Background: an optimization exercise with open tools, aiming at small area and a short achievable clock period. Do not read the settings as production practice. The RTL was checked by simulation tests, not by an equivalence proof against the original design. The series may have gaps, and a smaller design here may also do less where the tests do not look. Power is estimated from default activity; no workload was simulated.

==> flow/constraint.sdc <==
create_clock -name core_clock -period 5.5 [get_ports {clk}]
set_input_delay 1.1000 -clock core_clock [delete_from_list [all_inputs] [get_ports {clk}]]
set_output_delay 1.1000 -clock core_clock [all_outputs]
set_load 0.01 [all_outputs]
==> flow/run.sh <==
#!/bin/bash
# synth_recipe.tcl (not shown) runs the flow's synth.tcl, then flattens the netlist and writes it again
# the make line also repeats each setting of config.mk as NAME=value (left out here)
make -C /OpenROAD-flow-scripts/flow DESIGN_CONFIG=/design/flow/config.mk WORK_HOME=/design/flow/orfs CLKGATE_MAP_FILE= SYNTH_SCRIPT=/design/flow/synth_recipe.tcl finish
==> flow/design.v <==
module Project_VMU(pixel, weight, preset, clk, reset, memory);
input [63:0] pixel;
input [63:0] weight;
input preset, clk, reset;
output [1023:0] memory;
wire [7:0] pixel0;
wire [7:0] pixel1;
wire [7:0] pixel2;
wire [7:0] pixel3;
wire [7:0] pixel4;
wire [7:0] pixel5;
wire [7:0] pixel6;
wire [7:0] pixel7;
wire [7:0] weight0;
wire [7:0] weight1;
wire [7:0] weight2;
wire [7:0] weight3;
wire [7:0] weight4;
wire [7:0] weight5;
wire [7:0] weight6;
wire [7:0] weight7;
wire [15:0] convolution_ping0;
wire [15:0] convolution_ping1;
wire [15:0] convolution_ping2;
wire [15:0] convolution_ping3;
wire [15:0] convolution_ping4;
wire [15:0] convolution_ping5;
wire [15:0] convolution_ping6;
wire [15:0] convolution_ping7;
wire [15:0] convolution_ping8;
wire [15:0] convolution_ping9;
wire [15:0] convolution_ping10;
wire [15:0] convolution_ping11;
wire [15:0] convolution_ping12;
wire [15:0] convolution_ping13;
wire [15:0] convolution_ping14;
wire [15:0] convolution_ping15;
wire [15:0] convolution_ping16;
wire [15:0] convolution_ping17;
wire [15:0] convolution_ping18;
wire [15:0] convolution_ping19;
wire [15:0] convolution_ping20;
wire [15:0] convolution_ping21;
wire [15:0] convolution_ping22;
wire [15:0] convolution_ping23;
wire [15:0] convolution_ping24;
wire [15:0] convolution_ping25;
wire [15:0] convolution_ping26;
wire [15:0] convolution_ping27;
wire [15:0] convolution_ping28;
wire [15:0] convolution_ping29;
wire [15:0] convolution_ping30;
wire [15:0] convolution_ping31;
wire [15:0] convolution_ping32;
wire [15:0] convolution_ping33;
wire [15:0] convolution_ping34;
wire [15:0] convolution_ping35;
wire [15:0] convolution_ping36;
wire [15:0] convolution_ping37;
wire [15:0] convolution_ping38;
wire [15:0] convolution_ping39;
wire [15:0] convolution_ping40;
wire [15:0] convolution_ping41;
wire [15:0] convolution_ping42;
wire [15:0] convolution_ping43;
wire [15:0] convolution_ping44;
wire [15:0] convolution_ping45;
wire [15:0] convolution_ping46;
wire [15:0] convolution_ping47;
wire [15:0] convolution_ping48;
wire [15:0] convolution_ping49;
wire [15:0] convolution_ping50;
wire [15:0] convolution_ping51;
wire [15:0] convolution_ping52;
wire [15:0] convolution_ping53;
wire [15:0] convolution_ping54;
wire [15:0] convolution_ping55;
wire [15:0] convolution_ping56;
wire [15:0] convolution_ping57;
wire [15:0] convolution_ping58;
wire [15:0] convolution_ping59;
wire [15:0] convolution_ping60;
wire [15:0] convolution_ping61;
wire [15:0] convolution_ping62;
wire [15:0] convolution_ping63;
wire [15:0] convolution_pong0;
wire [15:0] convolution_pong1;
wire [15:0] convolution_pong2;
wire [15:0] convolution_pong3;
wire [15:0] convolution_pong4;
wire [15:0] convolution_pong5;
wire [15:0] convolution_pong6;
wire [15:0] convolution_pong7;
wire [15:0] convolution_pong8;
wire [15:0] convolution_pong9;
wire [15:0] convolution_pong10;
wire [15:0] convolution_pong11;
wire [15:0] convolution_pong12;
wire [15:0] convolution_pong13;
wire [15:0] convolution_pong14;
wire [15:0] convolution_pong15;
wire [15:0] convolution_pong16;
wire [15:0] convolution_pong17;
wire [15:0] convolution_pong18;
wire [15:0] convolution_pong19;
wire [15:0] convolution_pong20;
wire [15:0] convolution_pong21;
wire [15:0] convolution_pong22;
wire [15:0] convolution_pong23;
wire [15:0] convolution_pong24;
wire [15:0] convolution_pong25;
wire [15:0] convolution_pong26;
wire [15:0] convolution_pong27;
wire [15:0] convolution_pong28;
wire [15:0] convolution_pong29;
wire [15:0] convolution_pong30;
wire [15:0] convolution_pong31;
wire [15:0] convolution_pong32;
wire [15:0] convolution_pong33;
wire [15:0] convolution_pong34;
wire [15:0] convolution_pong35;
wire [15:0] convolution_pong36;
wire [15:0] convolution_pong37;
wire [15:0] convolution_pong38;
wire [15:0] convolution_pong39;
wire [15:0] convolution_pong40;
wire [15:0] convolution_pong41;
wire [15:0] convolution_pong42;
wire [15:0] convolution_pong43;
wire [15:0] convolution_pong44;
wire [15:0] convolution_pong45;
wire [15:0] convolution_pong46;
wire [15:0] convolution_pong47;
wire [15:0] convolution_pong48;
wire [15:0] convolution_pong49;
wire [15:0] convolution_pong50;
wire [15:0] convolution_pong51;
wire [15:0] convolution_pong52;
wire [15:0] convolution_pong53;
wire [15:0] convolution_pong54;
wire [15:0] convolution_pong55;
wire [15:0] convolution_pong56;
wire [15:0] convolution_pong57;
wire [15:0] convolution_pong58;
wire [15:0] convolution_pong59;
wire [15:0] convolution_pong60;
wire [15:0] convolution_pong61;
wire [15:0] convolution_pong62;
wire [15:0] convolution_pong63;
wire [1023:0] pingout;
wire [1023:0] pongout;
wire [1023:0] storage;
assign pixel0 = pixel[7:0];
assign pixel1 = pixel[15:8];
assign pixel2 = pixel[23:16];
assign pixel3 = pixel[31:24];
assign pixel4 = pixel[39:32];
assign pixel5 = pixel[47:40];
assign pixel6 = pixel[55:48];
assign pixel7 = pixel[63:56];
assign weight0 = weight[7:0];
assign weight1 = weight[15:8];
assign weight2 = weight[23:16];
assign weight3 = weight[31:24];
assign weight4 = weight[39:32];
assign weight5 = weight[47:40];
assign weight6 = weight[55:48];
assign weight7 = weight[63:56];
VMU_with_PingPong VMU0(pixel0, weight0, preset, clk, reset, convolution_ping0, convolution_pong0);
VMU_with_PingPong VMU1(pixel1, weight0, preset, clk, reset, convolution_ping1, convolution_pong1);
VMU_with_PingPong VMU2(pixel2, weight0, preset, clk, reset, convolution_ping2, convolution_pong2);
VMU_with_PingPong VMU3(pixel3, weight0, preset, clk, reset, convolution_ping3, convolution_pong3);
VMU_with_PingPong VMU4(pixel4, weight0, preset, clk, reset, convolution_ping4, convolution_pong4);
VMU_with_PingPong VMU5(pixel5, weight0, preset, clk, reset, convolution_ping5, convolution_pong5);
VMU_with_PingPong VMU6(pixel6, weight0, preset, clk, reset, convolution_ping6, convolution_pong6);
VMU_with_PingPong VMU7(pixel7, weight0, preset, clk, reset, convolution_ping7, convolution_pong7);
VMU_with_PingPong VMU8(pixel0, weight1, preset, clk, reset, convolution_ping8, convolution_pong8);
VMU_with_PingPong VMU9(pixel1, weight1, preset, clk, reset, convolution_ping9, convolution_pong9);
VMU_with_PingPong VMU10(pixel2, weight1, preset, clk, reset, convolution_ping10, convolution_pong10);
VMU_with_PingPong VMU11(pixel3, weight1, preset, clk, reset, convolution_ping11, convolution_pong11);
VMU_with_PingPong VMU12(pixel4, weight1, preset, clk, reset, convolution_ping12, convolution_pong12);
VMU_with_PingPong VMU13(pixel5, weight1, preset, clk, reset, convolution_ping13, convolution_pong13);
VMU_with_PingPong VMU14(pixel6, weight1, preset, clk, reset, convolution_ping14, convolution_pong14);
VMU_with_PingPong VMU15(pixel7, weight1, preset, clk, reset, convolution_ping15, convolution_pong15);
VMU_with_PingPong VMU16(pixel0, weight2, preset, clk, reset, convolution_ping16, convolution_pong16);
VMU_with_PingPong VMU17(pixel1, weight2, preset, clk, reset, convolution_ping17, convolution_pong17);
VMU_with_PingPong VMU18(pixel2, weight2, preset, clk, reset, convolution_ping18, convolution_pong18);
VMU_with_PingPong VMU19(pixel3, weight2, preset, clk, reset, convolution_ping19, convolution_pong19);
VMU_with_PingPong VMU20(pixel4, weight2, preset, clk, reset, convolution_ping20, convolution_pong20);
VMU_with_PingPong VMU21(pixel5, weight2, preset, clk, reset, convolution_ping21, convolution_pong21);
VMU_with_PingPong VMU22(pixel6, weight2, preset, clk, reset, convolution_ping22, convolution_pong22);
VMU_with_PingPong VMU23(pixel7, weight2, preset, clk, reset, convolution_ping23, convolution_pong23);
VMU_with_PingPong VMU24(pixel0, weight3, preset, clk, reset, convolution_ping24, convolution_pong24);
VMU_with_PingPong VMU25(pixel1, weight3, preset, clk, reset, convolution_ping25, convolution_pong25);
VMU_with_PingPong VMU26(pixel2, weight3, preset, clk, reset, convolution_ping26, convolution_pong26);
VMU_with_PingPong VMU27(pixel3, weight3, preset, clk, reset, convolution_ping27, convolution_pong27);
VMU_with_PingPong VMU28(pixel4, weight3, preset, clk, reset, convolution_ping28, convolution_pong28);
VMU_with_PingPong VMU29(pixel5, weight3, preset, clk, reset, convolution_ping29, convolution_pong29);
VMU_with_PingPong VMU30(pixel6, weight3, preset, clk, reset, convolution_ping30, convolution_pong30);
VMU_with_PingPong VMU31(pixel7, weight3, preset, clk, reset, convolution_ping31, convolution_pong31);
VMU_with_PingPong VMU32(pixel0, weight4, preset, clk, reset, convolution_ping32, convolution_pong32);
VMU_with_PingPong VMU33(pixel1, weight4, preset, clk, reset, convolution_ping33, convolution_pong33);
VMU_with_PingPong VMU34(pixel2, weight4, preset, clk, reset, convolution_ping34, convolution_pong34);
VMU_with_PingPong VMU35(pixel3, weight4, preset, clk, reset, convolution_ping35, convolution_pong35);
VMU_with_PingPong VMU36(pixel4, weight4, preset, clk, reset, convolution_ping36, convolution_pong36);
VMU_with_PingPong VMU37(pixel5, weight4, preset, clk, reset, convolution_ping37, convolution_pong37);
VMU_with_PingPong VMU38(pixel6, weight4, preset, clk, reset, convolution_ping38, convolution_pong38);
VMU_with_PingPong VMU39(pixel7, weight4, preset, clk, reset, convolution_ping39, convolution_pong39);
VMU_with_PingPong VMU40(pixel0, weight5, preset, clk, reset, convolution_ping40, convolution_pong40);
VMU_with_PingPong VMU41(pixel1, weight5, preset, clk, reset, convolution_ping41, convolution_pong41);
VMU_with_PingPong VMU42(pixel2, weight5, preset, clk, reset, convolution_ping42, convolution_pong42);
VMU_with_PingPong VMU43(pixel3, weight5, preset, clk, reset, convolution_ping43, convolution_pong43);
VMU_with_PingPong VMU44(pixel4, weight5, preset, clk, reset, convolution_ping44, convolution_pong44);
VMU_with_PingPong VMU45(pixel5, weight5, preset, clk, reset, convolution_ping45, convolution_pong45);
VMU_with_PingPong VMU46(pixel6, weight5, preset, clk, reset, convolution_ping46, convolution_pong46);
VMU_with_PingPong VMU47(pixel7, weight5, preset, clk, reset, convolution_ping47, convolution_pong47);
VMU_with_PingPong VMU48(pixel0, weight6, preset, clk, reset, convolution_ping48, convolution_pong48);
VMU_with_PingPong VMU49(pixel1, weight6, preset, clk, reset, convolution_ping49, convolution_pong49);
VMU_with_PingPong VMU50(pixel2, weight6, preset, clk, reset, convolution_ping50, convolution_pong50);
VMU_with_PingPong VMU51(pixel3, weight6, preset, clk, reset, convolution_ping51, convolution_pong51);
VMU_with_PingPong VMU52(pixel4, weight6, preset, clk, reset, convolution_ping52, convolution_pong52);
VMU_with_PingPong VMU53(pixel5, weight6, preset, clk, reset, convolution_ping53, convolution_pong53);
VMU_with_PingPong VMU54(pixel6, weight6, preset, clk, reset, convolution_ping54, convolution_pong54);
VMU_with_PingPong VMU55(pixel7, weight6, preset, clk, reset, convolution_ping55, convolution_pong55);
VMU_with_PingPong VMU56(pixel0, weight7, preset, clk, reset, convolution_ping56, convolution_pong56);
VMU_with_PingPong VMU57(pixel1, weight7, preset, clk, reset, convolution_ping57, convolution_pong57);
VMU_with_PingPong VMU58(pixel2, weight7, preset, clk, reset, convolution_ping58, convolution_pong58);
VMU_with_PingPong VMU59(pixel3, weight7, preset, clk, reset, convolution_ping59, convolution_pong59);
VMU_with_PingPong VMU60(pixel4, weight7, preset, clk, reset, convolution_ping60, convolution_pong60);
VMU_with_PingPong VMU61(pixel5, weight7, preset, clk, reset, convolution_ping61, convolution_pong61);
VMU_with_PingPong VMU62(pixel6, weight7, preset, clk, reset, convolution_ping62, convolution_pong62);
VMU_with_PingPong VMU63(pixel7, weight7, preset, clk, reset, convolution_ping63, convolution_pong63);
assign pongout = {convolution_pong63, convolution_pong62, convolution_pong61, convolution_pong60, convolution_pong59, convolution_pong58, convolution_pong57, convolution_pong56,
					convolution_pong55, convolution_pong54, convolution_pong53, convolution_pong52, convolution_pong51, convolution_pong50, 
					convolution_pong49, convolution_pong48, convolution_pong47, convolution_pong46, convolution_pong45, convolution_pong44, convolution_pong43, convolution_pong42, convolution_pong41, convolution_pong40, 
					convolution_pong39, convolution_pong38, convolution_pong37, convolution_pong36, convolution_pong35, convolution_pong34, convolution_pong33, convolution_pong32, convolution_pong31, convolution_pong30, 
					convolution_pong29, convolution_pong28, convolution_pong27, convolution_pong26, convolution_pong25, convolution_pong24, convolution_pong23, convolution_pong22, convolution_pong21, convolution_pong20, 
					convolution_pong19, convolution_pong18, convolution_pong17, convolution_pong16, convolution_pong15, convolution_pong14, convolution_pong13, convolution_pong12, convolution_pong11, convolution_pong10, 
					convolution_pong9, convolution_pong8, convolution_pong7, convolution_pong6, convolution_pong5, convolution_pong4, convolution_pong3, convolution_pong2, convolution_pong1, convolution_pong0};
assign pingout = {convolution_ping63, convolution_ping62, convolution_ping61, convolution_ping60, convolution_ping59, convolution_ping58, convolution_ping57, convolution_ping56,
					convolution_ping55, convolution_ping54, convolution_ping53, convolution_ping52, convolution_ping51, convolution_ping50, 
					convolution_ping49, convolution_ping48, convolution_ping47, convolution_ping46, convolution_ping45, convolution_ping44, convolution_ping43, convolution_ping42, convolution_ping41, convolution_ping40, 
					convolution_ping39, convolution_ping38, convolution_ping37, convolution_ping36, convolution_ping35, convolution_ping34, convolution_ping33, convolution_ping32, convolution_ping31, convolution_ping30, 
					convolution_ping29, convolution_ping28, convolution_ping27, convolution_ping26, convolution_ping25, convolution_ping24, convolution_ping23, convolution_ping22, convolution_ping21, convolution_ping20, 
					convolution_ping19, convolution_ping18, convolution_ping17, convolution_ping16, convolution_ping15, convolution_ping14, convolution_ping13, convolution_ping12, convolution_ping11, convolution_ping10, 
					convolution_ping9, convolution_ping8, convolution_ping7, convolution_ping6, convolution_ping5, convolution_ping4, convolution_ping3, convolution_ping2, convolution_ping1, convolution_ping0};
MUX MUX1(pingout, pongout, preset, storage);
assign memory = storage;
endmodule
module MUX(pingout, pongout, preset, storage);
input [1023:0] pingout;
input [1023:0] pongout;
input preset;
output [1023:0] storage;
assign storage = preset ? pingout : pongout;
endmodule
module VMU_with_PingPong(pixel, weight, preset, clk, reset, accum1out, accum2out);
input [7:0] pixel;
input [7:0] weight;
input clk,reset,preset;
output reg [15:0] accum1out;
output reg [15:0] accum2out;
reg [15:0] Mul0;
always@(posedge clk)
begin
	Mul0 <= pixel * weight;
end
wire [15:0] Q1;
wire [15:0] Q2;
ACC_Ping ACC1(clk, reset, preset, Mul0, Q1); 
ACC_Pong ACC2(clk, reset, preset, Mul0, Q2); 
always@(posedge clk)
begin
	if(reset == 1'b1) begin
		accum2out <= 16'd0;
	    accum1out <= 16'd0;
	end
	else begin
		accum2out <= Q2;
		accum1out <= Q1;
	end
end
endmodule
module ACC_Ping (clk, reset, preset, D, Q); 
input clk, reset, preset; 
input  [15:0] D; 
output [15:0] Q; 
reg    [15:0] tmp;  
wire [15:0] bk_tmp;
wire [15:0] S;
assign bk_tmp = tmp;
brent_kung bk1(bk_tmp, D, S);
always @(posedge clk) 
	begin 
      if (reset) 
        tmp <= 16'd0; 
	  else if (preset)
		tmp <= tmp;
      else 
		tmp <= S;
end 
assign Q = tmp; 
endmodule
module ACC_Pong (clk, reset, preset, D, Q); 
input clk, reset, preset; 
input  [15:0] D; 
output [15:0] Q; 
reg    [15:0] tmp;  
wire [15:0] bk_tmp;
wire [15:0] S;
assign bk_tmp = tmp;
brent_kung bk1(bk_tmp, D, S);
always @(posedge clk) 
	begin 
      if (reset) 
        tmp <= 16'd0; 
	  else if (!preset)
		tmp <= tmp;
      else 
		tmp <= S;
end 
assign Q = tmp; 
endmodule
module brent_kung(A, B, S);
    input  [15:0] A;
    input  [15:0] B;
	output [15:0] S;
    wire   [15:0] A;
    wire   [15:0] B;
	wire   [15:0] S;
    wire [15:0] p;
    wire [15:0] g;
    wire [15:0] C;
    wire [7:0] level1_g;
    wire [7:0] level1_p;
    wire [3:0] level2_g;
    wire [3:0] level2_p;
    wire [1:0] level3_g;
    wire [1:0] level3_p;
    wire       level4_g;
    wire       level4_p;
    wire       level5_g;
    wire       level5_p;
    wire [2:0] level6_g;
    wire [2:0] level6_p;
    wire [7:0] level7_g;
    wire [7:0] level7_p;
    genvar i;
    generate
    	for (i=0; i<16; i=i+1) begin
    		pg_gen pg_gen_ins(
    			.a(A[i]),
    			.b(B[i]),
    			.p(p[i]),
    			.g(g[i])
    		);
    	end
    endgenerate
    generate
    	for (i=0; i<8; i=i+1) begin
    		dot_operation dot_operation_instance_level1(
    			.g1(g[i*2]),
    			.p1(p[i*2]),
    			.g2(g[i*2+1]),
    			.p2(p[i*2+1]),
    			.gout(level1_g[i]),
    			.pout(level1_p[i])
    		);
    	end
    endgenerate
    generate
    	for (i=0; i<4; i=i+1) begin
    		dot_operation dot_operation_instance_level2(
    			.g1(level1_g[i*2]),
    			.p1(level1_p[i*2]),
    			.g2(level1_g[i*2+1]),
    			.p2(level1_p[i*2+1]),
    			.gout(level2_g[i]),
    			.pout(level2_p[i])
    		);    		
    	end
    endgenerate
    generate
    	for (i=0; i<2; i=i+1) begin
    		dot_operation dot_operation_instance_level3(
    			.g1(level2_g[i*2]),
    			.p1(level2_p[i*2]),
    			.g2(level2_g[i*2+1]),
    			.p2(level2_p[i*2+1]),
    			.gout(level3_g[i]),
    			.pout(level3_p[i])
    		);    		
    	end
    endgenerate
	dot_operation dot_operation_instance_level4(
		.g1(level3_g[0]),
		.p1(level3_p[0]),
		.g2(level3_g[1]),
		.p2(level3_p[1]),
		.gout(level4_g),
		.pout(level4_p)
	);    		
	dot_operation dot_operation_instance_level5(
		.g1(level3_g[0]),
		.p1(level3_p[0]),
		.g2(level2_g[2]),
		.p2(level2_p[2]),
		.gout(level5_g),
		.pout(level5_p)
	);   
	dot_operation dot_operation_instance_level6_0(  
		.g1(level2_g[0]),
		.p1(level2_p[0]),
		.g2(level1_g[2]),
		.p2(level1_p[2]),
		.gout(level6_g[0]),
		.pout(level6_p[0])
	); 
	dot_operation dot_operation_instance_level6_1(  
		.g1(level3_g[0]),
		.p1(level3_p[0]),
		.g2(level1_g[4]),
		.p2(level1_p[4]),
		.gout(level6_g[1]),
		.pout(level6_p[1])
	); 
	dot_operation dot_operation_instance_level6_2(  
		.g1(level5_g),
		.p1(level5_p),
		.g2(level1_g[6]),
		.p2(level1_p[6]),
		.gout(level6_g[2]),
		.pout(level6_p[2])
	); 
    assign level7_g[0] = g[0];
    assign level7_p[0] = 0;
	dot_operation dot_operation_instance_level7_1(  
		.g1(level1_g[0]),
		.p1(level1_p[0]),
		.g2(g[2]),
		.p2(p[2]),
		.gout(level7_g[1]),
		.pout(level7_p[1])
	); 	
	dot_operation dot_operation_instance_level7_2(  
		.g1(level2_g[0]),
		.p1(level2_p[0]),
		.g2(g[4]),
		.p2(p[4]),
		.gout(level7_g[2]),
		.pout(level7_p[2])
	); 	
	dot_operation dot_operation_instance_level7_3(  
		.g1(level6_g[0]),
		.p1(level6_p[0]),
		.g2(g[6]),
		.p2(p[6]),
		.gout(level7_g[3]),
		.pout(level7_p[3])
	); 	
	dot_operation dot_operation_instance_level7_4(  
		.g1(level3_g[0]),
		.p1(level3_p[0]),
		.g2(g[8]),
		.p2(p[8]),
		.gout(level7_g[4]),
		.pout(level7_p[4])
	); 	
	dot_operation dot_operation_instance_level7_5(  
		.g1(level6_g[1]),
		.p1(level6_p[1]),
		.g2(g[10]),
		.p2(p[10]),
		.gout(level7_g[5]),
		.pout(level7_p[5])
	); 	
	dot_operation dot_operation_instance_level7_6(  
		.g1(level5_g),
		.p1(level5_p),
		.g2(g[12]),
		.p2(p[12]),
		.gout(level7_g[6]),
		.pout(level7_p[6])
	); 	
	dot_operation dot_operation_instance_level7_7(  
		.g1(level6_g[2]),
		.p1(level6_p[2]),
		.g2(g[14]),
		.p2(p[14]),
		.gout(level7_g[7]),
		.pout(level7_p[7])
	); 	
    assign C = {level4_g,    level7_g[7], level6_g[2], level7_g[6],
                level5_g,    level7_g[5], level6_g[1], level7_g[4],
                level3_g[0], level7_g[3], level6_g[0], level7_g[2],
                level2_g[0], level7_g[1], level1_g[0], level7_g[0]};
	assign S[0] = p[0];
	generate
		for (i=1; i<16; i=i+1) begin
			assign S[i] = C[i-1] ^ p[i];
		end
	endgenerate
endmodule
module dot_operation(g1, p1, g2, p2, gout, pout
	);
    input  g1;
    input  p1;
    input  g2;
    input  p2;
    output gout;
    output pout;
    wire   g1;
    wire   p1;
    wire   g2;
    wire   p2;
    wire  gout;
    wire  pout;
    assign gout = g2 + (p2 & g1);
    assign pout = p2 & p1;
endmodule
module pg_gen(a, b, p, g
	);
    input  a;
    input  b;
    output g;
    output p;
    wire   a;
    wire   b;
    wire   p;
    wire   g;
	assign g = a & b;
	assign p = a ^ b;
endmodule
==> flow/config.mk <==
export PLATFORM = sky130hd
export DESIGN_NAME = Project_VMU
export DESIGN_NICKNAME = Project_VMU
export VERILOG_FILES = /design/flow/design.v
export SDC_FILE = /design/flow/constraint.sdc
export NUM_CORES = 8
export LEC_CHECK = 0
export CAP_MARGIN = 20
export CORE_MARGIN = 2
export CORE_UTILIZATION = 40
export SLEW_MARGIN = 20
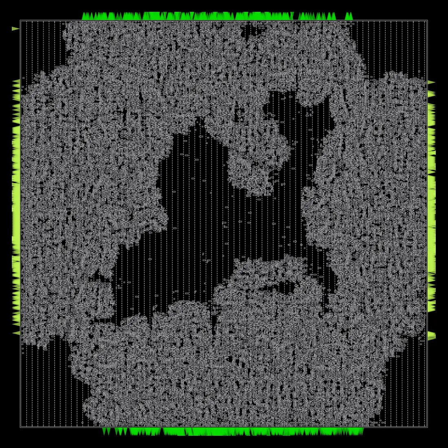
Run 1: placement view
FFs & Latches: 5120
num rows: 367
Core Util, Final: 46.4%
register share of the cell area: 22.1%
Non-Filler Instances: 59260

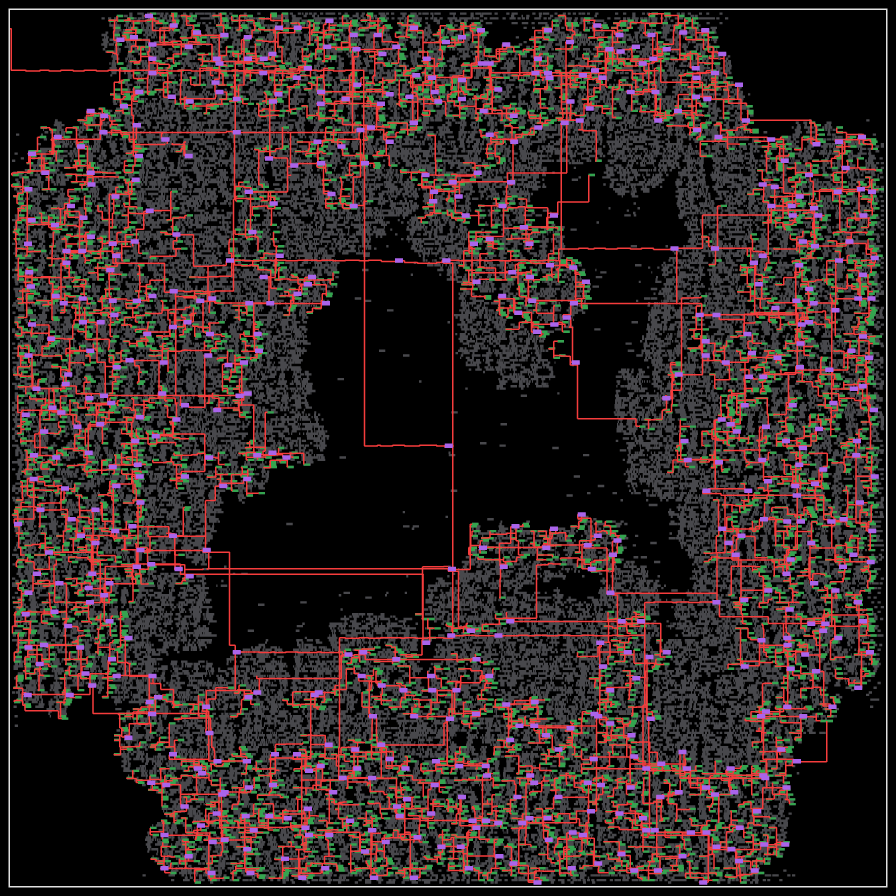
Run 1: clock distribution
Key: clock wires = red [length 77.8 mm]; flip-flops = green [count 5120]; cells driving clock nets = purple [count 617]
There are 618 routed clock nets.
clock share of power: 18.9%
Fin Clk Skew: 73.8 ps
Clock Latency Late Sink: 1140 ps
clk pwr: 43.0 mW

==> metrics.md, run 1 <==
| Metric | Value |
|---|---|
| Status | finished clean |
| Critical path startpoint category | flip-flop |
| Share of layout cells above drive strength 1 | 10.2% |
| CTS root buffer | clkbuf_16 |
| Final #Nets | around 53000 |
| DRC | 0 |
| CP Cell Sequence | ha_1 -> fa_1 -> and3b_1 -> o21ai_0 -> xor2_1 -> o2111a_1 -> o32a_1 -> nor3_1 -> xnor2_1 -> and2_1 -> o21ai_1 -> mux2_2 -> a41oi_1 -> nor3_1 -> fa_1 -> xor2_1 -> or3_1 -> a21oi_1 |
| Syn Area/Cell | 9.22 um2 |
| Clk buf depth | 5 |
| Worst hold slack | between 300 and 400 ps |
| Yosys reg bits | 5120 |
| Critical Path RT | 6560 ps |
| Global-route usage over all layers | 22.7% |
| Hold WC Path Type | input pin to flip-flop |
| Worst rel slew slack | 32.0% |
| TritonCTS clock tree | done |
| Gpl congestion | 0.881 |
| DP HPWL | between 900000 and 1000000 um |
| Top FF cell, synth | dfxtp_1 |
| Post-synth EDFFs | 0 |
| Async set-reset flop share out of synthesis | 0% |
| Synth warn | 3 |
| Via-to-Cell Ratio | 5.16 |
| Worst Max-Slew Pin Slew | 1020 ps |
| Max stage delay cell, worst path | o21ai_0 |
| Power per cell area | 492 mW/mm2 |
| Final setup fails | 0 |
| DR iter-0 viols | between 15000 and 20000 |
| Setup crit end kind | flip-flop |
| Most common cell after layout, fill and taps aside | dfxtp_1 |
| Clk pin slew, worst setup/hold paths | 60 ps |
| CTS Sinks | 5120 |
| DR pass1 iterations | 7 |
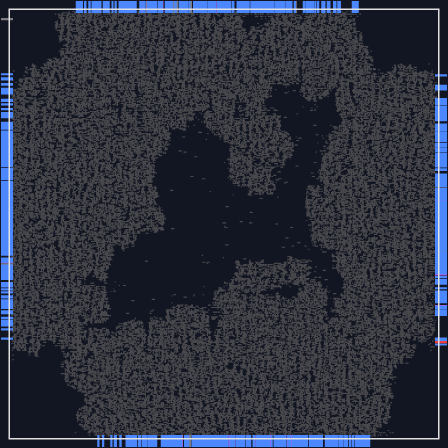
Run 1: pin placement
Pins as bars across the die edge, other pins in gray.
Key: memory = blue [pins 1024, direction output, edge 297 bottom, 249 top, 245 left, 233 right]; reset = red [pins 1, direction input, edge right]; weight = purple [pins 64, direction input, edge 19 bottom, 19 right, 19 top, 7 left]
All pins by edge: 333 bottom, 285 top, 272 right, 265 left.
die height: 1000 um
number of port buffers: 1154
die width: 1000 um

-- run 1: kinds of logic after synthesis --
kind of cell	share of synthesized area, %
and+or+nand+nor	20.5
buffers and inverters	6.85
adders and majority gates	29.1
DFF	25.6
AOI/OAI and AO/OA	7.88
xor gates and xnor gates	5.07
muxes	4.99
-- run 1: layout make-up --
| class | count | area, um2 |
|---|---|---|
| diodes | 111 | 278 |
| clock buffers | 842 | 17600 |
| clock inverters | 278 | 3670 |
| fillers | 93765 | 534000 |
| inverters | 5099 | 19100 |
| multi-input cells | 30949 | 270000 |
| flip-flops and latches | 5120 | 102000 |
| well taps | 13284 | 16600 |
| repair buffers | 3577 | 33200 |
-- run 1: where the power goes --
part / leakage [nW] / internal, mW / total (mW) / switching [mW]
logic: 157 / 58.9 / 126 / 67.3
registers: 42.2 / 48.4 / 58.4 / 9.92
clock network: 10.4 / 25.1 / 43.0 / 17.8
-- run 1: final timing paths --
path,start,to,depth (start not counted),slack [ps]
setup / recovery,VMU3.Mul0[0],VMU3.ACC1.tmp[15],18,350
hold / removal,pixel[56],VMU23.Mul0[0],2,350
setup reg to reg,VMU3.Mul0[0],VMU3.ACC1.tmp[15],18,350
hold reg to reg,VMU32.ACC2.tmp[0],VMU32.accum2out[0],1,440
-- run 1: per-stage QoR --
step | worst slack, ps | utilization [%] | cells | TNS, ps | power, mW
6_report | 348 | 46.4 | 59260 | 0 | 228
5_1_grt | 2.13 | 46.4 | 59187 | 0 | 248
4_1_cts | 232 | 46.4 | 59150 | 0 | 229
2_1_floorplan | -36.5 | - | 43365 | -150 | 144
3_5_place_dp | -863 | 44.3 | 58030 | -137820 | 184
3_3_place_gp | -863 | 44.3 | 58030 | -125290 | 180
-- run 1: metal layers --
metal	global-route usage [%]	routed length [um]	up-vias
met5	0	146	-
met4	10.6	61300	22
met3	3.42	67200	1714
met2	36.6	527000	7293
met1	30.1	516000	149433
li1	-	-	147077
-- run 1: timing repair --
action / in CTS / in global routing
setup endpoints to repair: 0 / 11
buffers inserted: 0 / 0
gates resized for setup: 0 / 10
endpoints found under the hold margin: 0 / 0
==> run 2: a larger rewrite; changed files in full <==
removed: flow/run.sh
==> flow/design.v <==
module Project_VMU(pixel, weight, preset, clk, reset, memory);
input [63:0] pixel;
input [63:0] weight;
input preset, clk, reset;
output [1023:0] memory;
reg [63:0] px1, wt1;
reg [63:0] px2;
reg [79:0] p3_2;
reg [31:0] s1_2, s2_2, s3_2;
integer n, d;
always @(posedge clk) begin
  px1 <= pixel;
  wt1 <= weight;
  px2 <= px1;
  for (n = 0; n < 8; n = n + 1) begin
    p3_2[10*n +: 10] <= {2'b00, px1[8*n +: 8]} + {1'b0, px1[8*n +: 8], 1'b0};
    for (d = 0; d < 4; d = d + 1) begin
      s1_2[4*n+d] <= (wt1[8*n+2*d +: 2] == 2'd1);
      s2_2[4*n+d] <= (wt1[8*n+2*d +: 2] == 2'd2);
      s3_2[4*n+d] <= (wt1[8*n+2*d +: 2] == 2'd3);
    end
  end
end
reg pr1;     
reg z;       
always @(posedge clk) begin
  pr1 <= preset;
  z <= reset;
end
wire same = ~(preset ^ pr1);      
wire na = ~(same & ~z);           
wire nb = ~(~same & ~z);          
wire ga = z | ~same;
wire gh = z | same;
vmu_cell c0 (.clk(clk), .px(px2[7:0]), .p3(p3_2[9:0]), .s1(s1_2[3:0]), .s2(s2_2[3:0]), .s3(s3_2[3:0]), .na(na), .nb(nb), .ga(ga), .gh(gh), .mem(memory[15:0]));
vmu_cell c1 (.clk(clk), .px(px2[15:8]), .p3(p3_2[19:10]), .s1(s1_2[3:0]), .s2(s2_2[3:0]), .s3(s3_2[3:0]), .na(na), .nb(nb), .ga(ga), .gh(gh), .mem(memory[31:16]));
vmu_cell c2 (.clk(clk), .px(px2[23:16]), .p3(p3_2[29:20]), .s1(s1_2[3:0]), .s2(s2_2[3:0]), .s3(s3_2[3:0]), .na(na), .nb(nb), .ga(ga), .gh(gh), .mem(memory[47:32]));
vmu_cell c3 (.clk(clk), .px(px2[31:24]), .p3(p3_2[39:30]), .s1(s1_2[3:0]), .s2(s2_2[3:0]), .s3(s3_2[3:0]), .na(na), .nb(nb), .ga(ga), .gh(gh), .mem(memory[63:48]));
vmu_cell c4 (.clk(clk), .px(px2[39:32]), .p3(p3_2[49:40]), .s1(s1_2[3:0]), .s2(s2_2[3:0]), .s3(s3_2[3:0]), .na(na), .nb(nb), .ga(ga), .gh(gh), .mem(memory[79:64]));
vmu_cell c5 (.clk(clk), .px(px2[47:40]), .p3(p3_2[59:50]), .s1(s1_2[3:0]), .s2(s2_2[3:0]), .s3(s3_2[3:0]), .na(na), .nb(nb), .ga(ga), .gh(gh), .mem(memory[95:80]));
vmu_cell c6 (.clk(clk), .px(px2[55:48]), .p3(p3_2[69:60]), .s1(s1_2[3:0]), .s2(s2_2[3:0]), .s3(s3_2[3:0]), .na(na), .nb(nb), .ga(ga), .gh(gh), .mem(memory[111:96]));
vmu_cell c7 (.clk(clk), .px(px2[63:56]), .p3(p3_2[79:70]), .s1(s1_2[3:0]), .s2(s2_2[3:0]), .s3(s3_2[3:0]), .na(na), .nb(nb), .ga(ga), .gh(gh), .mem(memory[127:112]));
vmu_cell c8 (.clk(clk), .px(px2[7:0]), .p3(p3_2[9:0]), .s1(s1_2[7:4]), .s2(s2_2[7:4]), .s3(s3_2[7:4]), .na(na), .nb(nb), .ga(ga), .gh(gh), .mem(memory[143:128]));
vmu_cell c9 (.clk(clk), .px(px2[15:8]), .p3(p3_2[19:10]), .s1(s1_2[7:4]), .s2(s2_2[7:4]), .s3(s3_2[7:4]), .na(na), .nb(nb), .ga(ga), .gh(gh), .mem(memory[159:144]));
vmu_cell c10 (.clk(clk), .px(px2[23:16]), .p3(p3_2[29:20]), .s1(s1_2[7:4]), .s2(s2_2[7:4]), .s3(s3_2[7:4]), .na(na), .nb(nb), .ga(ga), .gh(gh), .mem(memory[175:160]));
vmu_cell c11 (.clk(clk), .px(px2[31:24]), .p3(p3_2[39:30]), .s1(s1_2[7:4]), .s2(s2_2[7:4]), .s3(s3_2[7:4]), .na(na), .nb(nb), .ga(ga), .gh(gh), .mem(memory[191:176]));
vmu_cell c12 (.clk(clk), .px(px2[39:32]), .p3(p3_2[49:40]), .s1(s1_2[7:4]), .s2(s2_2[7:4]), .s3(s3_2[7:4]), .na(na), .nb(nb), .ga(ga), .gh(gh), .mem(memory[207:192]));
vmu_cell c13 (.clk(clk), .px(px2[47:40]), .p3(p3_2[59:50]), .s1(s1_2[7:4]), .s2(s2_2[7:4]), .s3(s3_2[7:4]), .na(na), .nb(nb), .ga(ga), .gh(gh), .mem(memory[223:208]));
vmu_cell c14 (.clk(clk), .px(px2[55:48]), .p3(p3_2[69:60]), .s1(s1_2[7:4]), .s2(s2_2[7:4]), .s3(s3_2[7:4]), .na(na), .nb(nb), .ga(ga), .gh(gh), .mem(memory[239:224]));
vmu_cell c15 (.clk(clk), .px(px2[63:56]), .p3(p3_2[79:70]), .s1(s1_2[7:4]), .s2(s2_2[7:4]), .s3(s3_2[7:4]), .na(na), .nb(nb), .ga(ga), .gh(gh), .mem(memory[255:240]));
vmu_cell c16 (.clk(clk), .px(px2[7:0]), .p3(p3_2[9:0]), .s1(s1_2[11:8]), .s2(s2_2[11:8]), .s3(s3_2[11:8]), .na(na), .nb(nb), .ga(ga), .gh(gh), .mem(memory[271:256]));
vmu_cell c17 (.clk(clk), .px(px2[15:8]), .p3(p3_2[19:10]), .s1(s1_2[11:8]), .s2(s2_2[11:8]), .s3(s3_2[11:8]), .na(na), .nb(nb), .ga(ga), .gh(gh), .mem(memory[287:272]));
vmu_cell c18 (.clk(clk), .px(px2[23:16]), .p3(p3_2[29:20]), .s1(s1_2[11:8]), .s2(s2_2[11:8]), .s3(s3_2[11:8]), .na(na), .nb(nb), .ga(ga), .gh(gh), .mem(memory[303:288]));
vmu_cell c19 (.clk(clk), .px(px2[31:24]), .p3(p3_2[39:30]), .s1(s1_2[11:8]), .s2(s2_2[11:8]), .s3(s3_2[11:8]), .na(na), .nb(nb), .ga(ga), .gh(gh), .mem(memory[319:304]));
vmu_cell c20 (.clk(clk), .px(px2[39:32]), .p3(p3_2[49:40]), .s1(s1_2[11:8]), .s2(s2_2[11:8]), .s3(s3_2[11:8]), .na(na), .nb(nb), .ga(ga), .gh(gh), .mem(memory[335:320]));
vmu_cell c21 (.clk(clk), .px(px2[47:40]), .p3(p3_2[59:50]), .s1(s1_2[11:8]), .s2(s2_2[11:8]), .s3(s3_2[11:8]), .na(na), .nb(nb), .ga(ga), .gh(gh), .mem(memory[351:336]));
vmu_cell c22 (.clk(clk), .px(px2[55:48]), .p3(p3_2[69:60]), .s1(s1_2[11:8]), .s2(s2_2[11:8]), .s3(s3_2[11:8]), .na(na), .nb(nb), .ga(ga), .gh(gh), .mem(memory[367:352]));
vmu_cell c23 (.clk(clk), .px(px2[63:56]), .p3(p3_2[79:70]), .s1(s1_2[11:8]), .s2(s2_2[11:8]), .s3(s3_2[11:8]), .na(na), .nb(nb), .ga(ga), .gh(gh), .mem(memory[383:368]));
vmu_cell c24 (.clk(clk), .px(px2[7:0]), .p3(p3_2[9:0]), .s1(s1_2[15:12]), .s2(s2_2[15:12]), .s3(s3_2[15:12]), .na(na), .nb(nb), .ga(ga), .gh(gh), .mem(memory[399:384]));
vmu_cell c25 (.clk(clk), .px(px2[15:8]), .p3(p3_2[19:10]), .s1(s1_2[15:12]), .s2(s2_2[15:12]), .s3(s3_2[15:12]), .na(na), .nb(nb), .ga(ga), .gh(gh), .mem(memory[415:400]));
vmu_cell c26 (.clk(clk), .px(px2[23:16]), .p3(p3_2[29:20]), .s1(s1_2[15:12]), .s2(s2_2[15:12]), .s3(s3_2[15:12]), .na(na), .nb(nb), .ga(ga), .gh(gh), .mem(memory[431:416]));
vmu_cell c27 (.clk(clk), .px(px2[31:24]), .p3(p3_2[39:30]), .s1(s1_2[15:12]), .s2(s2_2[15:12]), .s3(s3_2[15:12]), .na(na), .nb(nb), .ga(ga), .gh(gh), .mem(memory[447:432]));
vmu_cell c28 (.clk(clk), .px(px2[39:32]), .p3(p3_2[49:40]), .s1(s1_2[15:12]), .s2(s2_2[15:12]), .s3(s3_2[15:12]), .na(na), .nb(nb), .ga(ga), .gh(gh), .mem(memory[463:448]));
vmu_cell c29 (.clk(clk), .px(px2[47:40]), .p3(p3_2[59:50]), .s1(s1_2[15:12]), .s2(s2_2[15:12]), .s3(s3_2[15:12]), .na(na), .nb(nb), .ga(ga), .gh(gh), .mem(memory[479:464]));
vmu_cell c30 (.clk(clk), .px(px2[55:48]), .p3(p3_2[69:60]), .s1(s1_2[15:12]), .s2(s2_2[15:12]), .s3(s3_2[15:12]), .na(na), .nb(nb), .ga(ga), .gh(gh), .mem(memory[495:480]));
vmu_cell c31 (.clk(clk), .px(px2[63:56]), .p3(p3_2[79:70]), .s1(s1_2[15:12]), .s2(s2_2[15:12]), .s3(s3_2[15:12]), .na(na), .nb(nb), .ga(ga), .gh(gh), .mem(memory[511:496]));
vmu_cell c32 (.clk(clk), .px(px2[7:0]), .p3(p3_2[9:0]), .s1(s1_2[19:16]), .s2(s2_2[19:16]), .s3(s3_2[19:16]), .na(na), .nb(nb), .ga(ga), .gh(gh), .mem(memory[527:512]));
vmu_cell c33 (.clk(clk), .px(px2[15:8]), .p3(p3_2[19:10]), .s1(s1_2[19:16]), .s2(s2_2[19:16]), .s3(s3_2[19:16]), .na(na), .nb(nb), .ga(ga), .gh(gh), .mem(memory[543:528]));
vmu_cell c34 (.clk(clk), .px(px2[23:16]), .p3(p3_2[29:20]), .s1(s1_2[19:16]), .s2(s2_2[19:16]), .s3(s3_2[19:16]), .na(na), .nb(nb), .ga(ga), .gh(gh), .mem(memory[559:544]));
vmu_cell c35 (.clk(clk), .px(px2[31:24]), .p3(p3_2[39:30]), .s1(s1_2[19:16]), .s2(s2_2[19:16]), .s3(s3_2[19:16]), .na(na), .nb(nb), .ga(ga), .gh(gh), .mem(memory[575:560]));
vmu_cell c36 (.clk(clk), .px(px2[39:32]), .p3(p3_2[49:40]), .s1(s1_2[19:16]), .s2(s2_2[19:16]), .s3(s3_2[19:16]), .na(na), .nb(nb), .ga(ga), .gh(gh), .mem(memory[591:576]));
vmu_cell c37 (.clk(clk), .px(px2[47:40]), .p3(p3_2[59:50]), .s1(s1_2[19:16]), .s2(s2_2[19:16]), .s3(s3_2[19:16]), .na(na), .nb(nb), .ga(ga), .gh(gh), .mem(memory[607:592]));
vmu_cell c38 (.clk(clk), .px(px2[55:48]), .p3(p3_2[69:60]), .s1(s1_2[19:16]), .s2(s2_2[19:16]), .s3(s3_2[19:16]), .na(na), .nb(nb), .ga(ga), .gh(gh), .mem(memory[623:608]));
vmu_cell c39 (.clk(clk), .px(px2[63:56]), .p3(p3_2[79:70]), .s1(s1_2[19:16]), .s2(s2_2[19:16]), .s3(s3_2[19:16]), .na(na), .nb(nb), .ga(ga), .gh(gh), .mem(memory[639:624]));
vmu_cell c40 (.clk(clk), .px(px2[7:0]), .p3(p3_2[9:0]), .s1(s1_2[23:20]), .s2(s2_2[23:20]), .s3(s3_2[23:20]), .na(na), .nb(nb), .ga(ga), .gh(gh), .mem(memory[655:640]));
vmu_cell c41 (.clk(clk), .px(px2[15:8]), .p3(p3_2[19:10]), .s1(s1_2[23:20]), .s2(s2_2[23:20]), .s3(s3_2[23:20]), .na(na), .nb(nb), .ga(ga), .gh(gh), .mem(memory[671:656]));
vmu_cell c42 (.clk(clk), .px(px2[23:16]), .p3(p3_2[29:20]), .s1(s1_2[23:20]), .s2(s2_2[23:20]), .s3(s3_2[23:20]), .na(na), .nb(nb), .ga(ga), .gh(gh), .mem(memory[687:672]));
vmu_cell c43 (.clk(clk), .px(px2[31:24]), .p3(p3_2[39:30]), .s1(s1_2[23:20]), .s2(s2_2[23:20]), .s3(s3_2[23:20]), .na(na), .nb(nb), .ga(ga), .gh(gh), .mem(memory[703:688]));
vmu_cell c44 (.clk(clk), .px(px2[39:32]), .p3(p3_2[49:40]), .s1(s1_2[23:20]), .s2(s2_2[23:20]), .s3(s3_2[23:20]), .na(na), .nb(nb), .ga(ga), .gh(gh), .mem(memory[719:704]));
vmu_cell c45 (.clk(clk), .px(px2[47:40]), .p3(p3_2[59:50]), .s1(s1_2[23:20]), .s2(s2_2[23:20]), .s3(s3_2[23:20]), .na(na), .nb(nb), .ga(ga), .gh(gh), .mem(memory[735:720]));
vmu_cell c46 (.clk(clk), .px(px2[55:48]), .p3(p3_2[69:60]), .s1(s1_2[23:20]), .s2(s2_2[23:20]), .s3(s3_2[23:20]), .na(na), .nb(nb), .ga(ga), .gh(gh), .mem(memory[751:736]));
vmu_cell c47 (.clk(clk), .px(px2[63:56]), .p3(p3_2[79:70]), .s1(s1_2[23:20]), .s2(s2_2[23:20]), .s3(s3_2[23:20]), .na(na), .nb(nb), .ga(ga), .gh(gh), .mem(memory[767:752]));
vmu_cell c48 (.clk(clk), .px(px2[7:0]), .p3(p3_2[9:0]), .s1(s1_2[27:24]), .s2(s2_2[27:24]), .s3(s3_2[27:24]), .na(na), .nb(nb), .ga(ga), .gh(gh), .mem(memory[783:768]));
vmu_cell c49 (.clk(clk), .px(px2[15:8]), .p3(p3_2[19:10]), .s1(s1_2[27:24]), .s2(s2_2[27:24]), .s3(s3_2[27:24]), .na(na), .nb(nb), .ga(ga), .gh(gh), .mem(memory[799:784]));
vmu_cell c50 (.clk(clk), .px(px2[23:16]), .p3(p3_2[29:20]), .s1(s1_2[27:24]), .s2(s2_2[27:24]), .s3(s3_2[27:24]), .na(na), .nb(nb), .ga(ga), .gh(gh), .mem(memory[815:800]));
vmu_cell c51 (.clk(clk), .px(px2[31:24]), .p3(p3_2[39:30]), .s1(s1_2[27:24]), .s2(s2_2[27:24]), .s3(s3_2[27:24]), .na(na), .nb(nb), .ga(ga), .gh(gh), .mem(memory[831:816]));
vmu_cell c52 (.clk(clk), .px(px2[39:32]), .p3(p3_2[49:40]), .s1(s1_2[27:24]), .s2(s2_2[27:24]), .s3(s3_2[27:24]), .na(na), .nb(nb), .ga(ga), .gh(gh), .mem(memory[847:832]));
vmu_cell c53 (.clk(clk), .px(px2[47:40]), .p3(p3_2[59:50]), .s1(s1_2[27:24]), .s2(s2_2[27:24]), .s3(s3_2[27:24]), .na(na), .nb(nb), .ga(ga), .gh(gh), .mem(memory[863:848]));
vmu_cell c54 (.clk(clk), .px(px2[55:48]), .p3(p3_2[69:60]), .s1(s1_2[27:24]), .s2(s2_2[27:24]), .s3(s3_2[27:24]), .na(na), .nb(nb), .ga(ga), .gh(gh), .mem(memory[879:864]));
vmu_cell c55 (.clk(clk), .px(px2[63:56]), .p3(p3_2[79:70]), .s1(s1_2[27:24]), .s2(s2_2[27:24]), .s3(s3_2[27:24]), .na(na), .nb(nb), .ga(ga), .gh(gh), .mem(memory[895:880]));
vmu_cell c56 (.clk(clk), .px(px2[7:0]), .p3(p3_2[9:0]), .s1(s1_2[31:28]), .s2(s2_2[31:28]), .s3(s3_2[31:28]), .na(na), .nb(nb), .ga(ga), .gh(gh), .mem(memory[911:896]));
vmu_cell c57 (.clk(clk), .px(px2[15:8]), .p3(p3_2[19:10]), .s1(s1_2[31:28]), .s2(s2_2[31:28]), .s3(s3_2[31:28]), .na(na), .nb(nb), .ga(ga), .gh(gh), .mem(memory[927:912]));
vmu_cell c58 (.clk(clk), .px(px2[23:16]), .p3(p3_2[29:20]), .s1(s1_2[31:28]), .s2(s2_2[31:28]), .s3(s3_2[31:28]), .na(na), .nb(nb), .ga(ga), .gh(gh), .mem(memory[943:928]));
vmu_cell c59 (.clk(clk), .px(px2[31:24]), .p3(p3_2[39:30]), .s1(s1_2[31:28]), .s2(s2_2[31:28]), .s3(s3_2[31:28]), .na(na), .nb(nb), .ga(ga), .gh(gh), .mem(memory[959:944]));
vmu_cell c60 (.clk(clk), .px(px2[39:32]), .p3(p3_2[49:40]), .s1(s1_2[31:28]), .s2(s2_2[31:28]), .s3(s3_2[31:28]), .na(na), .nb(nb), .ga(ga), .gh(gh), .mem(memory[975:960]));
vmu_cell c61 (.clk(clk), .px(px2[47:40]), .p3(p3_2[59:50]), .s1(s1_2[31:28]), .s2(s2_2[31:28]), .s3(s3_2[31:28]), .na(na), .nb(nb), .ga(ga), .gh(gh), .mem(memory[991:976]));
vmu_cell c62 (.clk(clk), .px(px2[55:48]), .p3(p3_2[69:60]), .s1(s1_2[31:28]), .s2(s2_2[31:28]), .s3(s3_2[31:28]), .na(na), .nb(nb), .ga(ga), .gh(gh), .mem(memory[1007:992]));
vmu_cell c63 (.clk(clk), .px(px2[63:56]), .p3(p3_2[79:70]), .s1(s1_2[31:28]), .s2(s2_2[31:28]), .s3(s3_2[31:28]), .na(na), .nb(nb), .ga(ga), .gh(gh), .mem(memory[1023:1008]));
endmodule
module vmu_cell(
  input clk,
  input [7:0] px,       
  input [9:0] p3,       
  input [3:0] s1,       
  input [3:0] s2,       
  input [3:0] s3,       
  input na, nb,          
  input ga, gh,          
  output [15:0] mem
);
  reg [15:0] ny;         
  reg [15:0] nw;         
  wire x0 = ny[0];
  wire x1 = ny[1];
  wire x2 = ny[2];
  wire x3 = ny[3];
  wire x4 = ny[4];
  wire x5 = ny[5];
  wire x6 = ny[6];
  wire x7 = ny[7];
  wire x8 = ny[8];
  wire x9 = ny[9];
  wire x10 = ny[10];
  wire x11 = ny[11];
  wire x12 = ny[12];
  wire x13 = ny[13];
  wire x14 = ny[14];
  wire x15 = ny[15];
  wire pp0_0 = ~((s1[0] & px[0]) | (s3[0] & p3[0]));
  wire pp0_1 = ~((s1[0] & px[1]) | (s2[0] & px[0]) | (s3[0] & p3[1]));
  wire pp0_2 = ~((s1[0] & px[2]) | (s2[0] & px[1]) | (s3[0] & p3[2]));
  wire pp0_3 = ~((s1[0] & px[3]) | (s2[0] & px[2]) | (s3[0] & p3[3]));
  wire pp0_4 = ~((s1[0] & px[4]) | (s2[0] & px[3]) | (s3[0] & p3[4]));
  wire pp0_5 = ~((s1[0] & px[5]) | (s2[0] & px[4]) | (s3[0] & p3[5]));
  wire pp0_6 = ~((s1[0] & px[6]) | (s2[0] & px[5]) | (s3[0] & p3[6]));
  wire pp0_7 = ~((s1[0] & px[7]) | (s2[0] & px[6]) | (s3[0] & p3[7]));
  wire pp0_8 = ~((s2[0] & px[7]) | (s3[0] & p3[8]));
  wire pp0_9 = ~((s3[0] & p3[9]));
  wire pp1_0 = ~((s1[1] & px[0]) | (s3[1] & p3[0]));
  wire pp1_1 = ~((s1[1] & px[1]) | (s2[1] & px[0]) | (s3[1] & p3[1]));
  wire pp1_2 = ~((s1[1] & px[2]) | (s2[1] & px[1]) | (s3[1] & p3[2]));
  wire pp1_3 = ~((s1[1] & px[3]) | (s2[1] & px[2]) | (s3[1] & p3[3]));
  wire pp1_4 = ~((s1[1] & px[4]) | (s2[1] & px[3]) | (s3[1] & p3[4]));
  wire pp1_5 = ~((s1[1] & px[5]) | (s2[1] & px[4]) | (s3[1] & p3[5]));
  wire pp1_6 = ~((s1[1] & px[6]) | (s2[1] & px[5]) | (s3[1] & p3[6]));
  wire pp1_7 = ~((s1[1] & px[7]) | (s2[1] & px[6]) | (s3[1] & p3[7]));
  wire pp1_8 = ~((s2[1] & px[7]) | (s3[1] & p3[8]));
  wire pp1_9 = ~((s3[1] & p3[9]));
  wire pp2_0 = ~((s1[2] & px[0]) | (s3[2] & p3[0]));
  wire pp2_1 = ~((s1[2] & px[1]) | (s2[2] & px[0]) | (s3[2] & p3[1]));
  wire pp2_2 = ~((s1[2] & px[2]) | (s2[2] & px[1]) | (s3[2] & p3[2]));
  wire pp2_3 = ~((s1[2] & px[3]) | (s2[2] & px[2]) | (s3[2] & p3[3]));
  wire pp2_4 = ~((s1[2] & px[4]) | (s2[2] & px[3]) | (s3[2] & p3[4]));
  wire pp2_5 = ~((s1[2] & px[5]) | (s2[2] & px[4]) | (s3[2] & p3[5]));
  wire pp2_6 = ~((s1[2] & px[6]) | (s2[2] & px[5]) | (s3[2] & p3[6]));
  wire pp2_7 = ~((s1[2] & px[7]) | (s2[2] & px[6]) | (s3[2] & p3[7]));
  wire pp2_8 = ~((s2[2] & px[7]) | (s3[2] & p3[8]));
  wire pp2_9 = ~((s3[2] & p3[9]));
  wire pp3_0 = ~((s1[3] & px[0]) | (s3[3] & p3[0]));
  wire pp3_1 = ~((s1[3] & px[1]) | (s2[3] & px[0]) | (s3[3] & p3[1]));
  wire pp3_2 = ~((s1[3] & px[2]) | (s2[3] & px[1]) | (s3[3] & p3[2]));
  wire pp3_3 = ~((s1[3] & px[3]) | (s2[3] & px[2]) | (s3[3] & p3[3]));
  wire pp3_4 = ~((s1[3] & px[4]) | (s2[3] & px[3]) | (s3[3] & p3[4]));
  wire pp3_5 = ~((s1[3] & px[5]) | (s2[3] & px[4]) | (s3[3] & p3[5]));
  wire pp3_6 = ~((s1[3] & px[6]) | (s2[3] & px[5]) | (s3[3] & p3[6]));
  wire pp3_7 = ~((s1[3] & px[7]) | (s2[3] & px[6]) | (s3[3] & p3[7]));
  wire pp3_8 = ~((s2[3] & px[7]) | (s3[3] & p3[8]));
  wire pp3_9 = ~((s3[3] & p3[9]));
  wire fs1, fc2;
  vmu_fa ufs1 (.a(x6), .b(pp0_6), .c(pp1_4), .s(fs1), .co(fc2));
  wire fs3, fc4;
  vmu_fa ufs3 (.a(x7), .b(pp0_7), .c(pp1_5), .s(fs3), .co(fc4));
  wire fs5, fc6;
  vmu_fa ufs5 (.a(x8), .b(pp0_8), .c(pp1_6), .s(fs5), .co(fc6));
  wire fs7, fc8;
  vmu_fa ufs7 (.a(x9), .b(pp0_9), .c(pp1_7), .s(fs7), .co(fc8));
  wire fs9, fc10;
  vmu_fa ufs9 (.a(x10), .b(pp1_8), .c(pp2_6), .s(fs9), .co(fc10));
  wire fs11, fc12;
  vmu_fa ufs11 (.a(x11), .b(pp1_9), .c(pp2_7), .s(fs11), .co(fc12));
  wire fs13, fc14;
  vmu_fa ufs13 (.a(x4), .b(pp0_4), .c(pp1_2), .s(fs13), .co(fc14));
  wire fs15, fc16;
  vmu_fa ufs15 (.a(x5), .b(pp0_5), .c(pp1_3), .s(fs15), .co(fc16));
  wire fs17, fc18;
  vmu_fa ufs17 (.a(pp2_2), .b(pp3_0), .c(fs1), .s(fs17), .co(fc18));
  wire fs19, fc20;
  vmu_fa ufs19 (.a(pp2_3), .b(pp3_1), .c(fc2), .s(fs19), .co(fc20));
  wire fs21, fc22;
  vmu_fa ufs21 (.a(pp2_4), .b(pp3_2), .c(fc4), .s(fs21), .co(fc22));
  wire fs23, fc24;
  vmu_fa ufs23 (.a(pp2_5), .b(pp3_3), .c(fc6), .s(fs23), .co(fc24));
  wire fs25, fc26;
  vmu_fa ufs25 (.a(pp3_4), .b(fc8), .c(fs9), .s(fs25), .co(fc26));
  wire fs27, fc28;
  vmu_fa ufs27 (.a(pp3_5), .b(fc10), .c(fs11), .s(fs27), .co(fc28));
  wire fs29, fc30;
  vmu_fa ufs29 (.a(x12), .b(pp2_8), .c(pp3_6), .s(fs29), .co(fc30));
  wire fs31, fc32;
  vmu_fa ufs31 (.a(x13), .b(pp2_9), .c(pp3_7), .s(fs31), .co(fc32));
  wire fs33, fc34;
  vmu_fa ufs33 (.a(x2), .b(pp0_2), .c(pp1_0), .s(fs33), .co(fc34));
  wire fs35, fc36;
  vmu_fa ufs35 (.a(x3), .b(pp0_3), .c(pp1_1), .s(fs35), .co(fc36));
  wire fs37, fc38;
  vmu_fa ufs37 (.a(pp2_0), .b(fs13), .c(1'b1), .s(fs37), .co(fc38));
  wire fs39, fc40;
  vmu_fa ufs39 (.a(pp2_1), .b(fc14), .c(fs15), .s(fs39), .co(fc40));
  wire fs41, fc42;
  vmu_fa ufs41 (.a(fc16), .b(fs17), .c(1'b1), .s(fs41), .co(fc42));
  wire fs43, fc44;
  vmu_fa ufs43 (.a(fs3), .b(fc18), .c(fs19), .s(fs43), .co(fc44));
  wire fs45, fc46;
  vmu_fa ufs45 (.a(fs5), .b(fc20), .c(fs21), .s(fs45), .co(fc46));
  wire fs47, fc48;
  vmu_fa ufs47 (.a(fs7), .b(fc22), .c(fs23), .s(fs47), .co(fc48));
  wire fs49, fc50;
  vmu_fa ufs49 (.a(fc24), .b(fs25), .c(1'b1), .s(fs49), .co(fc50));
  wire fs51, fc52;
  vmu_fa ufs51 (.a(fc26), .b(fs27), .c(1'b1), .s(fs51), .co(fc52));
  wire fs53, fc54;
  vmu_fa ufs53 (.a(fc12), .b(fs29), .c(fc28), .s(fs53), .co(fc54));
  wire fs55, fc56;
  vmu_fa ufs55 (.a(fc30), .b(fs31), .c(1'b1), .s(fs55), .co(fc56));
  wire fs57, fc58;
  vmu_fa ufs57 (.a(x14), .b(pp3_8), .c(fc32), .s(fs57), .co(fc58));
  wire fs59 = ~(x15 ^ pp3_9);
  wire [16:0] ta = {fs59, fc56, fs55, fc52, fc50, fs49, fc46, fc44, fc42, fc40, fc38, fc36, fc34, fs33, x1, x0, 1'b1};
  wire [16:0] tb = {fc58, fs57, fc54, fs53, fs51, fc48, fs47, fs45, fs43, fs41, fs39, fs37, fs35, 1'b1, pp0_1, pp0_0, 1'b1};
  wire [16:0] g0 = ta & tb;
  wire [16:0] p0 = ta ^ tb;
  wire pg60 = g0[1] | (p0[1] & g0[0]);
  wire pp_61 = p0[1] & p0[0];
  wire pg62 = g0[3] | (p0[3] & g0[2]);
  wire pp_63 = p0[3] & p0[2];
  wire pg64 = g0[5] | (p0[5] & g0[4]);
  wire pp_65 = p0[5] & p0[4];
  wire pg66 = g0[7] | (p0[7] & g0[6]);
  wire pp_67 = p0[7] & p0[6];
  wire pg68 = g0[9] | (p0[9] & g0[8]);
  wire pp_69 = p0[9] & p0[8];
  wire pg70 = g0[11] | (p0[11] & g0[10]);
  wire pp_71 = p0[11] & p0[10];
  wire pg72 = g0[13] | (p0[13] & g0[12]);
  wire pp_73 = p0[13] & p0[12];
  wire pg74 = g0[15] | (p0[15] & g0[14]);
  wire pp_75 = p0[15] & p0[14];
  wire pg76 = pg62 | (pp_63 & pg60);
  wire pp_77 = pp_63 & pp_61;
  wire pg78 = pg66 | (pp_67 & pg64);
  wire pp_79 = pp_67 & pp_65;
  wire pg80 = pg70 | (pp_71 & pg68);
  wire pp_81 = pp_71 & pp_69;
  wire pg82 = pg74 | (pp_75 & pg72);
  wire pp_83 = pp_75 & pp_73;
  wire pg84 = pg78 | (pp_79 & pg76);
  wire pp_85 = pp_79 & pp_77;
  wire pg86 = pg82 | (pp_83 & pg80);
  wire pp_87 = pp_83 & pp_81;
  wire pg88 = pg86 | (pp_87 & pg84);
  wire pp_89 = pp_87 & pp_85;
  wire pg90 = pg80 | (pp_81 & pg84);
  wire pp_91 = pp_81 & pp_85;
  wire pg92 = pg64 | (pp_65 & pg76);
  wire pp_93 = pp_65 & pp_77;
  wire pg94 = pg68 | (pp_69 & pg84);
  wire pp_95 = pp_69 & pp_85;
  wire pg96 = pg72 | (pp_73 & pg90);
  wire pp_97 = pp_73 & pp_91;
  wire pg98 = g0[2] | (p0[2] & pg60);
  wire pp_99 = p0[2] & pp_61;
  wire pg100 = g0[4] | (p0[4] & pg76);
  wire pp_101 = p0[4] & pp_77;
  wire pg102 = g0[6] | (p0[6] & pg92);
  wire pp_103 = p0[6] & pp_93;
  wire pg104 = g0[8] | (p0[8] & pg84);
  wire pp_105 = p0[8] & pp_85;
  wire pg106 = g0[10] | (p0[10] & pg94);
  wire pp_107 = p0[10] & pp_95;
  wire pg108 = g0[12] | (p0[12] & pg90);
  wire pp_109 = p0[12] & pp_91;
  wire pg110 = g0[14] | (p0[14] & pg96);
  wire pp_111 = p0[14] & pp_97;
  wire pg112 = g0[16] | (p0[16] & pg88);
  wire pp_113 = p0[16] & pp_89;
  wire [16:0] cc = {pg88, pg110, pg96, pg108, pg90, pg106, pg94, pg104, pg84, pg102, pg92, pg100, pg76, pg98, pg60, g0[0], 1'b0};
  wire [16:0] sum17 = p0 ^ cc;
  wire [15:0] nnew = sum17[16:1];
  always @(posedge clk) begin
    ny <= (nnew | {16{na}}) & (nw | {16{nb}});
    nw <= (nw | {16{na}}) & (nnew | {16{nb}});
  end
  assign mem = ~((ny | {16{gh}}) & (nw | {16{ga}}));
endmodule
module vmu_fa(input a, input b, input c, output s, output co);
  assign s = a ^ b ^ c;
  assign co = (a & b) | (a & c) | (b & c);
endmodule
module vmu_ha(input a, input b, output s, output co);
  assign s = ~(a ^ b);
  assign co = a | b;
endmodule
==> flow/flow/run.sh <==
#!/bin/bash
# Standard layout (standard synthesis and steps), except that the ports get
# sky130_fd_sc_hd__buf_2 buffers instead of the default delay-cell buffers.
set -euo pipefail
export BUFFER_PORTS_ARGS="-buffer_cell sky130_fd_sc_hd__buf_2"
bash standard.sh finish > flow_make.log 2>&1
==> flow/standard.sh <==
#!/bin/bash
# synth_recipe.tcl (not shown) runs the flow's synth.tcl, then flattens the netlist and writes it again
# the make line also repeats each setting of config.mk as NAME=value (left out here)
make -C /OpenROAD-flow-scripts/flow DESIGN_CONFIG=/design/flow/config.mk WORK_HOME=/design/flow/orfs CLKGATE_MAP_FILE= SYNTH_SCRIPT=/design/flow/synth_recipe.tcl "${@:-finish}"
==> flow/config.mk <==
export PLATFORM = sky130hd
export DESIGN_NAME = Project_VMU
export DESIGN_NICKNAME = Project_VMU
export VERILOG_FILES = /design/flow/design.v
export SDC_FILE = /design/flow/constraint.sdc
export NUM_CORES = 8
export LEC_CHECK = 0
export CAP_MARGIN = 20
export CORE_MARGIN = 2
export CORE_UTILIZATION = 40
export PLACE_DENSITY = 0.5
export SLEW_MARGIN = 20
export SYNTH_HIERARCHICAL = 1
export SYNTH_MINIMUM_KEEP_SIZE = 0
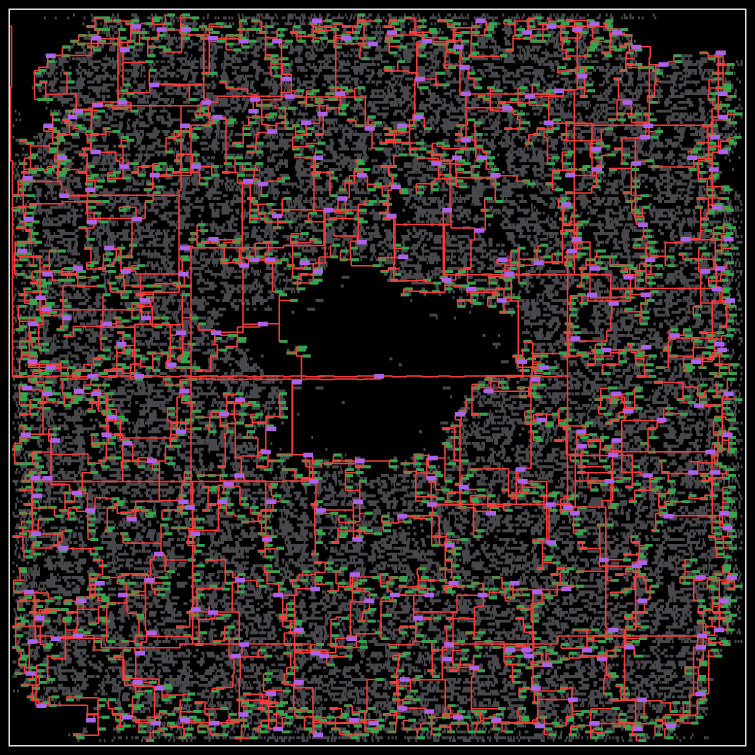
Run 2: clock distribution
Key: cells driving clock nets = purple [count 313]; flip-flops = green [count 2410]; clock wires = red [length 40.1 mm]
There are 314 routed clock nets. Position of the flops: spread over the die.
Clock Latency Late Sink: 1030 ps
clk pwr: 21.6 mW
Fin Clk Skew: 75.5 ps
clock share of power: 15.8%

==> run 2 against run 1 <==
  * First-iteration DRC count is 42% higher
  * Highest routed layer unchanged
  * Critical path type unchanged
  * Clock power fell by about 50%
  * Synthesized cell count decreased by 59%
  * Largest cell class unchanged
  * Utilization hardly changed
  * Maximum frequency is 0.81% lower
  * Global-route usage rose by 10 points
  * Combinational power down about 30%
==> metrics.md, run 2 <==
| Metric | Value |
|---|---|
| Status | finished clean (unchanged) |
| Final #Nets | 21810 (was 52791) |
| CTS root buffer | clkbuf_16 (unchanged) |
| Min Tclk post-route | 5190 ps (was 5150 ps) |
| DR iter-0 viols | 28039 (was 19703) |
| Hold WC Path Type | input pin to flip-flop (unchanged) |
| Global-route usage over all layers | 32.7% (was 22.7%) |
| Most common cell after layout, fill and taps aside | fa_1 (was dfxtp_1) |
| Worst R2R Start | s1_2[6] (was VMU3.Mul0[0]) |
| Clk buf depth | 4 (was 5) |
| Share of layout cells above drive strength 1 | 17.3% (was 10.2%) |
| Most frequent cells in the layout | 2312 x fa_1, 2236 x dfxtp_1, 1792 x a222oi_1 (was 5120 x dfxtp_1, 5099 x inv_1, 4106 x nor2_1) |
| Critical Path RT | 6380 ps (was 6560 ps) |
| Flop2flop setup slack | 310 ps (was 350 ps) |
| Worst Setup Slack, final | 306 ps (was 348 ps) |
| Via-to-Cell Ratio | 6.55 (was 5.16) |
| CTS Sinks | 2410 (was 5120) |
| Setup TNS | 0 ps (unchanged) |
| Critical path startpoint category | flip-flop (unchanged) |
| Top FF cell, synth | dfxtp_1 (unchanged) |
| Synth warn | 8 (was 3) |
| Register area | 0.0487 mm2 (was 0.102 mm2) |
| Gpl congestion | 0.911 (was 0.881) |
| Power per cell area | 637 mW/mm2 (was 492 mW/mm2) |
| DR pass1 iterations | 23 (was 7) |
| Hold Crit Start | weight[63] (was pixel[56]) |
| Worst hold path depth | 1 (was 2) |
| Core Util, Final | 46.4% (about the same) |
| Syn Area/Cell | 10.6 um2 (was 9.22 um2) |
| Crit path launch | s1_2[6] (was VMU3.Mul0[0]) |
| Area occupied by multi-input gates | 0.129 mm2 (was 0.270 mm2) |
| Async set-reset flop share out of synthesis | 0% (unchanged) |
| Number of port buffers | 1154 (unchanged) |
| Clk pin slew, worst setup/hold paths | 60 ps (about the same) |
| Final setup fails | 0 (unchanged) |
| Post-synth EDFFs | 0 (unchanged) |
| Yosys reg bits | 2410 (was 5120) |
| DP HPWL | 589000 um (was 928000 um) |
| Number of gates resized after cts | 0 (unchanged) |
| Fillers | 43721 (was 93765) |
| Post-CTS Setup Bufs | 0 (unchanged) |
| Reg2reg path depth | 13 (was 18) |
| Reg2reg end | c14.ny[13] (was VMU3.ACC1.tmp[15]) |
| Setup crit end kind | flip-flop (unchanged) |
| TritonCTS clock tree | done (unchanged) |
| Pre-CTS setup slack | 362 ps (was -863 ps) |
| Hold Path Sink | wt1[63] (was VMU23.Mul0[0]) |
| Worst rel slew slack | 23.2% (was 32.0%) |
| DRC | 0 (unchanged) |
| First-pass GRT wire length | 1130000 um (was 1800000 um) |
| Worst Max-Slew Pin Slew | 1150 ps (was 1020 ps) |
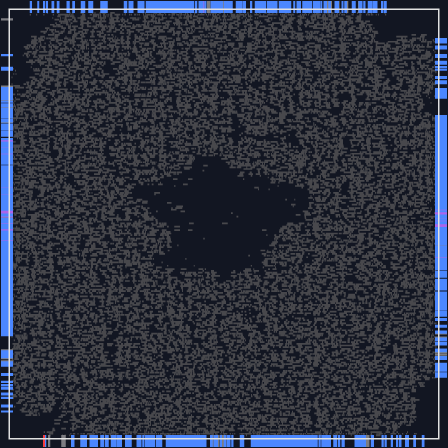
Run 2: pin placement
Pins as bars across the die edge, other pins in gray.
Key: memory = blue [pins 1024, direction output, edge 286 bottom, 249 right, 245 top, 244 left]; reset = red [pins 1, direction input, edge bottom]; weight = purple [pins 64, direction input, edge 33 left, 19 right, 10 top, 2 bottom]
die height: 686 um
die width: 686 um

[run 2: routing by layer]
metal	GRT usage (%)	share of wire (%)	wire length, um	vias to the layer above
met5	0.0714	0.033	260	-
met4	17.9	6.3	50600	36
met3	10.3	12	98200	1557
met2	47.6	42	333000	9725
met1	43.1	40	316000	81735
li1	-	-	-	69695
[run 2: through the flow]
step | cell area, um2 | std cells | hold slack [ps] | power, mW
2_1_floorplan | 187000 | 17838 | 337 | 90.9
3_3_place_gp | 204000 | 24257 | 347 | 114
3_5_place_dp | 204000 | 24258 | 343 | 115
4_1_cts | 215000 | 24820 | 84.3 | 137
5_1_grt | 215000 | 24835 | 134 | 149
6_report | 215000 | 24857 | 163 | 137
[run 2: how the worst max path moves through the flow]
stage | end
after CTS | c14.ny[13]
after global placement | c14.ny[13]
after floorplan | memory[1000]
final | c14.ny[13]
after global routing | c47.ny[13]
after detailed placement | c14.ny[13]
[run 2: final cells by class]
| cell class | instances | area share, % |
|---|---|---|
| diodes | 37 | 0.0431 |
| clock buffers | 427 | 4.16 |
| clock inverters | 135 | 0.790 |
| inverters | 675 | 1.18 |
| multi-input cells | 12833 | 59.9 |
| flip-flops and latches | 2410 | 22.7 |
| well taps | 6174 | 3.59 |
| repair buffers | 2166 | 7.69 |
[run 2: cells by family (layout without fill, tap and decap cells)]
group,after synthesis,after routing,share of synthesized area [%]
AOI/OAI and AO/OA,6873,6873,29.6
adders and majority gates,3280,3280,31.4
buffers and inverters,2595,3403,5.41
DFF,2410,2410,25.9
and+or+nand+nor,1739,1739,4.35
xor gates and xnor gates,621,621,3.18
other,64,357,0.129
[run 2: modules after synthesis, one instance, submodules excluded]
module	flops+latches	cell area (um2)	cells	times used
Project_VMU	362	10200	750	1
vmu_cell	32	2170	234	64
vmu_fa	0	20.0	1	1856
[run 2: report_power, final]
part           internal [mW]  total (mW)  switching, mW
sequential              22.5        27.4           4.88
combinational           39.5        88.0           48.4
clock                   12.7        21.6           8.96
[run 2: critical path, stage by stage, from the launching register on]
cell and delay (ps):
dfxtp_4 480, buf_12 240, a222oi_1 990, fa_1 580, fa_1 520, fa_1 420
ha_1 350, and4_1 180, o21ai_0 100, a21oi_2 210, nor2_1 90, o21ai_0 230
fa_1 480, o22a_1 180
Run 2, placement view:
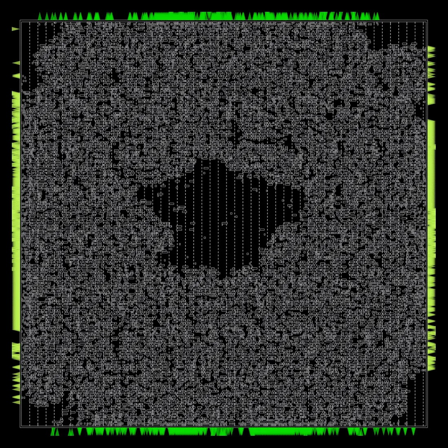

## Run 3: what changed since run 2
--- a/flow/config.mk
+++ b/flow/config.mk
@@ -11,4 +11,6 @@
 export PLACE_DENSITY = 0.5
-export SLEW_MARGIN = 20
+export SETUP_SLACK_MARGIN = 1.5
+export SLEW_MARGIN = 50
 export SYNTH_HIERARCHICAL = 1
 export SYNTH_MINIMUM_KEEP_SIZE = 0
+export TNS_END_PERCENT = 0
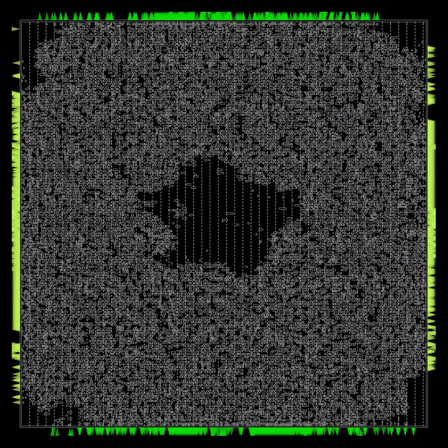
Run 3: placement view
# Taps: 6174
Core Util, Final: 47.6%

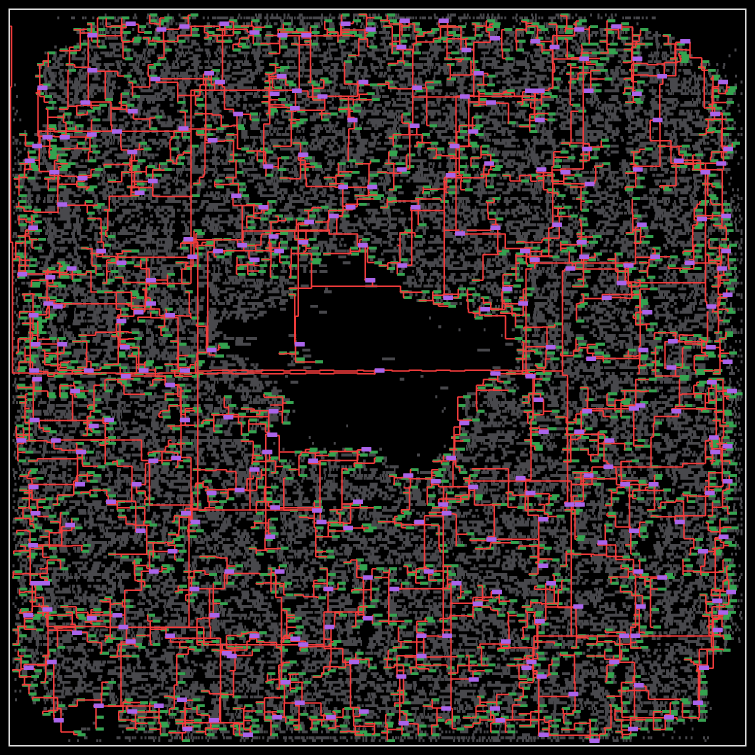
Run 3: clock distribution
Key: clock wires = red [length 40.5 mm]; flip-flops = green [count 2410]; cells driving clock nets = purple [count 315]
There are 316 routed clock nets.
Fin Clk Skew: 76.1 ps
clock share of power: 15.9%
clk pwr: 22.3 mW

==> run 3 against run 2 <==
  * Still clean
  * Hold slack improved by 7.7 ps
  * Setup slack gained 570 ps
  * Routed wire length increased by 3.9%
  * Clock skew rose by 0.58 ps
  * Maximum frequency grew 12%
  * Utilization increased by 1.2 points
  * First-iteration DRC count increased by 4.1%
  * Synthesized cell count unchanged
  * Sequential share of layout area is 0.53 points lower
  * Largest cell class unchanged
  * Largest power group unchanged
==> metrics.md, run 3 <==
| Metric | Value |
|---|---|
| First-pass GRT wire length | 1160000 um (was 1130000 um) |
| Top FF cell, synth | dfxtp_1 (unchanged) |
| Global-route usage over all layers | 33.7% (was 32.7%) |
| Critical Path RT | 6380 ps (about the same) |
| Most common cell after layout, fill and taps aside | fa_1 (unchanged) |
| Via-to-Cell Ratio | 6.55 (about the same) |
| Final #Nets | 22079 (was 21810) |
| Critical path startpoint category | flip-flop (unchanged) |
| Num rows | 250 (unchanged) |
| Worst hold slack | 170 ps (was 163 ps) |
| Setup crit end kind | flip-flop (unchanged) |
| Async set-reset flop share out of synthesis | 0% (unchanged) |
| Fillers | 43251 (was 43721) |
| Min Tclk post-route | 4620 ps (was 5190 ps) |
| CTS Sinks | 2410 (unchanged) |
| Biggest register | p3_2 (unchanged) |
| Syn Area/Cell | 10.6 um2 (unchanged) |
| Final setup fails | 0 (unchanged) |
| TritonCTS clock tree | done (unchanged) |
| Clk pin slew, worst setup/hold paths | 60 ps (about the same) |
| Most frequent cells in the layout | 2294 x fa_1, 2223 x dfxtp_1, 1792 x a222oi_1 (was 2312 x fa_1, 2236 x dfxtp_1, 1792 x a222oi_1) |
| Worst rel slew slack | 44.4% (was 23.2%) |
| Max FFs per register | 80 (unchanged) |
| Synth warn | 8 (unchanged) |
| Yosys reg bits | 2410 (unchanged) |
| Worst Max-Slew Pin Slew | 834 ps (was 1150 ps) |
| Gpl congestion | 0.909 (was 0.911) |
| Die width | 686 um (unchanged) |
| Post-synth EDFFs | 0 (unchanged) |
| Power per cell area | 638 mW/mm2 (was 637 mW/mm2) |
| Hold WC Path Type | input pin to flip-flop (unchanged) |
| Setup TNS | 0 ps (unchanged) |
| Die height | 686 um (unchanged) |
| Clock Latency Late Sink | 1030 ps (about the same) |
| Worst Setup Slack, final | 880 ps (was 306 ps) |
| CTS root buffer | clkbuf_16 (unchanged) |
| Number of gates resized after cts | 102 (was 0) |
| Share of layout cells above drive strength 1 | 19.5% (was 17.3%) |
| Clk buf depth | 4 (unchanged) |
| DP HPWL | 598000 um (was 589000 um) |
| DR iter-0 viols | 29192 (was 28039) |
| Status | finished clean (unchanged) |
| Final Power | 141 mW (was 137 mW) |
| WL final | 829000 um (was 798000 um) |
| Post-CTS Setup Bufs | 180 (was 0) |
run 3: critical path, cell delays in order (launching register included):
cell      delay [ps]
dfxtp_4          360
buf_12           150
a222oi_1         580
fa_1             510
fa_1             520
fa_1             430
ha_1             350
a21o_1           190
nor2b_1          150
a21oi_2          100
nor2_1           140
o21ai_1          100
fa_1             380
xor2_1           190
o22a_1           180
run 3: where the power goes:
group	switching [mW]	internal, mW	leakage, nW
sequential	4.48	22.5	20.1
combinational	49.8	41.6	58.3
clock	9.13	13.2	5.34
run 3: cell type report:
type	count	area [um2]	share of cell area (%)
multi-input combinational	12833	130000	58.9
sequential	2410	48800	22.1
timing repair buffer	2433	20500	9.30
clock buffer	413	8850	4.01
tap	6174	7720	3.50
inverter	675	2530	1.15
clock inverter	165	2180	0.990
antenna	46	115	0.0522
run 3: Yosys stat by module (local to each module, per instance):
module | flops+latches | cell area (um2) | cells | copies in the design
vmu_cell | 32 | 2170 | 234 | 64
vmu_fa | 0 | 20.0 | 1 | 1856
Project_VMU | 362 | 10200 | 750 | 1
run 3: logic make-up (layout without fill, tap and decap cells):
logic type / Yosys count / count (layout) / share of synthesized area [%]
AO/OA/AOI/OAI: 6873 / 6873 / 29.6
adder cells (fa/ha/maj): 3280 / 3280 / 31.4
buffers and inverters: 2595 / 3686 / 5.41
flip-flops: 2410 / 2410 / 25.9
AND/OR/NAND/NOR: 1739 / 1739 / 4.35
XOR/XNOR: 621 / 621 / 3.18
other: 64 / 366 / 0.129
run 3: worst paths after layout:
kind,slack (ps),cells past startpoint,to,startpoint
worst min-delay path,170,1,px1[28],pixel[28]
worst max register to register,880,14,c37.ny[14],s1_2[17]
worst max-delay path,880,14,c37.ny[14],s1_2[17]
worst min register to register,350,0,p3_2[50],px1[40]
run 3: stage by stage:
step | instances | instance area (um2) | utilization, %
floorplan | 17838 | 187000 | -
global placement | 24203 | 204000 | 44.0
detailed placement | 24255 | 205000 | 44.2
CTS | 25020 | 219000 | 47.2
global route | 25106 | 220000 | 47.6
finish | 25149 | 221000 | 47.6
run 3: metal layers:
layer | GRT usage [%] | routed length, um | vias up
li1 | - | - | 70282
met1 | 43.9 | 323000 | 82499
met2 | 48.4 | 341000 | 9945
met3 | 11.2 | 106000 | 1873
met4 | 20.1 | 58700 | 44
met5 | 0.0204 | 428 | -
Run 3, pin placement:
Pins as bars across the die edge, other pins in gray.
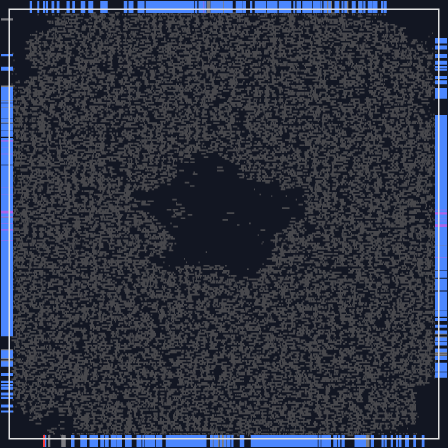

## Run 4: what changed since run 3
--- a/flow/design.v
+++ b/flow/design.v
@@ -29,7 +29,7 @@
 end
-wire same = ~(preset ^ pr1);      
-wire na = ~(same & ~z);           
-wire nb = ~(~same & ~z);          
-wire ga = z | ~same;
-wire gh = z | same;
+wire same = ~(preset ^ pr1);                 
+wire na = ~(same & ~z & ~reset);             
+wire nb = ~(~same & ~z & ~reset);            
+wire ga = ~same;
+wire gh = same;
 vmu_cell c0 (.clk(clk), .px(px2[7:0]), .p3(p3_2[9:0]), .s1(s1_2[3:0]), .s2(s2_2[3:0]), .s3(s3_2[3:0]), .na(na), .nb(nb), .ga(ga), .gh(gh), .mem(memory[15:0]));
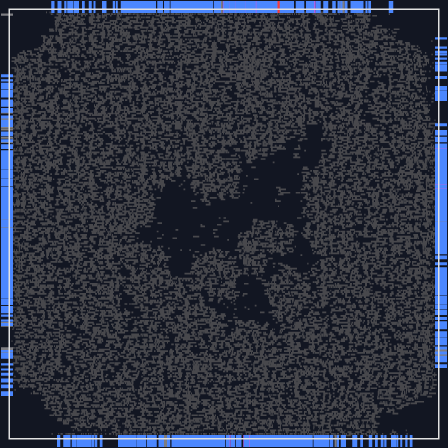
Run 4: pin placement
Pins as bars across the die edge, other pins in gray.
Key: memory = blue [pins 1024, direction output, edge 289 bottom, 276 top, 231 right, 228 left]; reset = red [pins 1, direction input, edge top]; weight = purple [pins 64, direction input, edge 37 top, 16 bottom, 9 right, 2 left]
All pins by edge: 330 top, 315 bottom, 255 left, 255 right.
die height: 691 um
die width: 691 um

==> run 4 against run 3 <==
  * Critical path depth decreased by 1
  * Sequential share of layout area down 0.36 points
  * Utilization hardly changed
  * Combinational power rose by 13%
  * Largest power group unchanged
  * Synthesized cell count down 1.0%
  * Die area up 1.4%
==> metrics.md, run 4 <==
| Metric | Value |
|---|---|
| Post-synth EDFFs | 0 (unchanged) |
| Status | finished clean (unchanged) |
| Psw | 71.4 mW (was 63.5 mW) |
| Most Frequent Cell on Critical Path | fa_1 (unchanged) |
| Via-to-Cell Ratio | 6.66 (was 6.55) |
| Setup crit end kind | flip-flop (unchanged) |
| Top FF cell, synth | dfxtp_1 (unchanged) |
| Worst hold path depth | 1 (unchanged) |
| Syn Area/Cell | 10.8 um2 (was 10.6 um2) |
| Sequential share of power | 17.9% (was 19.2%) |
| Async set-reset flop share out of synthesis | 0% (unchanged) |
| Critical path startpoint category | flip-flop (unchanged) |
| DP HPWL | 619000 um (was 598000 um) |
| CP endpoint | c60.ny[9] (was c37.ny[14]) |
| Clock share of power | 14.5% (was 15.9%) |
| Hold Path Sink | wt1[51] (was px1[28]) |
| Max FFs per register | 80 (unchanged) |
| Worst R2R Start | s1_2[29] (was s1_2[17]) |
| Clk pin slew, worst setup/hold paths | 60 ps (about the same) |
| Internal Power | 81.4 mW (was 77.2 mW) |
| TritonCTS clock tree | done (unchanged) |
| Placed Instances | 24132 (was 24255) |
| Hold Crit Start | weight[51] (was pixel[28]) |
| Min Tclk post-route | 4640 ps (was 4620 ps) |
| Most frequent cells in the layout | 2295 x fa_1, 2225 x dfxtp_1, 1792 x a222oi_1 (was 2294 x fa_1, 2223 x dfxtp_1, 1792 x a222oi_1) |
| Critical Path RT | 6380 ps (about the same) |
| Flop2flop setup slack | 860 ps (was 880 ps) |
| CP Cell Sequence | buf_12 -> a222oi_1 -> buf_2 -> fa_1 -> fa_1 -> fa_1 -> ha_4 -> a21oi_2 -> and2_4 -> and2_4 -> o31ai_1 -> fa_1 -> o22a_1 (was buf_12 -> a222oi_1 -> fa_1 -> fa_1 -> fa_1 -> ha_1 -> a21o_1 -> nor2b_1 -> a21oi_2 -> nor2_1 -> o21ai_1 -> fa_1 -> xor2_1 -> o22a_1) |
| WL final | 872000 um (was 829000 um) |
| First-pass GRT wire length | 1230000 um (was 1160000 um) |
| Clk buf depth | 4 (unchanged) |
| Net Sw Frac | 46.7% (was 45.1%) |
| Setup TNS | 0 ps (unchanged) |
| Logic gate share of total power | 67.6% (was 65.0%) |
| Yosys reg bits | 2410 (unchanged) |
| Register area | 0.0488 mm2 (about the same) |
| Final setup fails | 0 (unchanged) |
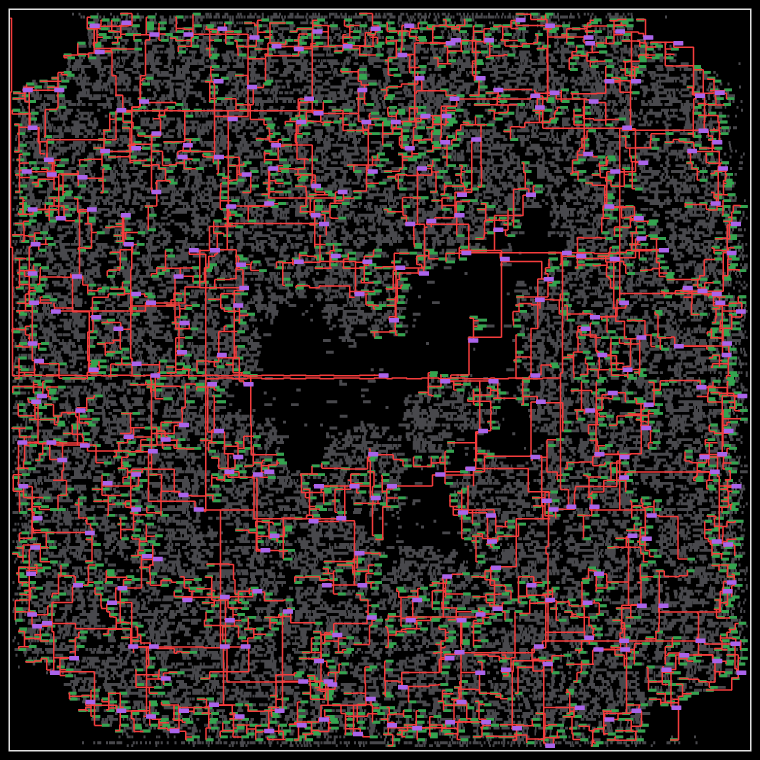
Run 4: clock distribution
Key: clock wires = red [length 40.6 mm]; cells driving clock nets = purple [count 312]; flip-flops = green [count 2410]
Position of the flops: spread over the die.
Fin Clk Skew: 91.3 ps
clk pwr: 22.2 mW

[run 4: cell types whose count changed after synthesis, sizes merged, moves of 129 or more]
| cell | before | now |
|---|---|---|
| clkbuf | 1536 | 1792 |
| o21ai | 334 | 12 |
| inv | 675 | 546 |
| o31ai | 2 | 131 |
| nor2 | 850 | 598 |
| and2 | 32 | 224 |
| buf | 384 | 128 |
[run 4: cells by family (layout without fill, tap and decap cells)]
| group | after synthesis | count (layout) | share of synthesized area [%] |
|---|---|---|---|
| AO/OA/AOI/OAI | 6493 | 6493 | 29.0 |
| adder cells (fa/ha/maj) | 3280 | 3280 | 31.0 |
| buffers and inverters | 2466 | 3627 | 5.55 |
| flip-flops | 2410 | 2410 | 25.6 |
| AND/OR/NAND/NOR | 2064 | 2064 | 5.87 |
| XOR/XNOR | 621 | 621 | 2.88 |
| other | 64 | 345 | 0.127 |
[run 4: stage by stage]
| stage | power (mW) | instance area [um2] | worst slack [ps] | utilization (%) | hold slack (ps) |
|---|---|---|---|---|---|
| after detailed placement | 124 | 207000 | 431 | 44.0 | 342 |
| after floorplan | 96.3 | 190000 | 793 | - | 337 |
| final | 153 | 224000 | 860 | 47.7 | 156 |
| after CTS | 150 | 222000 | 937 | 47.3 | 89.3 |
| after global routing | 165 | 224000 | 777 | 47.7 | 131 |
| after global placement | 123 | 205000 | 347 | 43.7 | 339 |
[run 4: metal layers]
layer	global-route usage (%)	up-vias	share of wire, %
li1	-	70060	-
met1	44.2	84485	38
met2	51.4	10409	42
met3	10.6	2066	12
met4	24.7	20	8.5
met5	0.440	-	0.044
[run 4: power groups by stage]
stage | logic (mW) | clock network [mW] | registers (mW)
finish | 103 | 22.2 | 27.3
global route | 114 | 23.1 | 28.0
CTS | 101 | 22.5 | 27.3
detailed placement | 95.8 | 0 | 27.8
global placement | 95.0 | 0 | 27.9
floorplan | 70.1 | 0 | 26.2
[run 4: layout make-up]
type	instances	share of cell area, %
Inverter	546	0.921
Multi-Input combinational cell	12778	59.5
Antenna cell	25	0.0279
Tap cell	6223	3.47
Clock inverter	139	0.912
Sequential cell	2410	21.8
Timing Repair inverter	1	0.00391
Clock buffer	427	3.95
Timing Repair Buffer	2514	9.42
[run 4: timing repair]
item | 4_1_cts | 5_1_grt
cloned | 12 | 4
setup buffers | 227 | 86
pin swaps | 229 | 235
resized for setup | 277 | 129
setup endpoints to repair | 2220 | 2310
Run 4, placement view:
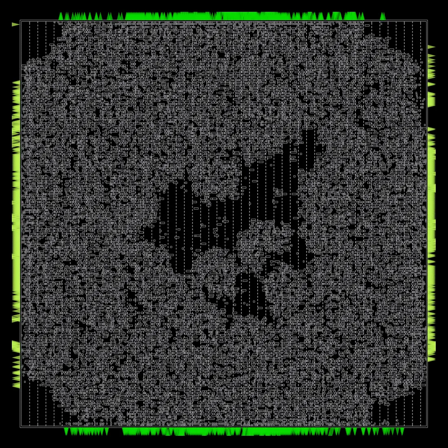

## Run 5: what changed since run 4
--- a/flow/config.mk
+++ b/flow/config.mk
@@ -8,4 +8,7 @@
 export CAP_MARGIN = 20
+export CELL_PAD_IN_SITES_DETAIL_PLACEMENT = 1
 export CORE_MARGIN = 2
 export CORE_UTILIZATION = 40
+export CTS_CLUSTER_DIAMETER = 100
+export CTS_CLUSTER_SIZE = 30
 export PLACE_DENSITY = 0.5
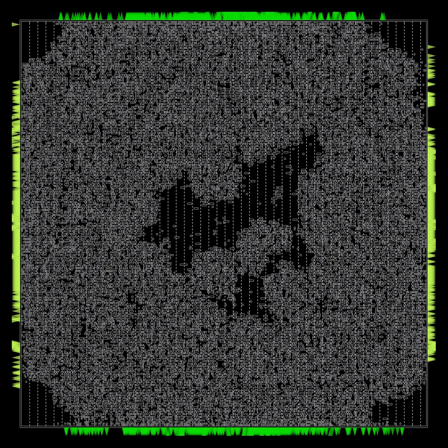
Run 5: placement view
Core Util, Final: 46.1%
FFs & Latches: 2410
Fillers: 50461
Non-Filler Instances: 24681

==> run 5 against run 4 <==
  * Clock skew shrank 29 ps
  * Clock power shrank 36%
  * Still clean
  * Sequential share of layout area is 0.73 points higher
  * Non-clock buffer count down 106
  * Setup slack worse by 140 ps
  * Sequential power hardly changed
  * Critical path type unchanged
  * Largest cell class unchanged
  * Register-to-register slack got worse by 140 ps
  * Clock-buffer cell count fell by 259
  * Design area is 3.3% lower
  * Area after synthesis did not move
  * Die area unchanged
  * First-iteration DRC count is 4.3% lower
==> metrics.md, run 5 <==
| Metric | Value |
|---|---|
| Clk buf depth | 4 (unchanged) |
| Status | finished clean (unchanged) |
| Power per cell area | 666 mW/mm2 (was 681 mW/mm2) |
| TritonCTS clock tree | done (unchanged) |
| DR iter-0 viols | 27012 (was 28235) |
| Synth warn | 8 (unchanged) |
| Critical Path RT | 6390 ps (was 6380 ps) |
| Min Tclk post-route | 4780 ps (was 4640 ps) |
| Syn Area/Cell | 10.8 um2 (unchanged) |
| First-pass GRT wire length | 1260000 um (was 1230000 um) |
| Die width | 691 um (unchanged) |
| Setup TNS | 0 ps (unchanged) |
| Share of layout cells above drive strength 1 | 21.5% (was 23.5%) |
| Final setup fails | 0 (unchanged) |
| CTS Sinks | 2410 (unchanged) |
| Die height | 691 um (unchanged) |
| Critical path startpoint category | flip-flop (unchanged) |
| Via-to-Cell Ratio | 6.82 (was 6.66) |
| Setup crit end kind | flip-flop (unchanged) |
| Number of port buffers | 1154 (unchanged) |
| Hold WC Path Type | input pin to flip-flop (unchanged) |
| Async set-reset flop share out of synthesis | 0% (unchanged) |
| Worst Max-Slew Pin Slew | 933 ps (was 859 ps) |
| Placed Instances | 24132 (unchanged) |
| DP HPWL | 644000 um (was 619000 um) |
| Most common cell after layout, fill and taps aside | fa_1 (unchanged) |
| Global-route usage over all layers | 36.0% (was 35.2%) |
| Clock Latency Late Sink | 1000 ps (was 1040 ps) |
| Worst rel slew slack | 37.8% (was 42.7%) |
| Final #Nets | 21707 (was 21974) |
| Top FF cell, synth | dfxtp_1 (unchanged) |
| Most frequent cells in the layout | 2306 x fa_1, 2226 x dfxtp_1, 1792 x a222oi_1 (was 2295 x fa_1, 2225 x dfxtp_1, 1792 x a222oi_1) |
| Gpl congestion | 0.903 (unchanged) |
| Yosys reg bits | 2410 (unchanged) |
| CTS root buffer | clkbuf_16 (unchanged) |
| DR pass1 iterations | 15 (was 17) |
| Biggest register | p3_2 (unchanged) |
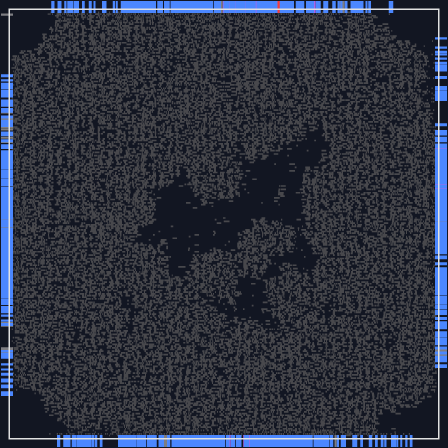
Run 5: pin placement
Pins as bars across the die edge, other pins in gray.
Key: memory = blue [pins 1024, direction output, edge 289 bottom, 276 top, 231 right, 228 left]; weight = purple [pins 64, direction input, edge 37 top, 16 bottom, 9 right, 2 left]; reset = red [pins 1, direction input, edge top]
All pins by edge: 330 top, 315 bottom, 255 left, 255 right.

run 5: critical path, cell delays in order, from the launching register on:
cell and delay (ps):
dfxtp_4 380, buf_16 160, a222oi_1 550, buf_2 280, fa_1 450, fa_1 490, fa_1 550, ha_4 230
a21oi_2 120, and2_4 150, and2_4 150, o31ai_4 60, a21bo_2 240, fa_2 340, xor2_1 180, o22a_1 190
run 5: layout make-up:
class	count	area (um2)	area share (%)
multi-input combinational	12778	133000	61.1
sequential	2410	48800	22.5
timing repair buffer	2408	20000	9.20
tap	6223	7790	3.59
clock buffer	168	4010	1.85
inverter	546	2070	0.952
clock inverter	110	1600	0.738
antenna	38	95.1	0.0438
run 5: kinds of logic (layout without fill, tap and decap cells):
kind of cell             after synthesis  after routing  share of synthesized area, %
AO/OA/AOI/OAI                       6493           6493                          29.0
AND/OR/NAND/NOR                     2064           2064                          5.87
adder cells (fa/ha/maj)             3280           3280                          31.0
flip-flops                          2410           2410                          25.6
buffers and inverters               2466           3232                          5.55
XOR/XNOR                             621            621                          2.88
other                                 64            358                         0.127
run 5: repair_timing:
action                                  4_1_cts  5_1_grt
endpoints found under the setup margin     2232     2322
buffers inserted                            178       35
gates resized for setup                     158       66
pin swaps                                   125       92
cloned                                       10        1
run 5: modules after synthesis (local to each module, per instance):
module / flip-flops and latches / cell area [um2] / cells
Project_VMU: 362 / 10300 / 758
vmu_cell: 32 / 2210 / 231
vmu_fa: 0 / 20.0 / 1
run 5: power breakdown:
group / total (mW) / internal [mW] / switching, mW
clock: 14.3 / 6.05 / 8.22
combinational: 103 / 44.9 / 57.9
sequential: 27.4 / 22.3 / 5.08
run 5: per-stage QoR:
stage / total power, mW / setup slack (ps) / area [um2] / util, %
after detailed placement: 126 / 408 / 207000 / 44.0
after global placement: 123 / 347 / 205000 / 43.7
after global routing: 156 / 706 / 217000 / 46.1
final: 144 / 717 / 217000 / 46.1
after floorplan: 96.3 / 793 / 190000 / -
after CTS: 143 / 864 / 216000 / 45.9
run 5: metal layers:
layer	wire [um]	share of wire (%)	global-route usage (%)
met5	280	0.031	0.0100
met4	76300	8.5	25.3
met3	99900	11	9.85
met2	380000	43	53.6
met1	336000	38	45.3
run 5: final timing paths:
check	start	endpoint	cells after the start	slack (ps)
min reg2reg	px1[0]	p3_2[0]	0	360
max reg2reg	s2_2[29]	c60.ny[14]	15	720
min	pixel[53]	px1[53]	1	190
max	s2_2[29]	c60.ny[14]	15	720

==> afterwards: timing with drivers on the ports <==
The flow's constraints put no driver on any port. The routed layouts listed below were extracted and timed again, unchanged, in two steps.
Step 1, drivers: a clkbuf_16 drives clk and a buf_2 each remaining input, both assumed.
Step 2 moves the port delays by t, midway between the first and last clock arrival at a register: inputs arrive t later, outputs are due t later. That takes back most of the time a late clock gives input paths.
Slacks: ideal ports / drivers / drivers and shift; pairs: ideal ports / drivers.
| run | t (ns) | setup slack, ns | pins driven straight from the clock port |
|---|---|---|---|
| run 1 | 1.267 | 0.348 / 0.293 / -0.974 | 1 |
| run 2 | 1.125 | 0.306 / 0.306 / 0.306 | 1 |
| run 3 | 1.115 | 0.880 / 0.877 / 0.880 | 1 |
| run 4 | 1.121 | 0.860 / 0.786 / 0.860 | 1 |
| run 5 | 1.098 | 0.717 / 0.684 / 0.717 | 1 |
Met with ideal ports but missed after step 2: setup timing in run 1. The setup slack of run 1, which loses most, moves by -0.055 ns with the drivers and by -1.322 ns with both steps.
